This design comes from an exercise in tuning for small area on the open sky130 flow, not from production work. RTL that was checked went through simulation tests only; none was proved equivalent to the original. The series may have gaps, and a smaller design here may also do less where the tests do not look. Function not checked in runs 2 and 3: the RTL went through the layout flow alone. Power figures rest on the tool's default switching activity, not on a simulated workload.

**Run 1: routed metal, one color a layer**

(2 px per micron) Only two layers are drawn.
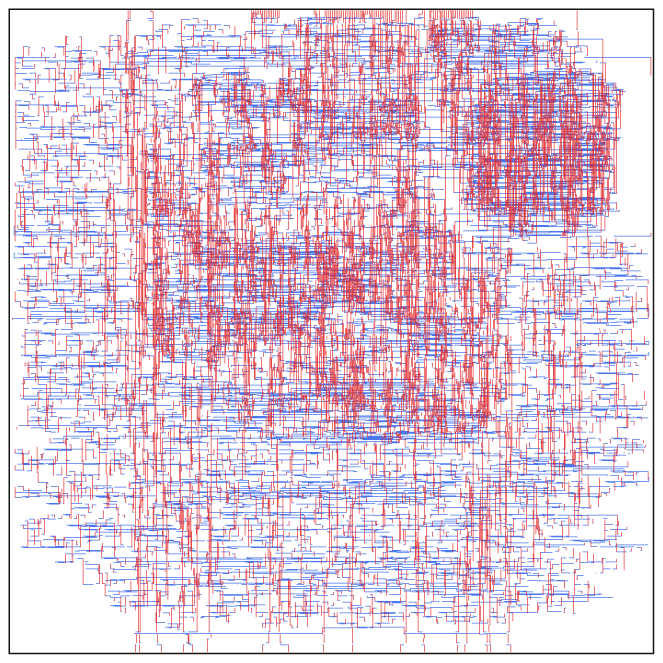
**Run 1: congestion heat map**

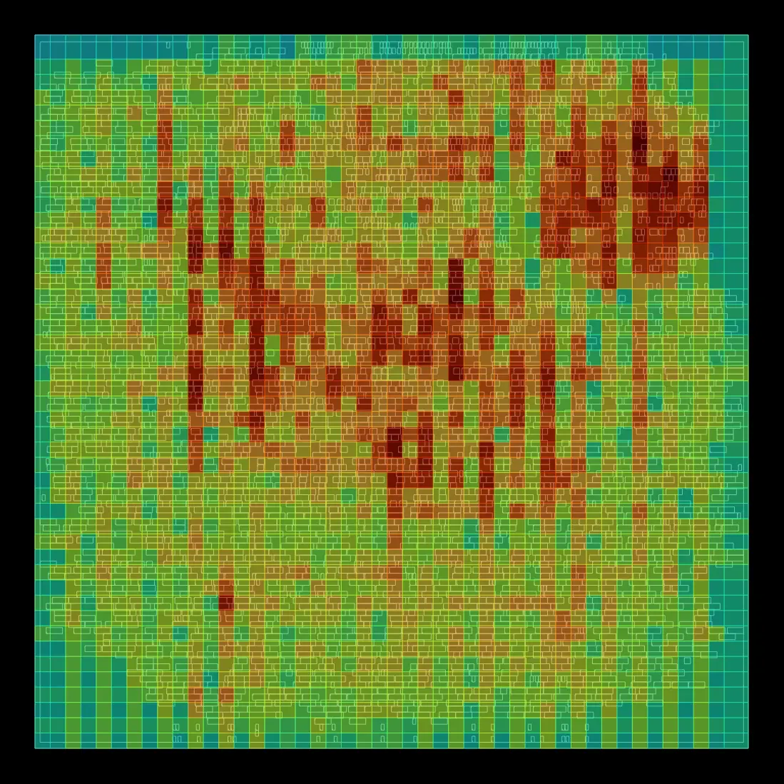
**Run 1: port wiring**

(1 px per micron)
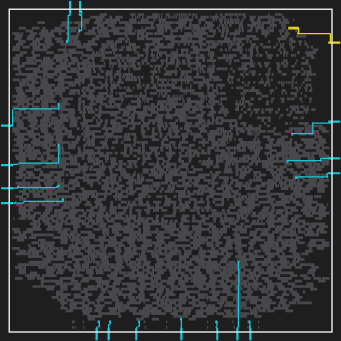
==> design.v <==
module filter(
input                       clk,                          
input                       rst,                          
input                       fclk,                         
input[15:0]                rd_left_data,
input[15:0]                rd_right_data,
output[31:0]               tx_left_data,
output[31:0]               tx_right_data,
input[3:0]                 gain_one,
input[3:0]                 gain_two,
input[3:0]                 gain_thr,
input[3:0]                 gain_fou,
input[3:0]                 gain_fiv,
input[3:0]                 gain_six,
input[3:0]                 gain_sev
    );
integer i;
wire [15:0] in_l = rd_left_data;
wire [15:0] in_r = rd_right_data;
wire strobe = fclk & ~rst;
reg  [4:0] ph;           
reg        pend;         
reg        busy;         
reg  [2:0] band;         
reg        fin;          
reg  [1:0] xl;           
reg        dval;         
wire ph0  = (ph == 5'd0);
wire ph21 = (ph == 5'd21);
wire start = (strobe | pend) & ph21;
wire lastpass = busy & (band == 3'd5) & ph21;
always @(posedge clk)
  if (rst) begin
    ph <= 5'd0; pend <= 1'b0; busy <= 1'b0; band <= 3'd0; fin <= 1'b0; xl <= 2'd0; dval <= 1'b0;
  end else begin
    if (~(xl == 2'd3)) ph <= ph21 ? 5'd0 : ph + 5'd1;
    pend <= (pend | strobe) & ~start;
    fin <= lastpass;
    if (start) begin
      busy <= 1'b1; band <= 3'd0;
    end else if (busy & ph21) begin
      band <= band + 3'd1;
      if (band == 3'd5) busy <= 1'b0;
    end
    if (lastpass) xl <= 2'd1;
    else if ((xl != 2'd0) & ph21) xl <= xl + 2'd1;
    else if ((xl == 2'd3) & ph0) xl <= 2'd0;
    if (dload) dval <= 1'b1;
    else if (ph == 5'd17) dval <= 1'b0;
  end
wire a_splice = (xl != 2'd0);
wire b_insert = lastpass;
wire dload = (busy & ph0 & (band != 3'd0)) | fin;
wire dstep = (ph >= 5'd1) & (ph <= 5'd12);
wire dcorr = dval & (ph == 5'd13);
reg  [3:0] gdiv;         
always @(*)
  case (band)
    3'd1: gdiv = gain_one;
    3'd2: gdiv = gain_thr;
    3'd3: gdiv = gain_fou;
    3'd4: gdiv = gain_fiv;
    3'd5: gdiv = gain_six;
    default: gdiv = gain_sev;
  endcase
wire gbit = dval & (((ph == 5'd14) & gdiv[0]) | ((ph == 5'd15) & gdiv[1]) |
                    ((ph == 5'd16) & gdiv[2]) | ((ph == 5'd17) & gdiv[3]));
wire [14:0] gmask = {ph == 5'd17, ph >= 5'd16, ph >= 5'd15, 12'hfff};
reg  [14:0] coef;         
always @(*)
  casez ({band, ph})
    8'b00000000: coef = {1'b0, 14'sd0};
    8'b00000001: coef = {1'b0, 14'sd0};
    8'b00000010: coef = {1'b0, 14'sd1};
    8'b00000011: coef = {1'b0, 14'sd2};
    8'b00000100: coef = {1'b0, 14'sd3};
    8'b00000101: coef = {1'b0, 14'sd5};
    8'b00000110: coef = {1'b0, 14'sd9};
    8'b00000111: coef = {1'b0, 14'sd13};
    8'b00001000: coef = {1'b0, 14'sd19};
    8'b00001001: coef = {1'b0, 14'sd27};
    8'b00001010: coef = {1'b0, 14'sd36};
    8'b00001011: coef = {1'b0, 14'sd47};
    8'b00001100: coef = {1'b0, 14'sd59};
    8'b00001101: coef = {1'b0, 14'sd73};
    8'b00001110: coef = {1'b0, 14'sd87};
    8'b00001111: coef = {1'b0, 14'sd100};
    8'b0001?000: coef = {1'b0, 14'sd120};
    8'b0001?001: coef = {1'b0, 14'sd130};
    8'b0001?010: coef = {1'b0, 14'sd140};
    8'b0001?011: coef = {1'b0, 14'sd150};
    8'b0001?100: coef = {1'b0, 14'sd160};
    8'b0001?101: coef = {1'b0, 14'sd170};
    8'b00100000: coef = {1'b0, 14'sd0};
    8'b00100001: coef = {1'b0, 14'sd2};
    8'b00100010: coef = {1'b0, 14'sd4};
    8'b00100011: coef = {1'b0, 14'sd10};
    8'b00100100: coef = {1'b0, 14'sd19};
    8'b00100101: coef = {1'b0, 14'sd35};
    8'b00100110: coef = {1'b0, 14'sd58};
    8'b00100111: coef = {1'b0, 14'sd92};
    8'b00101000: coef = {1'b0, 14'sd140};
    8'b00101001: coef = {1'b0, 14'sd200};
    8'b00101010: coef = {1'b0, 14'sd270};
    8'b00101011: coef = {1'b0, 14'sd360};
    8'b00101100: coef = {1'b0, 14'sd470};
    8'b00101101: coef = {1'b0, 14'sd590};
    8'b00101110: coef = {1'b0, 14'sd710};
    8'b00101111: coef = {1'b0, 14'sd850};
    8'b0011?000: coef = {1'b0, 14'sd980};
    8'b0011?001: coef = {1'b0, 14'sd1110};
    8'b0011?010: coef = {1'b0, 14'sd1230};
    8'b0011?011: coef = {1'b0, 14'sd1320};
    8'b0011?100: coef = {1'b0, 14'sd1400};
    8'b0011?101: coef = {1'b0, 14'sd1440};
    8'b01000000: coef = {1'b0, -14'sd1};
    8'b01000001: coef = {1'b0, -14'sd4};
    8'b01000010: coef = {1'b0, -14'sd14};
    8'b01000011: coef = {1'b0, -14'sd32};
    8'b01000100: coef = {1'b0, -14'sd65};
    8'b01000101: coef = {1'b0, -14'sd110};
    8'b01000110: coef = {1'b0, -14'sd180};
    8'b01000111: coef = {1'b0, -14'sd260};
    8'b01001000: coef = {1'b0, -14'sd340};
    8'b01001001: coef = {1'b0, -14'sd400};
    8'b01001010: coef = {1'b0, -14'sd410};
    8'b01001011: coef = {1'b0, -14'sd330};
    8'b01001100: coef = {1'b0, -14'sd120};
    8'b01001101: coef = {1'b0, 14'sd230};
    8'b01001110: coef = {1'b0, 14'sd760};
    8'b01001111: coef = {1'b0, 14'sd1460};
    8'b0101?000: coef = {1'b0, 14'sd2290};
    8'b0101?001: coef = {1'b0, 14'sd3200};
    8'b0101?010: coef = {1'b0, 14'sd4130};
    8'b0101?011: coef = {1'b0, 14'sd4970};
    8'b0101?100: coef = {1'b0, 14'sd5650};
    8'b0101?101: coef = {1'b0, 14'sd6100};
    8'b01100000: coef = {1'b0, 14'sd1};
    8'b01100001: coef = {1'b0, 14'sd4};
    8'b01100010: coef = {1'b0, 14'sd10};
    8'b01100011: coef = {1'b0, 14'sd14};
    8'b01100100: coef = {1'b0, 14'sd10};
    8'b01100101: coef = {1'b0, -14'sd2};
    8'b01100110: coef = {1'b0, 14'sd0};
    8'b01100111: coef = {1'b0, 14'sd55};
    8'b01101000: coef = {1'b0, 14'sd200};
    8'b01101001: coef = {1'b0, 14'sd420};
    8'b01101010: coef = {1'b0, 14'sd580};
    8'b01101011: coef = {1'b0, 14'sd440};
    8'b01101100: coef = {1'b0, -14'sd270};
    8'b01101101: coef = {1'b0, -14'sd1680};
    8'b01101110: coef = {1'b0, -14'sd3600};
    8'b01101111: coef = {1'b0, -14'sd5440};
    8'b0111?000: coef = {1'b0, -14'sd6320};
    8'b0111?001: coef = {1'b0, -14'sd5450};
    8'b0111?010: coef = {1'b0, -14'sd2490};
    8'b0111?011: coef = {1'b0, 14'sd2110};
    8'b0111?100: coef = {1'b0, 14'sd7130};
    8'b0111?101: coef = {1'b1, 14'sd5515};
    8'b1?000000: coef = {1'b0, -14'sd1};
    8'b1?000001: coef = {1'b0, -14'sd2};
    8'b1?000010: coef = {1'b0, 14'sd3};
    8'b1?000011: coef = {1'b0, 14'sd17};
    8'b1?000100: coef = {1'b0, 14'sd24};
    8'b1?000101: coef = {1'b0, 14'sd8};
    8'b1?000110: coef = {1'b0, 14'sd0};
    8'b1?000111: coef = {1'b0, 14'sd65};
    8'b1?001000: coef = {1'b0, 14'sd160};
    8'b1?001001: coef = {1'b0, 14'sd29};
    8'b1?001010: coef = {1'b0, -14'sd580};
    8'b1?001011: coef = {1'b0, -14'sd1350};
    8'b1?001100: coef = {1'b0, -14'sd1270};
    8'b1?001101: coef = {1'b0, 14'sd590};
    8'b1?001110: coef = {1'b0, 14'sd3600};
    8'b1?001111: coef = {1'b0, 14'sd5160};
    8'b1?01?000: coef = {1'b0, 14'sd2620};
    8'b1?01?001: coef = {1'b0, -14'sd3650};
    8'b1?01?010: coef = {1'b1, -14'sd4640};
    8'b1?01?011: coef = {1'b1, -14'sd4485};
    8'b1?01?100: coef = {1'b0, -14'sd1530};
    8'b1?01?101: coef = {1'b0, 14'sd8110};
    8'b1?100000: coef = {1'b0, 14'sd0};
    8'b1?100001: coef = {1'b0, 14'sd2};
    8'b1?100010: coef = {1'b0, 14'sd0};
    8'b1?100011: coef = {1'b0, -14'sd19};
    8'b1?100100: coef = {1'b0, -14'sd34};
    8'b1?100101: coef = {1'b0, 14'sd37};
    8'b1?100110: coef = {1'b0, 14'sd180};
    8'b1?100111: coef = {1'b0, 14'sd120};
    8'b1?101000: coef = {1'b0, -14'sd360};
    8'b1?101001: coef = {1'b0, -14'sd730};
    8'b1?101010: coef = {1'b0, 14'sd0};
    8'b1?101011: coef = {1'b0, 14'sd1500};
    8'b1?101100: coef = {1'b0, 14'sd1550};
    8'b1?101101: coef = {1'b0, -14'sd1090};
    8'b1?101110: coef = {1'b0, -14'sd3600};
    8'b1?101111: coef = {1'b0, -14'sd1690};
    8'b1?11?000: coef = {1'b0, 14'sd3700};
    8'b1?11?001: coef = {1'b0, 14'sd5590};
    8'b1?11?010: coef = {1'b0, 14'sd0};
    8'b1?11?011: coef = {1'b0, -14'sd6870};
    8'b1?11?100: coef = {1'b0, -14'sd5600};
    8'b1?11?101: coef = {1'b0, 14'sd3150};
    default: coef = 15'd0;
  endcase
wire dbl = coef[14];
wire [6:0] one, two, neg;
assign one[0] = coef[0] ^ 1'b0;
assign two[0] = (coef[1] & ~coef[0] & ~1'b0) | (~coef[1] & coef[0] & 1'b0);
assign neg[0] = coef[1];
assign one[1] = coef[2] ^ coef[1];
assign two[1] = (coef[3] & ~coef[2] & ~coef[1]) | (~coef[3] & coef[2] & coef[1]);
assign neg[1] = coef[3];
assign one[2] = coef[4] ^ coef[3];
assign two[2] = (coef[5] & ~coef[4] & ~coef[3]) | (~coef[5] & coef[4] & coef[3]);
assign neg[2] = coef[5];
assign one[3] = coef[6] ^ coef[5];
assign two[3] = (coef[7] & ~coef[6] & ~coef[5]) | (~coef[7] & coef[6] & coef[5]);
assign neg[3] = coef[7];
assign one[4] = coef[8] ^ coef[7];
assign two[4] = (coef[9] & ~coef[8] & ~coef[7]) | (~coef[9] & coef[8] & coef[7]);
assign neg[4] = coef[9];
assign one[5] = coef[10] ^ coef[9];
assign two[5] = (coef[11] & ~coef[10] & ~coef[9]) | (~coef[11] & coef[10] & coef[9]);
assign neg[5] = coef[11];
assign one[6] = coef[12] ^ coef[11];
assign two[6] = (coef[13] & ~coef[12] & ~coef[11]) | (~coef[13] & coef[12] & coef[11]);
assign neg[6] = coef[13];
reg  [15:0] ra_l [0:21];    
reg  [15:0] rb_l [0:21];    
reg  [15:0] y_l;            
always @(posedge clk) begin
  for (i = 1; i < 22; i = i + 1) begin
    ra_l[i] <= ra_l[i-1];
    rb_l[i] <= rb_l[i-1];
  end
  ra_l[0] <= a_splice ? y_l : ra_l[21];
  rb_l[0] <= b_insert ? ra_l[21] : rb_l[21];
  if (strobe)        y_l <= in_l;
  else if (a_splice) y_l <= ra_l[21];
end
wire [15:0] av_l = (ph == 5'd0) ? y_l : ra_l[0];
wire [15:0] bv_l = rb_l[0];
wire pa_l_s0, pa_l_c0;
fa pa_l_fa0 (.a(av_l[0]), .b(bv_l[0]), .c(1'b0), .s(pa_l_s0), .co(pa_l_c0));
wire pa_l_s1, pa_l_c1;
fa pa_l_fa1 (.a(av_l[1]), .b(bv_l[1]), .c(pa_l_c0), .s(pa_l_s1), .co(pa_l_c1));
wire pa_l_s2, pa_l_c2;
fa pa_l_fa2 (.a(av_l[2]), .b(bv_l[2]), .c(pa_l_c1), .s(pa_l_s2), .co(pa_l_c2));
wire pa_l_s3, pa_l_c3;
fa pa_l_fa3 (.a(av_l[3]), .b(bv_l[3]), .c(pa_l_c2), .s(pa_l_s3), .co(pa_l_c3));
wire pa_l_s4, pa_l_c4;
fa pa_l_fa4 (.a(av_l[4]), .b(bv_l[4]), .c(pa_l_c3), .s(pa_l_s4), .co(pa_l_c4));
wire pa_l_s5, pa_l_c5;
fa pa_l_fa5 (.a(av_l[5]), .b(bv_l[5]), .c(pa_l_c4), .s(pa_l_s5), .co(pa_l_c5));
wire pa_l_s6, pa_l_c6;
fa pa_l_fa6 (.a(av_l[6]), .b(bv_l[6]), .c(pa_l_c5), .s(pa_l_s6), .co(pa_l_c6));
wire pa_l_s7, pa_l_c7;
fa pa_l_fa7 (.a(av_l[7]), .b(bv_l[7]), .c(pa_l_c6), .s(pa_l_s7), .co(pa_l_c7));
wire pa_l_s8, pa_l_c8;
fa pa_l_fa8 (.a(av_l[8]), .b(bv_l[8]), .c(pa_l_c7), .s(pa_l_s8), .co(pa_l_c8));
wire pa_l_s9, pa_l_c9;
fa pa_l_fa9 (.a(av_l[9]), .b(bv_l[9]), .c(pa_l_c8), .s(pa_l_s9), .co(pa_l_c9));
wire pa_l_s10, pa_l_c10;
fa pa_l_fa10 (.a(av_l[10]), .b(bv_l[10]), .c(pa_l_c9), .s(pa_l_s10), .co(pa_l_c10));
wire pa_l_s11, pa_l_c11;
fa pa_l_fa11 (.a(av_l[11]), .b(bv_l[11]), .c(pa_l_c10), .s(pa_l_s11), .co(pa_l_c11));
wire pa_l_s12, pa_l_c12;
fa pa_l_fa12 (.a(av_l[12]), .b(bv_l[12]), .c(pa_l_c11), .s(pa_l_s12), .co(pa_l_c12));
wire pa_l_s13, pa_l_c13;
fa pa_l_fa13 (.a(av_l[13]), .b(bv_l[13]), .c(pa_l_c12), .s(pa_l_s13), .co(pa_l_c13));
wire pa_l_s14, pa_l_c14;
fa pa_l_fa14 (.a(av_l[14]), .b(bv_l[14]), .c(pa_l_c13), .s(pa_l_s14), .co(pa_l_c14));
wire pa_l_s15, pa_l_c15;
fa pa_l_fa15 (.a(av_l[15]), .b(bv_l[15]), .c(pa_l_c14), .s(pa_l_s15), .co(pa_l_c15));
wire [16:0] p_l = {av_l[15] ^ bv_l[15] ^ pa_l_c15, pa_l_s15, pa_l_s14, pa_l_s13, pa_l_s12, pa_l_s11, pa_l_s10, pa_l_s9, pa_l_s8, pa_l_s7, pa_l_s6, pa_l_s5, pa_l_s4, pa_l_s3, pa_l_s2, pa_l_s1, pa_l_s0};
wire [17:0] pd_l = dbl ? {p_l, 1'b0} : {p_l[16], p_l};
reg  [31:0] acc_l;
wire [31:0] sum_l;
bmac m_l (.p(pd_l), .one(one), .two(two), .neg(neg), .acc((ph == 5'd0) ? 32'd2865233920 : acc_l), .sum(sum_l));
always @(posedge clk) acc_l <= sum_l;
reg         sg_l;     
reg         z_l;      
reg  [11:0] rr_l;     
reg  [11:0] nq_l;     
wire [12:0] tt_l = {rr_l, nq_l[11] ^ (sg_l & dstep)};
wire [12:0] td_l = tt_l + 13'd5067;    
wire        ge_l = dstep & (tt_l >= 13'd3125);
wire [11:0] ld_l = acc_l[31:20] ^ {12{acc_l[31]}};
always @(posedge clk) begin
  if (dload) begin
    sg_l <= acc_l[31];
    z_l  <= acc_l[31] & (acc_l[7:0] == 8'd0);
  end
  rr_l <= dload ? ld_l : (ge_l ? td_l[11:0] : tt_l[11:0]);
  nq_l <= dload ? acc_l[19:8] : {nq_l[10:0], ge_l};
end
wire        corr_l = dcorr & z_l & (rr_l == 12'd3124);
wire [14:0] win_l = {rr_l[3:0], nq_l[11:1]} & gmask;
wire [14:0] ad_l = corr_l ? {11'd0, gdiv} : (gbit ? win_l : 15'd0);
wire        sx_l = sg_l & (dcorr | gbit);
reg  [18:0] o_l;
wire oa_l_s0, oa_l_c0;
fa oa_l_fa0 (.a(o_l[0]), .b((ad_l[0] ^ sx_l)), .c(sx_l), .s(oa_l_s0), .co(oa_l_c0));
wire oa_l_s1, oa_l_c1;
fa oa_l_fa1 (.a(o_l[1]), .b((ad_l[1] ^ sx_l)), .c(oa_l_c0), .s(oa_l_s1), .co(oa_l_c1));
wire oa_l_s2, oa_l_c2;
fa oa_l_fa2 (.a(o_l[2]), .b((ad_l[2] ^ sx_l)), .c(oa_l_c1), .s(oa_l_s2), .co(oa_l_c2));
wire oa_l_s3, oa_l_c3;
fa oa_l_fa3 (.a(o_l[3]), .b((ad_l[3] ^ sx_l)), .c(oa_l_c2), .s(oa_l_s3), .co(oa_l_c3));
wire oa_l_s4, oa_l_c4;
fa oa_l_fa4 (.a(o_l[4]), .b((ad_l[4] ^ sx_l)), .c(oa_l_c3), .s(oa_l_s4), .co(oa_l_c4));
wire oa_l_s5, oa_l_c5;
fa oa_l_fa5 (.a(o_l[5]), .b((ad_l[5] ^ sx_l)), .c(oa_l_c4), .s(oa_l_s5), .co(oa_l_c5));
wire oa_l_s6, oa_l_c6;
fa oa_l_fa6 (.a(o_l[6]), .b((ad_l[6] ^ sx_l)), .c(oa_l_c5), .s(oa_l_s6), .co(oa_l_c6));
wire oa_l_s7, oa_l_c7;
fa oa_l_fa7 (.a(o_l[7]), .b((ad_l[7] ^ sx_l)), .c(oa_l_c6), .s(oa_l_s7), .co(oa_l_c7));
wire oa_l_s8, oa_l_c8;
fa oa_l_fa8 (.a(o_l[8]), .b((ad_l[8] ^ sx_l)), .c(oa_l_c7), .s(oa_l_s8), .co(oa_l_c8));
wire oa_l_s9, oa_l_c9;
fa oa_l_fa9 (.a(o_l[9]), .b((ad_l[9] ^ sx_l)), .c(oa_l_c8), .s(oa_l_s9), .co(oa_l_c9));
wire oa_l_s10, oa_l_c10;
fa oa_l_fa10 (.a(o_l[10]), .b((ad_l[10] ^ sx_l)), .c(oa_l_c9), .s(oa_l_s10), .co(oa_l_c10));
wire oa_l_s11, oa_l_c11;
fa oa_l_fa11 (.a(o_l[11]), .b((ad_l[11] ^ sx_l)), .c(oa_l_c10), .s(oa_l_s11), .co(oa_l_c11));
wire oa_l_s12, oa_l_c12;
fa oa_l_fa12 (.a(o_l[12]), .b((ad_l[12] ^ sx_l)), .c(oa_l_c11), .s(oa_l_s12), .co(oa_l_c12));
wire oa_l_s13, oa_l_c13;
fa oa_l_fa13 (.a(o_l[13]), .b((ad_l[13] ^ sx_l)), .c(oa_l_c12), .s(oa_l_s13), .co(oa_l_c13));
wire oa_l_s14, oa_l_c14;
fa oa_l_fa14 (.a(o_l[14]), .b((ad_l[14] ^ sx_l)), .c(oa_l_c13), .s(oa_l_s14), .co(oa_l_c14));
wire oa_l_s15, oa_l_c15;
fa oa_l_fa15 (.a(o_l[15]), .b(sx_l), .c(oa_l_c14), .s(oa_l_s15), .co(oa_l_c15));
wire oa_l_s16, oa_l_c16;
fa oa_l_fa16 (.a(o_l[16]), .b(sx_l), .c(oa_l_c15), .s(oa_l_s16), .co(oa_l_c16));
wire oa_l_s17, oa_l_c17;
fa oa_l_fa17 (.a(o_l[17]), .b(sx_l), .c(oa_l_c16), .s(oa_l_s17), .co(oa_l_c17));
wire oa_l_s18, oa_l_c18;
fa oa_l_fa18 (.a(o_l[18]), .b(sx_l), .c(oa_l_c17), .s(oa_l_s18), .co(oa_l_c18));
always @(posedge clk) o_l <= strobe ? 19'd0 : {oa_l_s18, oa_l_s17, oa_l_s16, oa_l_s15, oa_l_s14, oa_l_s13, oa_l_s12, oa_l_s11, oa_l_s10, oa_l_s9, oa_l_s8, oa_l_s7, oa_l_s6, oa_l_s5, oa_l_s4, oa_l_s3, oa_l_s2, oa_l_s1, oa_l_s0};
reg  [15:0] ra_r [0:21];    
reg  [15:0] rb_r [0:21];    
reg  [15:0] y_r;            
always @(posedge clk) begin
  for (i = 1; i < 22; i = i + 1) begin
    ra_r[i] <= ra_r[i-1];
    rb_r[i] <= rb_r[i-1];
  end
  ra_r[0] <= a_splice ? y_r : ra_r[21];
  rb_r[0] <= b_insert ? ra_r[21] : rb_r[21];
  if (strobe)        y_r <= in_r;
  else if (a_splice) y_r <= ra_r[21];
end
wire [15:0] av_r = (ph == 5'd0) ? y_r : ra_r[0];
wire [15:0] bv_r = rb_r[0];
wire pa_r_s0, pa_r_c0;
fa pa_r_fa0 (.a(av_r[0]), .b(bv_r[0]), .c(1'b0), .s(pa_r_s0), .co(pa_r_c0));
wire pa_r_s1, pa_r_c1;
fa pa_r_fa1 (.a(av_r[1]), .b(bv_r[1]), .c(pa_r_c0), .s(pa_r_s1), .co(pa_r_c1));
wire pa_r_s2, pa_r_c2;
fa pa_r_fa2 (.a(av_r[2]), .b(bv_r[2]), .c(pa_r_c1), .s(pa_r_s2), .co(pa_r_c2));
wire pa_r_s3, pa_r_c3;
fa pa_r_fa3 (.a(av_r[3]), .b(bv_r[3]), .c(pa_r_c2), .s(pa_r_s3), .co(pa_r_c3));
wire pa_r_s4, pa_r_c4;
fa pa_r_fa4 (.a(av_r[4]), .b(bv_r[4]), .c(pa_r_c3), .s(pa_r_s4), .co(pa_r_c4));
wire pa_r_s5, pa_r_c5;
fa pa_r_fa5 (.a(av_r[5]), .b(bv_r[5]), .c(pa_r_c4), .s(pa_r_s5), .co(pa_r_c5));
wire pa_r_s6, pa_r_c6;
fa pa_r_fa6 (.a(av_r[6]), .b(bv_r[6]), .c(pa_r_c5), .s(pa_r_s6), .co(pa_r_c6));
wire pa_r_s7, pa_r_c7;
fa pa_r_fa7 (.a(av_r[7]), .b(bv_r[7]), .c(pa_r_c6), .s(pa_r_s7), .co(pa_r_c7));
wire pa_r_s8, pa_r_c8;
fa pa_r_fa8 (.a(av_r[8]), .b(bv_r[8]), .c(pa_r_c7), .s(pa_r_s8), .co(pa_r_c8));
wire pa_r_s9, pa_r_c9;
fa pa_r_fa9 (.a(av_r[9]), .b(bv_r[9]), .c(pa_r_c8), .s(pa_r_s9), .co(pa_r_c9));
wire pa_r_s10, pa_r_c10;
fa pa_r_fa10 (.a(av_r[10]), .b(bv_r[10]), .c(pa_r_c9), .s(pa_r_s10), .co(pa_r_c10));
wire pa_r_s11, pa_r_c11;
fa pa_r_fa11 (.a(av_r[11]), .b(bv_r[11]), .c(pa_r_c10), .s(pa_r_s11), .co(pa_r_c11));
wire pa_r_s12, pa_r_c12;
fa pa_r_fa12 (.a(av_r[12]), .b(bv_r[12]), .c(pa_r_c11), .s(pa_r_s12), .co(pa_r_c12));
wire pa_r_s13, pa_r_c13;
fa pa_r_fa13 (.a(av_r[13]), .b(bv_r[13]), .c(pa_r_c12), .s(pa_r_s13), .co(pa_r_c13));
wire pa_r_s14, pa_r_c14;
fa pa_r_fa14 (.a(av_r[14]), .b(bv_r[14]), .c(pa_r_c13), .s(pa_r_s14), .co(pa_r_c14));
wire pa_r_s15, pa_r_c15;
fa pa_r_fa15 (.a(av_r[15]), .b(bv_r[15]), .c(pa_r_c14), .s(pa_r_s15), .co(pa_r_c15));
wire [16:0] p_r = {av_r[15] ^ bv_r[15] ^ pa_r_c15, pa_r_s15, pa_r_s14, pa_r_s13, pa_r_s12, pa_r_s11, pa_r_s10, pa_r_s9, pa_r_s8, pa_r_s7, pa_r_s6, pa_r_s5, pa_r_s4, pa_r_s3, pa_r_s2, pa_r_s1, pa_r_s0};
wire [17:0] pd_r = dbl ? {p_r, 1'b0} : {p_r[16], p_r};
reg  [31:0] acc_r;
wire [31:0] sum_r;
bmac m_r (.p(pd_r), .one(one), .two(two), .neg(neg), .acc((ph == 5'd0) ? 32'd2865233920 : acc_r), .sum(sum_r));
always @(posedge clk) acc_r <= sum_r;
reg         sg_r;     
reg         z_r;      
reg  [11:0] rr_r;     
reg  [11:0] nq_r;     
wire [12:0] tt_r = {rr_r, nq_r[11] ^ (sg_r & dstep)};
wire [12:0] td_r = tt_r + 13'd5067;    
wire        ge_r = dstep & (tt_r >= 13'd3125);
wire [11:0] ld_r = acc_r[31:20] ^ {12{acc_r[31]}};
always @(posedge clk) begin
  if (dload) begin
    sg_r <= acc_r[31];
    z_r  <= acc_r[31] & (acc_r[7:0] == 8'd0);
  end
  rr_r <= dload ? ld_r : (ge_r ? td_r[11:0] : tt_r[11:0]);
  nq_r <= dload ? acc_r[19:8] : {nq_r[10:0], ge_r};
end
wire        corr_r = dcorr & z_r & (rr_r == 12'd3124);
wire [14:0] win_r = {rr_r[3:0], nq_r[11:1]} & gmask;
wire [14:0] ad_r = corr_r ? {11'd0, gdiv} : (gbit ? win_r : 15'd0);
wire        sx_r = sg_r & (dcorr | gbit);
reg  [18:0] o_r;
wire oa_r_s0, oa_r_c0;
fa oa_r_fa0 (.a(o_r[0]), .b((ad_r[0] ^ sx_r)), .c(sx_r), .s(oa_r_s0), .co(oa_r_c0));
wire oa_r_s1, oa_r_c1;
fa oa_r_fa1 (.a(o_r[1]), .b((ad_r[1] ^ sx_r)), .c(oa_r_c0), .s(oa_r_s1), .co(oa_r_c1));
wire oa_r_s2, oa_r_c2;
fa oa_r_fa2 (.a(o_r[2]), .b((ad_r[2] ^ sx_r)), .c(oa_r_c1), .s(oa_r_s2), .co(oa_r_c2));
wire oa_r_s3, oa_r_c3;
fa oa_r_fa3 (.a(o_r[3]), .b((ad_r[3] ^ sx_r)), .c(oa_r_c2), .s(oa_r_s3), .co(oa_r_c3));
wire oa_r_s4, oa_r_c4;
fa oa_r_fa4 (.a(o_r[4]), .b((ad_r[4] ^ sx_r)), .c(oa_r_c3), .s(oa_r_s4), .co(oa_r_c4));
wire oa_r_s5, oa_r_c5;
fa oa_r_fa5 (.a(o_r[5]), .b((ad_r[5] ^ sx_r)), .c(oa_r_c4), .s(oa_r_s5), .co(oa_r_c5));
wire oa_r_s6, oa_r_c6;
fa oa_r_fa6 (.a(o_r[6]), .b((ad_r[6] ^ sx_r)), .c(oa_r_c5), .s(oa_r_s6), .co(oa_r_c6));
wire oa_r_s7, oa_r_c7;
fa oa_r_fa7 (.a(o_r[7]), .b((ad_r[7] ^ sx_r)), .c(oa_r_c6), .s(oa_r_s7), .co(oa_r_c7));
wire oa_r_s8, oa_r_c8;
fa oa_r_fa8 (.a(o_r[8]), .b((ad_r[8] ^ sx_r)), .c(oa_r_c7), .s(oa_r_s8), .co(oa_r_c8));
wire oa_r_s9, oa_r_c9;
fa oa_r_fa9 (.a(o_r[9]), .b((ad_r[9] ^ sx_r)), .c(oa_r_c8), .s(oa_r_s9), .co(oa_r_c9));
wire oa_r_s10, oa_r_c10;
fa oa_r_fa10 (.a(o_r[10]), .b((ad_r[10] ^ sx_r)), .c(oa_r_c9), .s(oa_r_s10), .co(oa_r_c10));
wire oa_r_s11, oa_r_c11;
fa oa_r_fa11 (.a(o_r[11]), .b((ad_r[11] ^ sx_r)), .c(oa_r_c10), .s(oa_r_s11), .co(oa_r_c11));
wire oa_r_s12, oa_r_c12;
fa oa_r_fa12 (.a(o_r[12]), .b((ad_r[12] ^ sx_r)), .c(oa_r_c11), .s(oa_r_s12), .co(oa_r_c12));
wire oa_r_s13, oa_r_c13;
fa oa_r_fa13 (.a(o_r[13]), .b((ad_r[13] ^ sx_r)), .c(oa_r_c12), .s(oa_r_s13), .co(oa_r_c13));
wire oa_r_s14, oa_r_c14;
fa oa_r_fa14 (.a(o_r[14]), .b((ad_r[14] ^ sx_r)), .c(oa_r_c13), .s(oa_r_s14), .co(oa_r_c14));
wire oa_r_s15, oa_r_c15;
fa oa_r_fa15 (.a(o_r[15]), .b(sx_r), .c(oa_r_c14), .s(oa_r_s15), .co(oa_r_c15));
wire oa_r_s16, oa_r_c16;
fa oa_r_fa16 (.a(o_r[16]), .b(sx_r), .c(oa_r_c15), .s(oa_r_s16), .co(oa_r_c16));
wire oa_r_s17, oa_r_c17;
fa oa_r_fa17 (.a(o_r[17]), .b(sx_r), .c(oa_r_c16), .s(oa_r_s17), .co(oa_r_c17));
wire oa_r_s18, oa_r_c18;
fa oa_r_fa18 (.a(o_r[18]), .b(sx_r), .c(oa_r_c17), .s(oa_r_s18), .co(oa_r_c18));
always @(posedge clk) o_r <= strobe ? 19'd0 : {oa_r_s18, oa_r_s17, oa_r_s16, oa_r_s15, oa_r_s14, oa_r_s13, oa_r_s12, oa_r_s11, oa_r_s10, oa_r_s9, oa_r_s8, oa_r_s7, oa_r_s6, oa_r_s5, oa_r_s4, oa_r_s3, oa_r_s2, oa_r_s1, oa_r_s0};
assign tx_left_data  = {{13{o_l[18]}}, o_l};
assign tx_right_data = {{13{o_r[18]}}, o_r};
endmodule
module bmac(
input  [17:0] p,
input  [6:0]  one,
input  [6:0]  two,
input  [6:0]  neg,
input  [31:0] acc,
output [31:0] sum
);
  wire n1 = ((one[0] & p[0])) ^ neg[0];
  wire n2 = ((one[0] & p[1]) | (two[0] & p[0])) ^ neg[0];
  wire n3 = ((one[0] & p[2]) | (two[0] & p[1])) ^ neg[0];
  wire n4 = ((one[0] & p[3]) | (two[0] & p[2])) ^ neg[0];
  wire n5 = ((one[0] & p[4]) | (two[0] & p[3])) ^ neg[0];
  wire n6 = ((one[0] & p[5]) | (two[0] & p[4])) ^ neg[0];
  wire n7 = ((one[0] & p[6]) | (two[0] & p[5])) ^ neg[0];
  wire n8 = ((one[0] & p[7]) | (two[0] & p[6])) ^ neg[0];
  wire n9 = ((one[0] & p[8]) | (two[0] & p[7])) ^ neg[0];
  wire n10 = ((one[0] & p[9]) | (two[0] & p[8])) ^ neg[0];
  wire n11 = ((one[0] & p[10]) | (two[0] & p[9])) ^ neg[0];
  wire n12 = ((one[0] & p[11]) | (two[0] & p[10])) ^ neg[0];
  wire n13 = ((one[0] & p[12]) | (two[0] & p[11])) ^ neg[0];
  wire n14 = ((one[0] & p[13]) | (two[0] & p[12])) ^ neg[0];
  wire n15 = ((one[0] & p[14]) | (two[0] & p[13])) ^ neg[0];
  wire n16 = ((one[0] & p[15]) | (two[0] & p[14])) ^ neg[0];
  wire n17 = ((one[0] & p[16]) | (two[0] & p[15])) ^ neg[0];
  wire n18 = ((one[0] & p[17]) | (two[0] & p[16])) ^ neg[0];
  wire n19 = ~(((one[0] & p[17]) | (two[0] & p[17])) ^ neg[0]);
  wire n20 = ((one[1] & p[0])) ^ neg[1];
  wire n21 = ((one[1] & p[1]) | (two[1] & p[0])) ^ neg[1];
  wire n22 = ((one[1] & p[2]) | (two[1] & p[1])) ^ neg[1];
  wire n23 = ((one[1] & p[3]) | (two[1] & p[2])) ^ neg[1];
  wire n24 = ((one[1] & p[4]) | (two[1] & p[3])) ^ neg[1];
  wire n25 = ((one[1] & p[5]) | (two[1] & p[4])) ^ neg[1];
  wire n26 = ((one[1] & p[6]) | (two[1] & p[5])) ^ neg[1];
  wire n27 = ((one[1] & p[7]) | (two[1] & p[6])) ^ neg[1];
  wire n28 = ((one[1] & p[8]) | (two[1] & p[7])) ^ neg[1];
  wire n29 = ((one[1] & p[9]) | (two[1] & p[8])) ^ neg[1];
  wire n30 = ((one[1] & p[10]) | (two[1] & p[9])) ^ neg[1];
  wire n31 = ((one[1] & p[11]) | (two[1] & p[10])) ^ neg[1];
  wire n32 = ((one[1] & p[12]) | (two[1] & p[11])) ^ neg[1];
  wire n33 = ((one[1] & p[13]) | (two[1] & p[12])) ^ neg[1];
  wire n34 = ((one[1] & p[14]) | (two[1] & p[13])) ^ neg[1];
  wire n35 = ((one[1] & p[15]) | (two[1] & p[14])) ^ neg[1];
  wire n36 = ((one[1] & p[16]) | (two[1] & p[15])) ^ neg[1];
  wire n37 = ((one[1] & p[17]) | (two[1] & p[16])) ^ neg[1];
  wire n38 = ~(((one[1] & p[17]) | (two[1] & p[17])) ^ neg[1]);
  wire n39 = ((one[2] & p[0])) ^ neg[2];
  wire n40 = ((one[2] & p[1]) | (two[2] & p[0])) ^ neg[2];
  wire n41 = ((one[2] & p[2]) | (two[2] & p[1])) ^ neg[2];
  wire n42 = ((one[2] & p[3]) | (two[2] & p[2])) ^ neg[2];
  wire n43 = ((one[2] & p[4]) | (two[2] & p[3])) ^ neg[2];
  wire n44 = ((one[2] & p[5]) | (two[2] & p[4])) ^ neg[2];
  wire n45 = ((one[2] & p[6]) | (two[2] & p[5])) ^ neg[2];
  wire n46 = ((one[2] & p[7]) | (two[2] & p[6])) ^ neg[2];
  wire n47 = ((one[2] & p[8]) | (two[2] & p[7])) ^ neg[2];
  wire n48 = ((one[2] & p[9]) | (two[2] & p[8])) ^ neg[2];
  wire n49 = ((one[2] & p[10]) | (two[2] & p[9])) ^ neg[2];
  wire n50 = ((one[2] & p[11]) | (two[2] & p[10])) ^ neg[2];
  wire n51 = ((one[2] & p[12]) | (two[2] & p[11])) ^ neg[2];
  wire n52 = ((one[2] & p[13]) | (two[2] & p[12])) ^ neg[2];
  wire n53 = ((one[2] & p[14]) | (two[2] & p[13])) ^ neg[2];
  wire n54 = ((one[2] & p[15]) | (two[2] & p[14])) ^ neg[2];
  wire n55 = ((one[2] & p[16]) | (two[2] & p[15])) ^ neg[2];
  wire n56 = ((one[2] & p[17]) | (two[2] & p[16])) ^ neg[2];
  wire n57 = ~(((one[2] & p[17]) | (two[2] & p[17])) ^ neg[2]);
  wire n58 = ((one[3] & p[0])) ^ neg[3];
  wire n59 = ((one[3] & p[1]) | (two[3] & p[0])) ^ neg[3];
  wire n60 = ((one[3] & p[2]) | (two[3] & p[1])) ^ neg[3];
  wire n61 = ((one[3] & p[3]) | (two[3] & p[2])) ^ neg[3];
  wire n62 = ((one[3] & p[4]) | (two[3] & p[3])) ^ neg[3];
  wire n63 = ((one[3] & p[5]) | (two[3] & p[4])) ^ neg[3];
  wire n64 = ((one[3] & p[6]) | (two[3] & p[5])) ^ neg[3];
  wire n65 = ((one[3] & p[7]) | (two[3] & p[6])) ^ neg[3];
  wire n66 = ((one[3] & p[8]) | (two[3] & p[7])) ^ neg[3];
  wire n67 = ((one[3] & p[9]) | (two[3] & p[8])) ^ neg[3];
  wire n68 = ((one[3] & p[10]) | (two[3] & p[9])) ^ neg[3];
  wire n69 = ((one[3] & p[11]) | (two[3] & p[10])) ^ neg[3];
  wire n70 = ((one[3] & p[12]) | (two[3] & p[11])) ^ neg[3];
  wire n71 = ((one[3] & p[13]) | (two[3] & p[12])) ^ neg[3];
  wire n72 = ((one[3] & p[14]) | (two[3] & p[13])) ^ neg[3];
  wire n73 = ((one[3] & p[15]) | (two[3] & p[14])) ^ neg[3];
  wire n74 = ((one[3] & p[16]) | (two[3] & p[15])) ^ neg[3];
  wire n75 = ((one[3] & p[17]) | (two[3] & p[16])) ^ neg[3];
  wire n76 = ~(((one[3] & p[17]) | (two[3] & p[17])) ^ neg[3]);
  wire n77 = ((one[4] & p[0])) ^ neg[4];
  wire n78 = ((one[4] & p[1]) | (two[4] & p[0])) ^ neg[4];
  wire n79 = ((one[4] & p[2]) | (two[4] & p[1])) ^ neg[4];
  wire n80 = ((one[4] & p[3]) | (two[4] & p[2])) ^ neg[4];
  wire n81 = ((one[4] & p[4]) | (two[4] & p[3])) ^ neg[4];
  wire n82 = ((one[4] & p[5]) | (two[4] & p[4])) ^ neg[4];
  wire n83 = ((one[4] & p[6]) | (two[4] & p[5])) ^ neg[4];
  wire n84 = ((one[4] & p[7]) | (two[4] & p[6])) ^ neg[4];
  wire n85 = ((one[4] & p[8]) | (two[4] & p[7])) ^ neg[4];
  wire n86 = ((one[4] & p[9]) | (two[4] & p[8])) ^ neg[4];
  wire n87 = ((one[4] & p[10]) | (two[4] & p[9])) ^ neg[4];
  wire n88 = ((one[4] & p[11]) | (two[4] & p[10])) ^ neg[4];
  wire n89 = ((one[4] & p[12]) | (two[4] & p[11])) ^ neg[4];
  wire n90 = ((one[4] & p[13]) | (two[4] & p[12])) ^ neg[4];
  wire n91 = ((one[4] & p[14]) | (two[4] & p[13])) ^ neg[4];
  wire n92 = ((one[4] & p[15]) | (two[4] & p[14])) ^ neg[4];
  wire n93 = ((one[4] & p[16]) | (two[4] & p[15])) ^ neg[4];
  wire n94 = ((one[4] & p[17]) | (two[4] & p[16])) ^ neg[4];
  wire n95 = ~(((one[4] & p[17]) | (two[4] & p[17])) ^ neg[4]);
  wire n96 = ((one[5] & p[0])) ^ neg[5];
  wire n97 = ((one[5] & p[1]) | (two[5] & p[0])) ^ neg[5];
  wire n98 = ((one[5] & p[2]) | (two[5] & p[1])) ^ neg[5];
  wire n99 = ((one[5] & p[3]) | (two[5] & p[2])) ^ neg[5];
  wire n100 = ((one[5] & p[4]) | (two[5] & p[3])) ^ neg[5];
  wire n101 = ((one[5] & p[5]) | (two[5] & p[4])) ^ neg[5];
  wire n102 = ((one[5] & p[6]) | (two[5] & p[5])) ^ neg[5];
  wire n103 = ((one[5] & p[7]) | (two[5] & p[6])) ^ neg[5];
  wire n104 = ((one[5] & p[8]) | (two[5] & p[7])) ^ neg[5];
  wire n105 = ((one[5] & p[9]) | (two[5] & p[8])) ^ neg[5];
  wire n106 = ((one[5] & p[10]) | (two[5] & p[9])) ^ neg[5];
  wire n107 = ((one[5] & p[11]) | (two[5] & p[10])) ^ neg[5];
  wire n108 = ((one[5] & p[12]) | (two[5] & p[11])) ^ neg[5];
  wire n109 = ((one[5] & p[13]) | (two[5] & p[12])) ^ neg[5];
  wire n110 = ((one[5] & p[14]) | (two[5] & p[13])) ^ neg[5];
  wire n111 = ((one[5] & p[15]) | (two[5] & p[14])) ^ neg[5];
  wire n112 = ((one[5] & p[16]) | (two[5] & p[15])) ^ neg[5];
  wire n113 = ((one[5] & p[17]) | (two[5] & p[16])) ^ neg[5];
  wire n114 = ~(((one[5] & p[17]) | (two[5] & p[17])) ^ neg[5]);
  wire n115 = ((one[6] & p[0])) ^ neg[6];
  wire n116 = ((one[6] & p[1]) | (two[6] & p[0])) ^ neg[6];
  wire n117 = ((one[6] & p[2]) | (two[6] & p[1])) ^ neg[6];
  wire n118 = ((one[6] & p[3]) | (two[6] & p[2])) ^ neg[6];
  wire n119 = ((one[6] & p[4]) | (two[6] & p[3])) ^ neg[6];
  wire n120 = ((one[6] & p[5]) | (two[6] & p[4])) ^ neg[6];
  wire n121 = ((one[6] & p[6]) | (two[6] & p[5])) ^ neg[6];
  wire n122 = ((one[6] & p[7]) | (two[6] & p[6])) ^ neg[6];
  wire n123 = ((one[6] & p[8]) | (two[6] & p[7])) ^ neg[6];
  wire n124 = ((one[6] & p[9]) | (two[6] & p[8])) ^ neg[6];
  wire n125 = ((one[6] & p[10]) | (two[6] & p[9])) ^ neg[6];
  wire n126 = ((one[6] & p[11]) | (two[6] & p[10])) ^ neg[6];
  wire n127 = ((one[6] & p[12]) | (two[6] & p[11])) ^ neg[6];
  wire n128 = ((one[6] & p[13]) | (two[6] & p[12])) ^ neg[6];
  wire n129 = ((one[6] & p[14]) | (two[6] & p[13])) ^ neg[6];
  wire n130 = ((one[6] & p[15]) | (two[6] & p[14])) ^ neg[6];
  wire n131 = ((one[6] & p[16]) | (two[6] & p[15])) ^ neg[6];
  wire n132 = ((one[6] & p[17]) | (two[6] & p[16])) ^ neg[6];
  wire n133 = ~(((one[6] & p[17]) | (two[6] & p[17])) ^ neg[6]);
  wire s134, c134;
  fa u134 (.a(n1), .b(neg[0]), .c(acc[0]), .s(s134), .co(c134));
  wire s135, c135;
  fa u135 (.a(n2), .b(acc[1]), .c(c134), .s(s135), .co(c135));
  wire s136, c136;
  fa u136 (.a(n3), .b(n20), .c(neg[1]), .s(s136), .co(c136));
  wire s137, c137;
  fa u137 (.a(acc[2]), .b(c135), .c(s136), .s(s137), .co(c137));
  wire s138, c138;
  fa u138 (.a(n4), .b(n21), .c(acc[3]), .s(s138), .co(c138));
  wire s139, c139;
  fa u139 (.a(c136), .b(c137), .c(s138), .s(s139), .co(c139));
  wire s140, c140;
  fa u140 (.a(n5), .b(n22), .c(n39), .s(s140), .co(c140));
  wire s141, c141;
  fa u141 (.a(neg[2]), .b(acc[4]), .c(c138), .s(s141), .co(c141));
  wire s142, c142;
  fa u142 (.a(c139), .b(s140), .c(s141), .s(s142), .co(c142));
  wire s143, c143;
  fa u143 (.a(n6), .b(n23), .c(n40), .s(s143), .co(c143));
  wire s144, c144;
  fa u144 (.a(acc[5]), .b(c140), .c(c141), .s(s144), .co(c144));
  wire s145, c145;
  fa u145 (.a(c142), .b(s143), .c(s144), .s(s145), .co(c145));
  wire s146, c146;
  fa u146 (.a(n7), .b(n24), .c(n41), .s(s146), .co(c146));
  wire s147, c147;
  fa u147 (.a(n58), .b(neg[3]), .c(acc[6]), .s(s147), .co(c147));
  wire s148, c148;
  fa u148 (.a(c143), .b(c144), .c(c145), .s(s148), .co(c148));
  wire s149, c149;
  fa u149 (.a(s146), .b(s147), .c(s148), .s(s149), .co(c149));
  wire s150, c150;
  fa u150 (.a(n8), .b(n25), .c(n42), .s(s150), .co(c150));
  wire s151, c151;
  fa u151 (.a(n59), .b(acc[7]), .c(c146), .s(s151), .co(c151));
  wire s152, c152;
  fa u152 (.a(c147), .b(c148), .c(c149), .s(s152), .co(c152));
  wire s153, c153;
  fa u153 (.a(s150), .b(s151), .c(s152), .s(s153), .co(c153));
  wire s154, c154;
  fa u154 (.a(n9), .b(n26), .c(n43), .s(s154), .co(c154));
  wire s155, c155;
  fa u155 (.a(n60), .b(n77), .c(neg[4]), .s(s155), .co(c155));
  wire s156, c156;
  fa u156 (.a(acc[8]), .b(c150), .c(c151), .s(s156), .co(c156));
  wire s157, c157;
  fa u157 (.a(c152), .b(c153), .c(s154), .s(s157), .co(c157));
  wire s158, c158;
  fa u158 (.a(s155), .b(s156), .c(s157), .s(s158), .co(c158));
  wire s159, c159;
  fa u159 (.a(n10), .b(n27), .c(n44), .s(s159), .co(c159));
  wire s160, c160;
  fa u160 (.a(n61), .b(n78), .c(acc[9]), .s(s160), .co(c160));
  wire s161, c161;
  fa u161 (.a(c154), .b(c155), .c(c156), .s(s161), .co(c161));
  wire s162, c162;
  fa u162 (.a(c157), .b(c158), .c(s159), .s(s162), .co(c162));
  wire s163, c163;
  fa u163 (.a(s160), .b(s161), .c(s162), .s(s163), .co(c163));
  wire s164, c164;
  fa u164 (.a(n11), .b(n28), .c(n45), .s(s164), .co(c164));
  wire s165, c165;
  fa u165 (.a(n62), .b(n79), .c(n96), .s(s165), .co(c165));
  wire s166, c166;
  fa u166 (.a(neg[5]), .b(acc[10]), .c(c159), .s(s166), .co(c166));
  wire s167, c167;
  fa u167 (.a(c160), .b(c161), .c(c162), .s(s167), .co(c167));
  wire s168, c168;
  fa u168 (.a(c163), .b(s164), .c(s165), .s(s168), .co(c168));
  wire s169, c169;
  fa u169 (.a(s166), .b(s167), .c(s168), .s(s169), .co(c169));
  wire s170, c170;
  fa u170 (.a(n12), .b(n29), .c(n46), .s(s170), .co(c170));
  wire s171, c171;
  fa u171 (.a(n63), .b(n80), .c(n97), .s(s171), .co(c171));
  wire s172, c172;
  fa u172 (.a(acc[11]), .b(c164), .c(c165), .s(s172), .co(c172));
  wire s173, c173;
  fa u173 (.a(c166), .b(c167), .c(c168), .s(s173), .co(c173));
  wire s174, c174;
  fa u174 (.a(c169), .b(s170), .c(s171), .s(s174), .co(c174));
  wire s175, c175;
  fa u175 (.a(s172), .b(s173), .c(s174), .s(s175), .co(c175));
  wire s176, c176;
  fa u176 (.a(n13), .b(n30), .c(n47), .s(s176), .co(c176));
  wire s177, c177;
  fa u177 (.a(n64), .b(n81), .c(n98), .s(s177), .co(c177));
  wire s178, c178;
  fa u178 (.a(n115), .b(neg[6]), .c(acc[12]), .s(s178), .co(c178));
  wire s179, c179;
  fa u179 (.a(c170), .b(c171), .c(c172), .s(s179), .co(c179));
  wire s180, c180;
  fa u180 (.a(c173), .b(c174), .c(c175), .s(s180), .co(c180));
  wire s181, c181;
  fa u181 (.a(s176), .b(s177), .c(s178), .s(s181), .co(c181));
  wire s182, c182;
  fa u182 (.a(s179), .b(s180), .c(s181), .s(s182), .co(c182));
  wire s183, c183;
  fa u183 (.a(n14), .b(n31), .c(n48), .s(s183), .co(c183));
  wire s184, c184;
  fa u184 (.a(n65), .b(n82), .c(n99), .s(s184), .co(c184));
  wire s185, c185;
  fa u185 (.a(n116), .b(acc[13]), .c(c176), .s(s185), .co(c185));
  wire s186, c186;
  fa u186 (.a(c177), .b(c178), .c(c179), .s(s186), .co(c186));
  wire s187, c187;
  fa u187 (.a(c180), .b(c181), .c(c182), .s(s187), .co(c187));
  wire s188, c188;
  fa u188 (.a(s183), .b(s184), .c(s185), .s(s188), .co(c188));
  wire s189, c189;
  fa u189 (.a(s186), .b(s187), .c(s188), .s(s189), .co(c189));
  wire s190, c190;
  fa u190 (.a(n15), .b(n32), .c(n49), .s(s190), .co(c190));
  wire s191, c191;
  fa u191 (.a(n66), .b(n83), .c(n100), .s(s191), .co(c191));
  wire s192, c192;
  fa u192 (.a(n117), .b(acc[14]), .c(c183), .s(s192), .co(c192));
  wire s193, c193;
  fa u193 (.a(c184), .b(c185), .c(c186), .s(s193), .co(c193));
  wire s194, c194;
  fa u194 (.a(c187), .b(c188), .c(c189), .s(s194), .co(c194));
  wire s195, c195;
  fa u195 (.a(s190), .b(s191), .c(s192), .s(s195), .co(c195));
  wire s196, c196;
  fa u196 (.a(s193), .b(s194), .c(s195), .s(s196), .co(c196));
  wire s197, c197;
  fa u197 (.a(n16), .b(n33), .c(n50), .s(s197), .co(c197));
  wire s198, c198;
  fa u198 (.a(n67), .b(n84), .c(n101), .s(s198), .co(c198));
  wire s199, c199;
  fa u199 (.a(n118), .b(acc[15]), .c(c190), .s(s199), .co(c199));
  wire s200, c200;
  fa u200 (.a(c191), .b(c192), .c(c193), .s(s200), .co(c200));
  wire s201, c201;
  fa u201 (.a(c194), .b(c195), .c(c196), .s(s201), .co(c201));
  wire s202, c202;
  fa u202 (.a(s197), .b(s198), .c(s199), .s(s202), .co(c202));
  wire s203, c203;
  fa u203 (.a(s200), .b(s201), .c(s202), .s(s203), .co(c203));
  wire s204, c204;
  fa u204 (.a(n17), .b(n34), .c(n51), .s(s204), .co(c204));
  wire s205, c205;
  fa u205 (.a(n68), .b(n85), .c(n102), .s(s205), .co(c205));
  wire s206, c206;
  fa u206 (.a(n119), .b(acc[16]), .c(c197), .s(s206), .co(c206));
  wire s207, c207;
  fa u207 (.a(c198), .b(c199), .c(c200), .s(s207), .co(c207));
  wire s208, c208;
  fa u208 (.a(c201), .b(c202), .c(c203), .s(s208), .co(c208));
  wire s209, c209;
  fa u209 (.a(s204), .b(s205), .c(s206), .s(s209), .co(c209));
  wire s210, c210;
  fa u210 (.a(s207), .b(s208), .c(s209), .s(s210), .co(c210));
  wire s211, c211;
  fa u211 (.a(n18), .b(n35), .c(n52), .s(s211), .co(c211));
  wire s212, c212;
  fa u212 (.a(n69), .b(n86), .c(n103), .s(s212), .co(c212));
  wire s213, c213;
  fa u213 (.a(n120), .b(acc[17]), .c(c204), .s(s213), .co(c213));
  wire s214, c214;
  fa u214 (.a(c205), .b(c206), .c(c207), .s(s214), .co(c214));
  wire s215, c215;
  fa u215 (.a(c208), .b(c209), .c(c210), .s(s215), .co(c215));
  wire s216, c216;
  fa u216 (.a(s211), .b(s212), .c(s213), .s(s216), .co(c216));
  wire s217, c217;
  fa u217 (.a(s214), .b(s215), .c(s216), .s(s217), .co(c217));
  wire s218, c218;
  fa u218 (.a(n19), .b(n36), .c(n53), .s(s218), .co(c218));
  wire s219, c219;
  fa u219 (.a(n70), .b(n87), .c(n104), .s(s219), .co(c219));
  wire s220, c220;
  fa u220 (.a(n121), .b(acc[18]), .c(c211), .s(s220), .co(c220));
  wire s221, c221;
  fa u221 (.a(c212), .b(c213), .c(c214), .s(s221), .co(c221));
  wire s222, c222;
  fa u222 (.a(c215), .b(c216), .c(c217), .s(s222), .co(c222));
  wire s223, c223;
  fa u223 (.a(s218), .b(s219), .c(s220), .s(s223), .co(c223));
  wire s224, c224;
  fa u224 (.a(s221), .b(s222), .c(s223), .s(s224), .co(c224));
  wire s225, c225;
  fa u225 (.a(n37), .b(n54), .c(n71), .s(s225), .co(c225));
  wire s226, c226;
  fa u226 (.a(n88), .b(n105), .c(n122), .s(s226), .co(c226));
  wire s227, c227;
  fa u227 (.a(acc[19]), .b(c218), .c(c219), .s(s227), .co(c227));
  wire s228, c228;
  fa u228 (.a(c220), .b(c221), .c(c222), .s(s228), .co(c228));
  wire s229, c229;
  fa u229 (.a(c223), .b(c224), .c(s225), .s(s229), .co(c229));
  wire s230, c230;
  fa u230 (.a(s226), .b(s227), .c(s228), .s(s230), .co(c230));
  wire s231, c231;
  ha u231 (.a(s229), .b(s230), .s(s231), .co(c231));
  wire s232, c232;
  fa u232 (.a(n38), .b(n55), .c(n72), .s(s232), .co(c232));
  wire s233, c233;
  fa u233 (.a(n89), .b(n106), .c(n123), .s(s233), .co(c233));
  wire s234, c234;
  fa u234 (.a(acc[20]), .b(c225), .c(c226), .s(s234), .co(c234));
  wire s235, c235;
  fa u235 (.a(c227), .b(c228), .c(c229), .s(s235), .co(c235));
  wire s236, c236;
  fa u236 (.a(c230), .b(c231), .c(s232), .s(s236), .co(c236));
  wire s237, c237;
  fa u237 (.a(s233), .b(s234), .c(s235), .s(s237), .co(c237));
  wire s238, c238;
  ha u238 (.a(s236), .b(s237), .s(s238), .co(c238));
  wire s239, c239;
  fa u239 (.a(n56), .b(n73), .c(n90), .s(s239), .co(c239));
  wire s240, c240;
  fa u240 (.a(n107), .b(n124), .c(acc[21]), .s(s240), .co(c240));
  wire s241, c241;
  fa u241 (.a(c232), .b(c233), .c(c234), .s(s241), .co(c241));
  wire s242, c242;
  fa u242 (.a(c235), .b(c236), .c(c237), .s(s242), .co(c242));
  wire s243, c243;
  fa u243 (.a(c238), .b(s239), .c(s240), .s(s243), .co(c243));
  wire s244, c244;
  fa u244 (.a(s241), .b(s242), .c(s243), .s(s244), .co(c244));
  wire s245, c245;
  fa u245 (.a(n57), .b(n74), .c(n91), .s(s245), .co(c245));
  wire s246, c246;
  fa u246 (.a(n108), .b(n125), .c(acc[22]), .s(s246), .co(c246));
  wire s247, c247;
  fa u247 (.a(c239), .b(c240), .c(c241), .s(s247), .co(c247));
  wire s248, c248;
  fa u248 (.a(c242), .b(c243), .c(c244), .s(s248), .co(c248));
  wire s249, c249;
  fa u249 (.a(s245), .b(s246), .c(s247), .s(s249), .co(c249));
  wire s250, c250;
  ha u250 (.a(s248), .b(s249), .s(s250), .co(c250));
  wire s251, c251;
  fa u251 (.a(n75), .b(n92), .c(n109), .s(s251), .co(c251));
  wire s252, c252;
  fa u252 (.a(n126), .b(acc[23]), .c(c245), .s(s252), .co(c252));
  wire s253, c253;
  fa u253 (.a(c246), .b(c247), .c(c248), .s(s253), .co(c253));
  wire s254, c254;
  fa u254 (.a(c249), .b(c250), .c(s251), .s(s254), .co(c254));
  wire s255, c255;
  fa u255 (.a(s252), .b(s253), .c(s254), .s(s255), .co(c255));
  wire s256, c256;
  fa u256 (.a(n76), .b(n93), .c(n110), .s(s256), .co(c256));
  wire s257, c257;
  fa u257 (.a(n127), .b(acc[24]), .c(c251), .s(s257), .co(c257));
  wire s258, c258;
  fa u258 (.a(c252), .b(c253), .c(c254), .s(s258), .co(c258));
  wire s259, c259;
  fa u259 (.a(c255), .b(s256), .c(s257), .s(s259), .co(c259));
  wire s260, c260;
  ha u260 (.a(s258), .b(s259), .s(s260), .co(c260));
  wire s261, c261;
  fa u261 (.a(n94), .b(n111), .c(n128), .s(s261), .co(c261));
  wire s262, c262;
  fa u262 (.a(acc[25]), .b(c256), .c(c257), .s(s262), .co(c262));
  wire s263, c263;
  fa u263 (.a(c258), .b(c259), .c(c260), .s(s263), .co(c263));
  wire s264, c264;
  fa u264 (.a(s261), .b(s262), .c(s263), .s(s264), .co(c264));
  wire s265, c265;
  fa u265 (.a(n95), .b(n112), .c(n129), .s(s265), .co(c265));
  wire s266, c266;
  fa u266 (.a(acc[26]), .b(c261), .c(c262), .s(s266), .co(c266));
  wire s267, c267;
  fa u267 (.a(c263), .b(c264), .c(s265), .s(s267), .co(c267));
  wire s268, c268;
  ha u268 (.a(s266), .b(s267), .s(s268), .co(c268));
  wire s269, c269;
  fa u269 (.a(n113), .b(n130), .c(acc[27]), .s(s269), .co(c269));
  wire s270, c270;
  fa u270 (.a(c265), .b(c266), .c(c267), .s(s270), .co(c270));
  wire s271, c271;
  fa u271 (.a(c268), .b(s269), .c(s270), .s(s271), .co(c271));
  wire s272, c272;
  fa u272 (.a(n114), .b(n131), .c(acc[28]), .s(s272), .co(c272));
  wire s273, c273;
  fa u273 (.a(c269), .b(c270), .c(c271), .s(s273), .co(c273));
  wire s274, c274;
  ha u274 (.a(s272), .b(s273), .s(s274), .co(c274));
  wire s275, c275;
  fa u275 (.a(n132), .b(acc[29]), .c(c272), .s(s275), .co(c275));
  wire s276, c276;
  fa u276 (.a(c273), .b(c274), .c(s275), .s(s276), .co(c276));
  wire s277, c277;
  fa u277 (.a(n133), .b(acc[30]), .c(c275), .s(s277), .co(c277));
  wire s278, c278;
  ha u278 (.a(c276), .b(s277), .s(s278), .co(c278));
  wire s279, c279;
  fa u279 (.a(acc[31]), .b(c277), .c(c278), .s(s279), .co(c279));
  assign sum = {s279, s278, s276, s274, s271, s268, s264, s260, s255, s250, s244, s238, s231, s224, s217, s210, s203, s196, s189, s182, s175, s169, s163, s158, s153, s149, s145, s142, s139, s137, s135, s134};
endmodule
module fa(input a, input b, input c, output s, output co);
  assign s  = a ^ b ^ c;
  assign co = (a & b) | (a & c) | (b & c);
endmodule
module ha(input a, input b, output s, output co);
  assign s  = a ^ b;
  assign co = a & b;
endmodule
==> flow/run.sh <==
#!/bin/bash
# Own layout flow: the standard ORFS flow (standard.sh, which runs the
# standard synthesis unchanged), with these changes to how the layout is made:
#  - the buffers that synthesis (abc) inserted are removed at floorplan
#    (REMOVE_ABC_BUFFERS), and every cell is swapped to the smallest cell of its
#    family (flow/downsize.tcl); placement's repair_design then re-buffers and
#    re-sizes where slew, capacitance or fanout need it;
#  - ports are buffered with the smallest buffer cell;
#  - clock tree synthesis uses clkbuf_4 with larger sink clusters and no dummy loads.
# ORFS keeps each step's full log in orfs/logs/; this script's output goes to run.log.
set -euo pipefail
exec > >(tee -a run.log) 2>&1
here=$(pwd)
export REMOVE_ABC_BUFFERS=1
export POST_FLOORPLAN_TCL="$here/flow/post_floorplan.tcl"
export BUFFER_PORTS_ARGS="-buffer_cell sky130_fd_sc_hd__buf_1"
export CTS_ARGS="-sink_clustering_enable -repair_clock_nets -dont_use_dummy_load -buf_list sky130_fd_sc_hd__clkbuf_4 -sink_clustering_size 10 -sink_clustering_max_diameter 40"
bash standard.sh
==> flow/downsize.tcl <==
# Swap every standard cell to the smallest cell of its family (same function, same
# footprint name in the library), then let repair_design fix slew/cap/fanout.
proc my_downsize {} {
  set fam {}
  foreach lc [get_lib_cells sky130_fd_sc_hd__*] {
    set n [get_name $lc]
    if {![regexp {^(sky130_fd_sc_hd__[a-z0-9]+)_([0-9]+)$} $n -> base drv]} { continue }
    if {[get_property $lc dont_use]} { continue }
    set a [get_property $lc area]
    if {![dict exists $fam $base] || $a < [lindex [dict get $fam $base] 1]} { dict set fam $base [list $n $a] }
  }
  set cnt 0; set saved 0.0
  foreach inst [get_cells *] {
    set m [get_property $inst ref_name]
    if {![regexp {^(sky130_fd_sc_hd__[a-z0-9]+)_([0-9]+)$} $m -> base drv]} { continue }
    if {[string match "*tap*" $base] || [string match "*clkbuf*" $base] || [string match "*clkinv*" $base] || [string match "*conb*" $base]} { continue }
    if {![dict exists $fam $base]} { continue }
    lassign [dict get $fam $base] small sa
    if {$small ne $m} {
      set oa [get_property [get_lib_cells */$m] area]
      if {$sa < $oa} {
        replace_cell $inst $small
        incr cnt; set saved [expr $saved + $oa - $sa]
      }
    }
  }
  puts "my_downsize: swapped $cnt cells, saved $saved um2"
}
==> flow/post_floorplan.tcl <==
# Sourced by ORFS at the end of the floorplan step (POST_FLOORPLAN_TCL).
source [file join [file dirname [info script]] downsize.tcl]
my_downsize
==> standard.sh <==
#!/bin/bash
# synth_recipe.tcl (not shown) runs the flow's synth.tcl, then flattens the netlist and writes it again
# the make line also repeats each setting of config.mk as NAME=value (left out here)
make -C /OpenROAD-flow-scripts/flow DESIGN_CONFIG=/design/flow/config.mk WORK_HOME=/design/flow/orfs CLKGATE_MAP_FILE= SYNTH_SCRIPT=/design/flow/synth_recipe.tcl "${@:-finish}"
==> config.mk <==
export PLATFORM = sky130hd
export DESIGN_NAME = filter
export DESIGN_NICKNAME = filter
export VERILOG_FILES = /design/flow/design.v
export SDC_FILE = /design/flow/constraint.sdc
export NUM_CORES = 4
export LEC_CHECK = 0
export CAP_MARGIN = 10
export CORE_MARGIN = 2
export CORE_UTILIZATION = 55
export PLACE_DENSITY = 0.65
export SLEW_MARGIN = 10
export SYNTH_HIERARCHICAL = 1
==> constraint.sdc <==
create_clock -name core_clock -period 100.0 [get_ports {clk}]
set_input_delay 20.0000 -clock core_clock [delete_from_list [all_inputs] [get_ports {clk}]]
set_output_delay 20.0000 -clock core_clock [all_outputs]
set_load 0.01 [all_outputs]
==> summary.md, run 1 <==
| Metric | Value |
|---|---|
| Outcome | `no timing/DRC/antenna violations` |
| Synth Cell Area | `55,400 sq um` |
| Die Span Y | `321 microns` |
| Register area | `32,600 sq um` |
| MaxCap Viol Count | `0` |
| RSZ-0062 raised after global routing | `no` |
| Sw Ratio | `26.3%` |
| Int Power | `0.821 mW` |
| Post-layout instance area | `55,800 sq um` |
| Hold buffers post-CTS | `0` |
| Total Power | `1.11 mW` |
| Final core occ | `55.8%` |
| Number of synthesized flops with an enable pin | `36` |
| Max stage delay cell, worst path | `fa_1` |
| Clk latency of the worst-skew pair | `1.10 ns` |
| Static leakage | `22.4 nW` |
| Slew Limit Fails | `0` |
| Crit start category | `input port` |
| Initial core utilization | `55.4%` |
| Seq group | `0.698 mW` |
| Yosys warnings | `11` |
| Repair and plain buffers | `174` |
| Inverters | `28` |
| Cell Rows | `116` |
| CP max stage delay | `0.46 ns` |
| Final Hold Vio Count | `0` |
| Gpl congestion | `0.928` |
| Clk pwr share | `24.4%` |
| Fin cells | `5,368` |
| Achievable Freq | `34.7 MHz` |
| Number of global-route vias before repair | `29,800` |
| Placed Cells | `5,167` |
| CTS root buf | `clkbuf_4` |
| Crit Path Max Fanout | `45` |
| Synth area leader | `dfxtp_1` |
| Final HPWL DP | `67,900 microns` |
| DIE AREA | `103,000 sq um` |
| DRC Markers | `0` |
| Total core area | `100,000 sq um` |
| Flop pwr share | `62.7%` |
| Sequential share of the synthesized area | `58.8%` |
| GRT overflow | `0` |
| Detailed Route Iter0 Violations | `2,134` |
| Layout clock buffer count | `193` |
| Ys async rst share | `0%` |
| Flops & latches, synth | `1,608` |
| PnR worst setup slack | `71.18 ns` |
| Clock buffer depth | `3` |
| Resized cells post-CTS | `0` |
| Max power group | `registers` |
| Antenna Nets Post-Route | `0` |
| Synth Instances | `4,023` |
| CTS Sinks | `1,608` |
| Most common cell in the synthesized netlist | `dfxtp_1` |
| First-pass GRT wire length | `170,000 microns` |
| Slew headroom | `21.3%` |
| Pre-CTS WS | `70.11 ns` |
| Syn_area_per_cell | `13.8 sq um` |
| Worst EP required | `101.02 ns` |
| Most used cell, CP | `fa_1` |
| Clk. pwr | `0.272 mW` |
| Critical path class | `in2reg` |
| Sequential fraction of total cell area | `58.4%` |
| Share of cells above drive strength 1 | `10.4%` |
| Top cells by count, synth | `1,572 x dfxtp_1, 348 x fa_1, 268 x xnor2_1` |
| N_diodes | `8` |
| Top post-synthesis cells by area | `dfxtp_1 57%, fa_1 13%, a22oi_2 5.4%, xnor2_1 4.2%, mux2_2 2.6%` |
| Dpl cell area | `54,300 sq um` |
| Synth-to-layout area growth | `0.648%` |
| Multi-Input Combinational | `2,059` |
| Largest net degree at the start of global routing | `72` |
| HP Class | `reg2reg` |
| Max IR drop VDD | `17.2 uV` |
| Die X | `321 microns` |
| Total combinational power | `0.144 mW` |
| # fillers | `8,284` |
| Switching power | `0.293 mW` |
| Tapcell count | `1,298` |
| Pwr Density | `20.0 nW/um^2` |
| FFs & Latches | `1,608` |
| Largest class | `sequential cells` |
| Drt first pass iters | `6` |
| Clock-pin slew on the worst setup and hold paths | `0.10 ns` |
| Top_reg_cell synth | `dfxtp_1` |
| Setup_tns | `0 ns` |
| Antenna violations before repair | `2` |
| Crit share post-route | `28.8%` |
| Share of the synthesized area in the top cell type | `56.8%` |
| Vias per Instance | `5.35` |
| Fin nets | `4,505` |
| Layout clock area frac | `2.60%` |
| Fraction of area in multi-input gates | `34.4%` |
| Clock skew | `0.131 ns` |
| Final min period | `28.82 ns` |
| TritonCTS Buffers | `193` |
| Slew @ Worst Pin | `1.17 ns` |
| Setup violators final | `0` |
| CTS tree | `yes` |
| Hold_ws | `0.261 ns` |
| Part of the power in combinational logic | `12.9%` |
| Max H-tree Level | `4` |
| Multi-input gate area | `19,200 sq um` |
| Synth unique cells | `97` |
| Arrival time at the worst endpoint | `29.84 ns` |
| CP endpoint kind | `flip-flop` |
| Non-clock buffer share | `1.52%` |
| Setup repair bufs after CTS | `0` |
-- 'routed metal, one color a layer' (at the start) --
[blue] M1 | wire length: 49.4 mm
[red] M2 | wire length: 47.0 mm
DR WL/cell: 20.0 microns
Vias: 28,700
drt total wl: 107,000 microns
total track usage: 21.4%

-- 'congestion heat map' (at the start) --
met3 Resource Use GR: 4.02%
met1 Use GR: 30.1%

-- 'port wiring' (at the start) --
[yellow] `fclk` | bits: 1 | direction: input | edge: east | end cells: 2 | wire: 53.4 microns
[cyan] `rd_left_data` | bits: 16 | direction: input | edge: 7 south, 4 west, 3 east, 2 north | end cells: 16 | wire: 574 microns
Ports: 127
IO Port Bufs: 122

-- run 1: placed cells by master, fill, tap and decap left out, types with 11 or more instances in the layout --
cell type  count
a31oi_1       12
nor3_1        30
xor2_1        46
a211oi_1      16
nand4_1       16
and2_1        55
buf_1        122
xnor2_1      262
a22o_1        19
nand3b_1      21
nor4_1        16
nor2b_1       64
clkbuf_4     193
o211ai_1      11
o21ai_1       21
nor2_1        71
a22oi_1      247
fa_1         348
or3_1         13
nand3_1       24
o21ai_0       66
inv_1         23
buf_4         52
nand2_1      256
or2_2         14
a21oi_1       60
mux2_2       128
edfxtp_1      36
dfxtp_1     1571
mux2i_1       11
ha_1          29
nand2b_1      19
o22ai_1       20
-- run 1: flip-flops by register name (all words and copies together) (netlist names), 16 cells and up --
register,flops
o_r,19
acc_l,32
ra_l,352
ra_r,352
o_l,19
y_l,16
y_r,16
rb_l,352
rb_r,352
acc_r,32
-- run 1: worst max-delay path: cells and delay by family --
family                     cells  cell delay, ns
adders and majority gates     19            7.56
AOI/OAI and AO/OA              5            1.21
and+or+nand+nor                3            0.54
buffers and inverters          2            0.47
-- run 1: Yosys stat by module, one instance, submodules excluded --
module | copies in the design | cell area (sq um) | cells inside
fa | 348 | 20.0 | 1
ha | 14 | 12.5 | 1
bmac | 2 | 3570 | 358
filter | 1 | 41100 | 2945
-- run 1: routing by layer --
metal / wire (microns) / global-route usage [%] / up-vias / part of all wire (%)
met5: 0 / 0 / - / 0
met4: 4880 / 11.1 / 0 / 4.6
met3: 5940 / 4.02 / 267 / 5.5
met2: 47000 / 31.6 / 874 / 44
met1: 49400 / 30.1 / 14200 / 46
li1: - / - / 13400 / -
-- run 1: path summary, 6_finish.rpt --
kind	from	endpoint	slack, ns	cells after the start
setup / recovery	gain_six[1]	o_r[18]$_SDFF_PP0_	71.18	29
hold / removal	rb_r[8][3]$_DFF_P_	rb_r[9][3]$_DFF_P_	0.26	0
setup reg to reg	band[2]$_SDFFE_PP0P_	acc_r[31]$_DFF_P_	72.29	67
hold reg to reg	rb_r[8][3]$_DFF_P_	rb_r[9][3]$_DFF_P_	0.26	0
-- run 1: kinds of logic after synthesis --
kind of cell,after synthesis,synth area share [%]
muxes,144,2.90
DFF,1608,58.8
buffers and inverters,357,4.62
xor gates and xnor gates,314,4.96
AOI/OAI and AO/OA,551,9.18
adders and majority gates,378,13.3
and+or+nand+nor,670,6.32
other,1,0.00677
**Run 1: signal wires on met3**

(2 px per micron) Cells faint in the background.
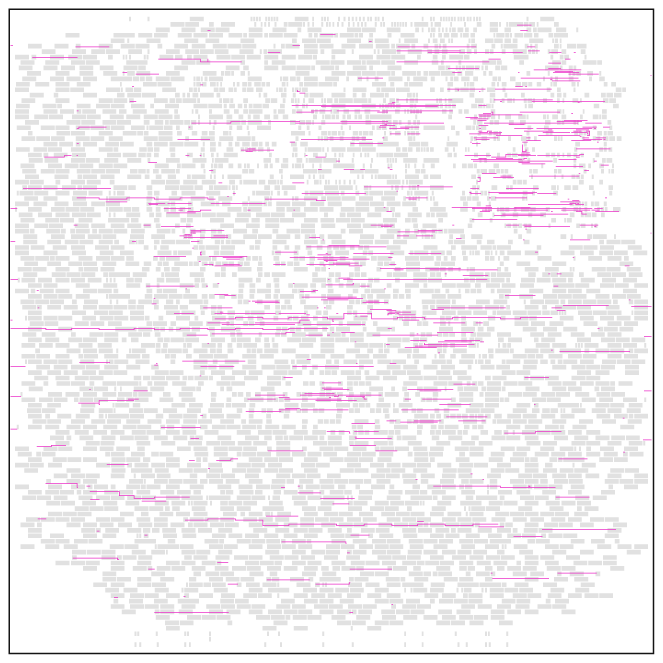

==> run 2: too many edits to list; what changed since run 1 <==
design.v: 900 -> 919 lines; modules unchanged: 3
  filter: edited, 457 -> 476 lines
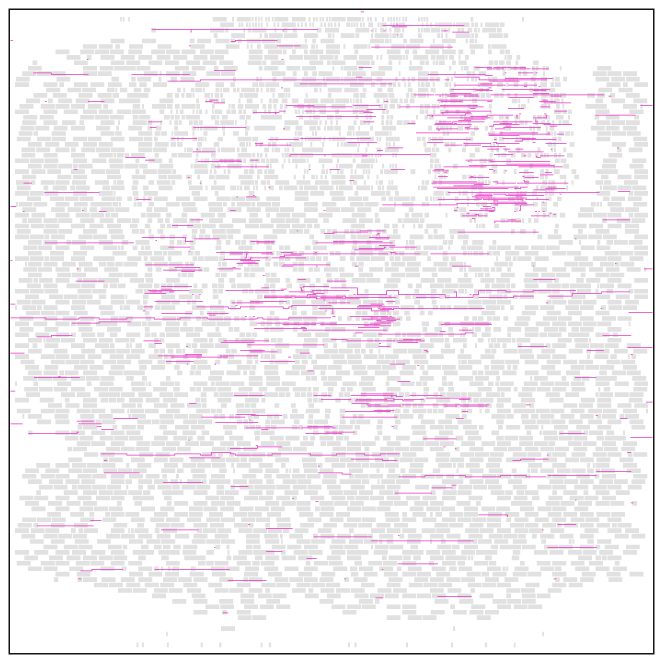
**Above:** run 2 (signal wires on met3).
(2 px per micron) Cells faint in the background.
longest straight run: 119 microns
wire length on this layer: 7,020 microns
main direction: horizontal
share of all routed wire: 6.6%
nets with wire on the layer: 218
drt total wl: 107,000 microns
Vias: 28,700
met3 Resource Use GR: 4.22%

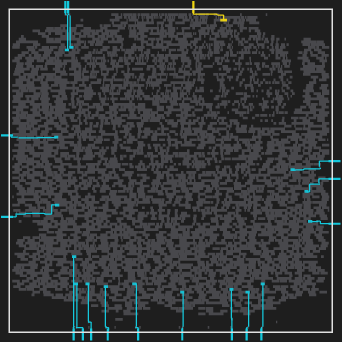
**Above:** run 2 (port wiring).
(1 px per micron)
[yellow] `fclk` | bits: 1 | direction: input | edge: north | end cells: 2 | wire: 41.9 microns
[cyan] `rd_left_data` | bits: 16 | direction: input | edge: 9 south, 3 east, 2 west, 2 north | end cells: 16 | wire: 739 microns

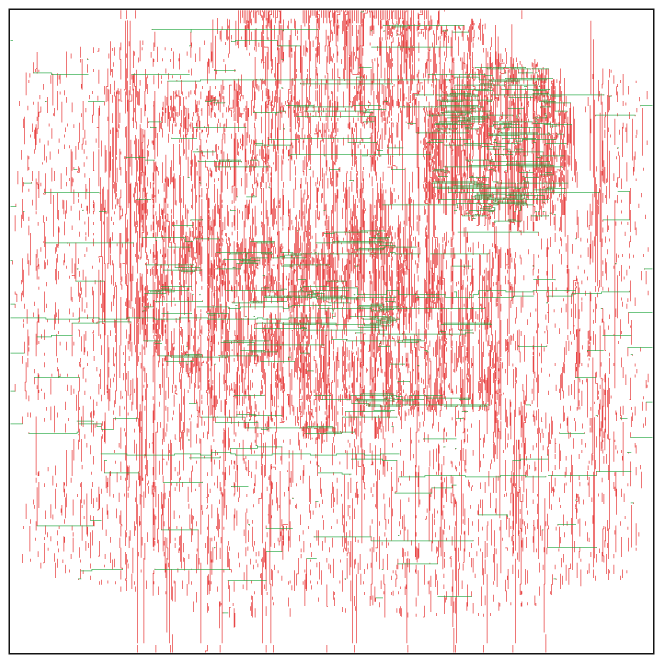
**Above:** run 2 (routed metal, one color a layer).
(2 px per micron) Only two layers are drawn.
[red] M2 | wire length: 47.8 mm
[green] M3 | wire length: 7,020 microns
total track usage: 21.4%
DR WL/cell: 20.0 microns

==> run 2 against run 1 <==
Against the previous run: design area grew 0.17%; setup slack worse by 0.0031 ns; critical endpoint unchanged; clock power is essentially flat; critical path type unchanged; wire length decreased by 0.20%; sequential cell count grew 1; critical path depth unchanged; register-to-register slack worse by 0.14 ns; still clean on timing, DRC and antenna; hold slack about the same; synthesized area about the same; non-clock buffer count up 6; global-route usage about the same; utilization grew 0.093 points.
==> summary.md, run 2 <==
| Metric | Value |
|---|---|
| Clock-pin slew on the worst setup and hold paths | `0.09 ns (about the same)` |
| Crit share post-route | `28.8% (about the same)` |
| Clk. pwr | `0.275 mW (about the same)` |
| Commonest non-fill, non-tap cell in the layout | `dfxtp_1` |
| Clock skew | `0.126 ns (-0.00595 ns)` |
| MaxCap Viol Count | `0 (unchanged)` |
| Top_reg_cell synth | `dfxtp_1` |
| Crit Path Max Fanout | `13 (-71%)` |
| Placed Cells | `5,145 (-0.43%)` |
| Clk latency of the worst-skew pair | `1.16 ns (+0.06 ns)` |
| Detailed Route Iter0 Violations | `2,091 (-2.0%)` |
| PnR worst setup slack | `71.18 ns (-0.00310 ns)` |
| Slew @ Worst Pin | `1.21 ns (+0.0425 ns)` |
| IO Port Bufs | `122 (unchanged)` |
| Most frequent cells in the layout | `1,570 x dfxtp_1, 348 x fa_1, 275 x xnor2_1` |
| Hold buffers post-CTS | `0 (unchanged)` |
| TritonCTS Buffers | `197 (+2.1%)` |
| CTS tree | `yes` |
| HP Class | `reg2reg` |
| Most common cell in the synthesized netlist | `dfxtp_1` |
| Cell Rows | `116 (unchanged)` |
| Clock buffer depth | `3 (unchanged)` |
| Crit-path leading delay family | `adder cells` |
| GRT overflow | `0 (unchanged)` |
| Slew Limit Fails | `0 (unchanged)` |
| Final Hold Vio Count | `0 (unchanged)` |
| Flop pwr share | `63.8% (+1.1 points)` |
| Max power group | `registers` |
| Dpl cell area | `54,400 sq um (+0.12%)` |
| Number of global-route vias before repair | `29,700 (-0.31%)` |
| Flops & latches, synth | `1,609 (+0.062%)` |
| Setup violators final | `0 (unchanged)` |
| Synth Cell Area | `55,500 sq um (about the same)` |
| Number of synthesized flops with an enable pin | `36 (unchanged)` |
| Int Power | `0.797 mW (-3.0%)` |
| Synth-to-layout area growth | `0.720% (about the same)` |
| Die Span Y | `322 microns (about the same)` |
| Ports | `127 (unchanged)` |
| Fin cells | `5,348 (-0.37%)` |
| Critical path class | `in2reg` |
| Share of the synthesized area in the top cell type | `56.8% (about the same)` |
| Max stage delay cell, worst path | `fa_1` |
| Top post-synthesis cells by area | `dfxtp_1 57%, fa_1 13%, a22oi_2 5.4%, xnor2_1 4.4%, mux2_2 2.6%` |
| Total combinational power | `0.111 mW (-23%)` |
| Top cells by count, synth | `1,573 x dfxtp_1, 348 x fa_1, 281 x xnor2_1` |
| Register area | `32,600 sq um (about the same)` |
| Ys async rst share | `0% (unchanged)` |
| Hold EP | `ra_l[11][0]$_DFF_P_` |
| Clk pwr share | `25.7% (+1.3 points)` |
| Crit start category | `input port` |
| Die X | `322 microns (about the same)` |
| RR Endpoint | `acc_l[31]$_DFF_P_` |
| Buf/Inv on CP | `3 (+1)` |
| Setup repair bufs after CTS | `0 (unchanged)` |
| Part of the power in combinational logic | `10.4% (-2.5 points)` |
| Hold depth | `0 (unchanged)` |
| Max IR drop VDD | `16.2 uV (-6.0%)` |
| Resized cells post-CTS | `0 (unchanged)` |
| Share of cells above drive strength 1 | `10.8% (+0.44 points)` |
| Static leakage | `22.5 nW (+0.47%)` |
| RSZ-0062 raised after global routing | `no` |
| Slew headroom | `19.0% (-2.3 points)` |
| Initial core utilization | `55.5% (about the same)` |
| CTS root buf | `clkbuf_4` |
| Seq group | `0.681 mW (-2%)` |
| Vias per Instance | `5.36 (+0.28%)` |
| Gpl congestion | `0.938 (+1.1%)` |
| Post-layout instance area | `55,800 sq um (+0.17%)` |
| Setup slack, reg-to-reg | `72.15 ns (-0.14 ns)` |
| Most used cell, CP | `fa_1` |
| Setup_tns | `0 ns (unchanged)` |
| DIE AREA | `103,000 sq um (about the same)` |
| # fillers | `8,305 (+0.25%)` |
| Switching power | `0.270 mW (-7.7%)` |
| DRC Markers | `0 (unchanged)` |
| Pwr Density | `19.1 nW/um^2 (-4.4%)` |
| Sw Ratio | `25.3% (-0.97 points)` |
| First-pass GRT wire length | `171,000 microns (+0.17%)` |
| Total core area | `100,000 sq um (unchanged)` |
| Achievable Freq | `34.7 MHz (about the same)` |
| Outcome | `no timing/DRC/antenna violations` |
| Synth unique cells | `96 (-1.0%)` |
| Worst reg2reg path depth | `65 (-3.0%)` |
| Synth area leader | `dfxtp_1` |
| Multi-input gate area | `19,200 sq um (about the same)` |
| Final HPWL DP | `66,600 microns (-1.9%)` |
| Sequential share of the synthesized area | `58.7% (about the same)` |
| Worst EP required | `101.01 ns (about the same)` |
| Syn_area_per_cell | `13.9 sq um (+0.59%)` |
| Fin nets | `4,478 (-0.60%)` |
| Arrival time at the worst endpoint | `29.83 ns (about the same)` |
| Final min period | `28.82 ns (+0.00310 ns)` |
| Synth Instances | `4,003 (-0.50%)` |
| Antenna violations before repair | `3 (+1)` |
| Max H-tree Level | `4 (unchanged)` |
| Hold Crit Start | `ra_l[10][0]$_DFF_P_` |
| Yosys warnings | `11 (unchanged)` |
| Antenna Nets Post-Route | `0 (unchanged)` |
| Drt first pass iters | `6 (unchanged)` |
| Pre-CTS WS | `70.03 ns (-0.0769 ns)` |
| Largest net degree at the start of global routing | `57 (-21%)` |
| Final core occ | `55.8% (+0.093 points)` |
| CP endpoint kind | `flip-flop` |
| CP max stage delay | `0.47 ns (about the same)` |
| Worst reg2reg startpoint | `ph[0]$_SDFF_PP0_` |
| CTS Sinks | `1,609 (+0.062%)` |
## run 2: cell types whose count changed in the layout (fill, tap and decap cells not counted), moves of 13 or more
cell	change
mux2i_1	+44
nand2_1	-40
nand3b_1	-17
nor3_1	-16
o21ai_0	+46
o22ai_1	-15
xnor2_1	+13
## run 2: cell type report
class / instances / share of cell area (%)
well taps: 1298 / 2.91
repair buffers: 180 / 1.60
multi-input cells: 2029 / 34.3
inverters: 29 / 0.195
diodes: 6 / 0.0269
clock buffers: 197 / 2.65
flip-flops and latches: 1609 / 58.3
## run 2: kinds of logic (layout without fill, tap and decap cells)
logic type / after synthesis / after routing / share of synthesized area, %
AO/OA/AOI/OAI: 601 / 601 / 9.79
XOR/XNOR: 320 / 320 / 5.05
adder cells (fa/ha/maj): 369 / 369 / 13.0
buffers and inverters: 366 / 406 / 4.70
flip-flops: 1609 / 1609 / 58.7
multiplexers: 188 / 188 / 3.68
other: 1 / 8 / 0.00676
AND/OR/NAND/NOR: 549 / 549 / 4.99
## run 2: worst reg2reg max path, delay by kind of cell, from the launching register on
family	cells	cell delay, ns
XOR/XNOR	1	0.20
AND/OR/NAND/NOR	2	1.33
AO/OA/AOI/OAI	5	1.56
buffers and inverters	3	1.15
adder cells (fa/ha/maj)	54	23.08
flip-flops	1	0.39
## run 2: worst max path at each step
stage                                 from                  to  slack (ns)  cells after the start
after CTS                      gain_one[0]  o_r[18]$_SDFF_PP0_       71.31                     29
after global routing           gain_one[0]  o_r[18]$_SDFF_PP0_       70.89                     29
after global placement         gain_one[0]  o_r[18]$_SDFF_PP0_       70.14                     29
final                          gain_one[2]  o_r[18]$_SDFF_PP0_       71.18                     29
after floorplan           ph[2]$_SDFF_PP0_   acc_l[31]$_DFF_P_       68.99                     61
after detailed placement       gain_one[0]  o_r[18]$_SDFF_PP0_       70.03                     29
## run 2: metal layers
metal | vias up | global-route usage (%) | part of all wire (%)
met5 | - | 0 | 0.012
met4 | 2 | 9.84 | 4.0
met3 | 284 | 4.22 | 6.6
met2 | 1017 | 32.5 | 45
met1 | 14100 | 29.6 | 45
li1 | 13300 | - | -
## run 2: through the flow
step	power [mW]	hold WS, ns
global route	1.13	0.233
detailed placement	0.808	0.312
finish	1.07	0.261
floorplan	0.773	0.310
global placement	0.806	0.310
CTS	1.08	0.243
**Run 2: sequential cells colored by netlist name**

(1 px per micron) Other sequential cells in the stronger gray, the rest of the logic in the fainter gray.
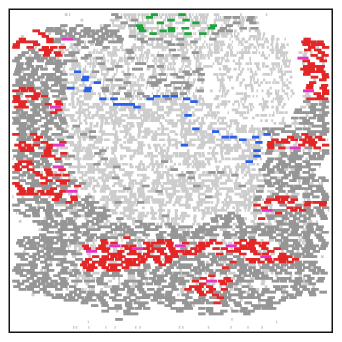

==> run 3: changes to the inputs <==
--- a/flow/run.sh
+++ b/flow/run.sh
@@ -14,5 +14,5 @@
 export REMOVE_ABC_BUFFERS=1
 export POST_FLOORPLAN_TCL="$here/flow/post_floorplan.tcl"
 export BUFFER_PORTS_ARGS="-buffer_cell sky130_fd_sc_hd__buf_1"
-export CTS_ARGS="-sink_clustering_enable -repair_clock_nets -dont_use_dummy_load -buf_list sky130_fd_sc_hd__clkbuf_4 -sink_clustering_size 10 -sink_clustering_max_diameter 40"
+export CTS_ARGS="-sink_clustering_enable -repair_clock_nets -dont_use_dummy_load -buf_list sky130_fd_sc_hd__clkbuf_4 -sink_clustering_size 11 -sink_clustering_max_diameter 50"
 bash standard.sh
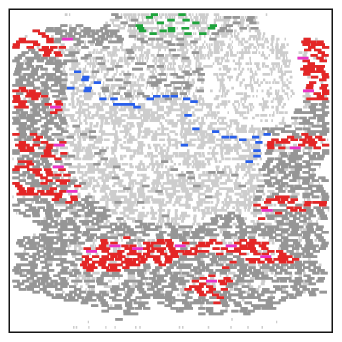
**Above:** run 3 (sequential cells colored by netlist name).
(1 px per micron) Other sequential cells in the stronger gray, the rest of the logic in the fainter gray.
[green] `o_l` | flops: 19 | where: north
[blue] `acc_r` | flops: 32
[red] `ra_r` | flops: 352 | where: widely spread
[magenta] `y_r` | flops: 16
not colored: 1,190
sequential fraction of total cell area: 58.5%
Seq group: 0.681 mW

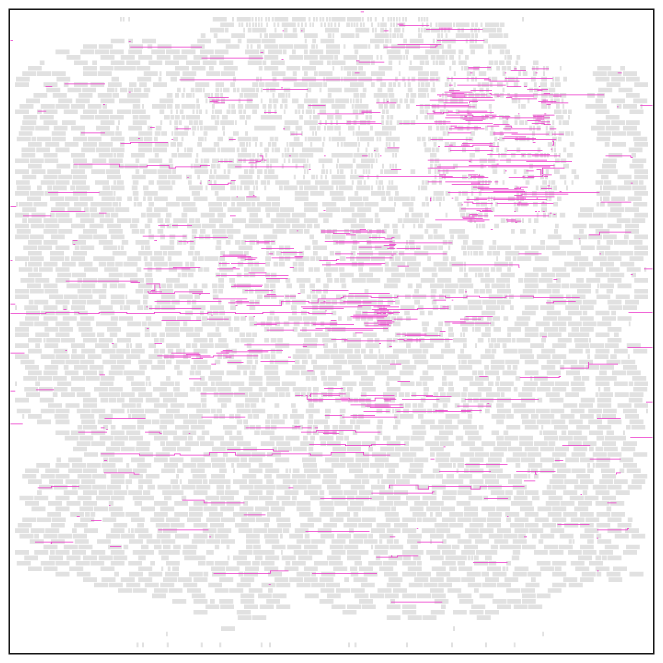
**Above:** run 3 (signal wires on met3).
(2 px per micron) Cells faint in the background.
main direction: horizontal
wire length on this layer: 6,630 microns
longest straight run: 129 microns
nets with wire on the layer: 218
share of all routed wire: 6.2%
Vias: 28,500
met3 Resource Use GR: 4.09%

==> run 3 against run 2 <==
Against the previous run: via count decreased by 0.75%; first-iteration DRC count increased by 9.8%; sequential power about the same; non-clock buffer count unchanged; global-route usage is 0.070 points lower; sequential cell count is the same; final cell count shrank 0.34%; critical path depth unchanged; clock skew rose by 0.010 ns; count of clock-buffer cells in the layout shrank 21; setup slack worse by 0.029 ns.
==> summary.md, run 3 <==
| Metric | Value |
|---|---|
| Outcome | `no timing/DRC/antenna violations` |
| Layout clock buffer count | `176 (-11%)` |
| RSZ-0062 raised after global routing | `no` |
| Clock buffer depth | `3 (unchanged)` |
| Drt first pass iters | `6 (unchanged)` |
| Vias per Instance | `5.34 (-0.41%)` |
| Number of global-route vias before repair | `29,500 (-0.87%)` |
| Setup violators final | `0 (unchanged)` |
| Number of synthesized flops with an enable pin | `36 (unchanged)` |
| TritonCTS Buffers | `176 (-11%)` |
| Final HPWL DP | `66,600 microns (unchanged)` |
| Clock skew | `0.136 ns (+0.0102 ns)` |
| Register area | `32,600 sq um (unchanged)` |
| Sw Ratio | `25.3% (about the same)` |
| Resized cells post-CTS | `0 (unchanged)` |
| Crit Path Max Fanout | `13 (unchanged)` |
| Layout clock area frac | `2.37% (-0.28 points)` |
| # fillers | `8,307 (+0.024%)` |
| PnR worst setup slack | `71.15 ns (-0.0294 ns)` |
| Non-clock buffer share | `1.60% (+0.0043 points)` |
| Hold Crit Start | `ra_r[14][3]$_DFF_P_` |
| Switching power | `0.267 mW (-1.1%)` |
| Repair and plain buffers | `180 (unchanged)` |
| Worst EP required | `100.99 ns (-0.02 ns)` |
| Crit share post-route | `28.8% (+0.029 points)` |
| FFs & Latches | `1,609 (unchanged)` |
| Top post-synthesis cells by area | `dfxtp_1 57%, fa_1 13%, a22oi_2 5.4%, xnor2_1 4.4%, mux2_2 2.6%` |
| Most frequent cells in the layout | `1,570 x dfxtp_1, 348 x fa_1, 275 x xnor2_1` |
| Clk pwr share | `24.9% (-0.8 points)` |
| RR Endpoint | `acc_l[31]$_DFF_P_` |
| Yosys warnings | `11 (unchanged)` |
| Clock-pin slew on the worst setup and hold paths | `0.11 ns (+0.02 ns)` |
| Worst reg2reg startpoint | `ph[0]$_SDFF_PP0_` |
| CTS root buf | `clkbuf_4` |
| Met1 Use GR | `29.8% (+0.18 points)` |
| CTS Sinks | `1,609 (unchanged)` |
| Static leakage | `22.4 nW (-0.43%)` |
| Drt total wl | `107,000 microns (-0.36%)` |
| DIE AREA | `103,000 sq um (unchanged)` |
| Die X | `322 microns (unchanged)` |
| Critical path class | `in2reg` |
| HP Class | `reg2reg` |
| Ys async rst share | `0% (unchanged)` |
| Multi-Input Combinational | `2,029 (unchanged)` |
| Share of the synthesized area in the top cell type | `56.8% (unchanged)` |
| Total core area | `100,000 sq um (unchanged)` |
| Largest class | `sequential cells` |
| Top_reg_cell synth | `dfxtp_1` |
| Inverters | `29 (unchanged)` |
| Slew Limit Fails | `0 (unchanged)` |
| Max IR drop VDD | `16.3 uV (+0.87%)` |
| Pre-CTS WS | `70.03 ns (unchanged)` |
| Slew @ Worst Pin | `1.23 ns (+0.0264 ns)` |
| Setup repair bufs after CTS | `0 (unchanged)` |
| Largest net degree at the start of global routing | `57 (unchanged)` |
| Crit start category | `input port` |
| Int Power | `0.788 mW (-1.1%)` |
| Hold EP | `ra_r[15][3]$_DFF_P_` |
| Commonest non-fill, non-tap cell in the layout | `dfxtp_1` |
| Part of the power in combinational logic | `10.5% (about the same)` |
| N_diodes | `9 (+3)` |
| Gpl congestion | `0.938 (unchanged)` |
| Buf/Inv on CP | `3 (unchanged)` |
| MaxCap Viol Count | `0 (unchanged)` |
| Slew headroom | `17.2% (-1.8 points)` |
| DRC Markers | `0 (unchanged)` |
| Arrival time at the worst endpoint | `29.84 ns (about the same)` |
| Initial core utilization | `55.5% (unchanged)` |
| Detailed Route Iter0 Violations | `2,295 (+9.8%)` |
| Final min period | `28.85 ns (+0.0294 ns)` |
| Synth area leader | `dfxtp_1` |
| Synth-to-layout area growth | `0.449%` |
| Top cells by count, synth | `1,573 x dfxtp_1, 348 x fa_1, 281 x xnor2_1` |
| Busiest grt layer | `met2` |
| Most common cell in the synthesized netlist | `dfxtp_1` |
| Die Span Y | `322 microns (unchanged)` |
| Ports | `127 (unchanged)` |
| CP endpoint kind | `flip-flop` |
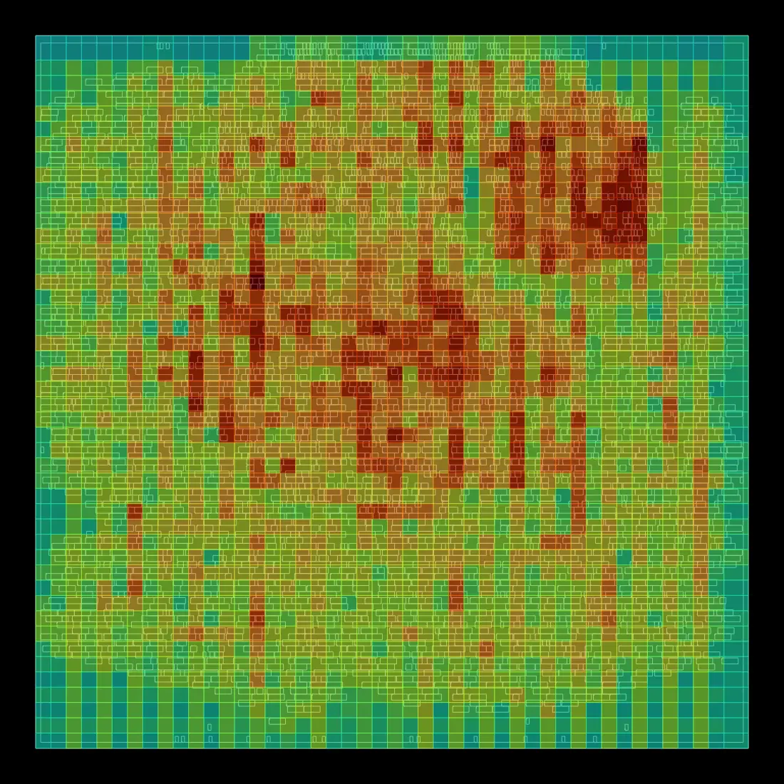
**Above:** run 3 (congestion heat map).
global routing met2 resource utilization: 32.3%
total track usage: 21.3%

-- run 3: cell counts after synthesis --
Identical to the previous run, type by type.
-- run 3: modules after synthesis (local to each module, per instance) --
module | area, sq um | cells | flip-flops and latches
bmac | 3570 | 358 | 0
fa | 20.0 | 1 | 0
filter | 41200 | 2925 | 1609
ha | 12.5 | 1 | 0
-- run 3: worst max-delay path by stage --
stage	from	endpoint	slack (ns)	cells after the start
final	gain_one[0]	o_r[18]$_SDFF_PP0_	71.15	29
after global routing	gain_one[0]	o_r[18]$_SDFF_PP0_	70.93	29
after CTS	gain_one[0]	o_r[18]$_SDFF_PP0_	71.29	29
after detailed placement	gain_one[0]	o_r[18]$_SDFF_PP0_	70.03	29
after global placement	gain_one[0]	o_r[18]$_SDFF_PP0_	70.14	29
after floorplan	ph[2]$_SDFF_PP0_	acc_l[31]$_DFF_P_	68.99	61
-- run 3: through the flow --
| step | total power, mW | hold WS [ns] | std cells | cell area, sq um |
|---|---|---|---|---|
| 2_1_floorplan | 0.773 | 0.310 | 3667 | 53000 |
| 3_3_place_gp | 0.806 | 0.310 | 5145 | 54400 |
| 3_5_place_dp | 0.808 | 0.312 | 5145 | 54400 |
| 4_1_cts | 1.07 | 0.252 | 5321 | 55700 |
| 5_1_grt | 1.11 | 0.236 | 5329 | 55700 |
| 6_report | 1.06 | 0.264 | 5330 | 55700 |
-- run 3: power groups by stage --
stage	registers [mW]	clock network, mW	logic (mW)
after global routing	0.684	0.302	0.126
final	0.681	0.263	0.111
after detailed placement	0.696	0	0.112
after global placement	0.696	0	0.110
after CTS	0.682	0.277	0.113
after floorplan	0.689	0	0.0838
-- run 3: cells by family (layout without fill, tap and decap cells) --
| logic type | Yosys count | after routing | share of synthesized area, % |
|---|---|---|---|
| simple gates | 549 | 549 | 4.99 |
| buf+inv | 366 | 385 | 4.70 |
| compound gates | 601 | 601 | 9.79 |
| fa+ha+maj | 369 | 369 | 13.0 |
| flops | 1609 | 1609 | 58.7 |
| other cells | 1 | 11 | 0.00676 |
| xor+xnor | 320 | 320 | 5.05 |
| mux | 188 | 188 | 3.68 |
-- run 3: layer usage --
metal  vias to the layer above  share of wire, %
met5                         -                 0
met4                         0               3.7
met3                       242               6.2
met2                       983                45
met1                     14000                45
li1                      13200                 -

[afterwards: timing with drivers on the ports]
In the flow no input, the clock included, has a driving cell. The finished layouts below were timed again as built, in two steps.
Step 1, drivers: a clkbuf_16 drives clk and a buf_2 each remaining input, both assumed.
Step 2 times the ports against the registers' clock, not the clock port: input delays grow and output delays shrink by t, the midpoint of the rising clock arrivals with the driver on.
Three values: ideal ports, drivers, drivers and shift; two values: the first two.
run | t (ns) | setup slack, ns | worst setup path after step 2 | worst register clock-pin slew, ns
run 1 | 1.107 | 71.183 / 71.221 / 70.113 | input to register | 0.11 / 0.11
run 2 | 1.153 | 71.180 / 71.221 / 70.067 | input to register | 0.11 / 0.11
run 3 | 1.132 | 71.150 / 71.190 / 70.058 | input to register | 0.12 / 0.12
After both steps setup and hold are still met in every run listed. For run 2, which loses most, drivers alone change the setup slack by +0.041 ns; drivers and shift together by -1.113 ns.
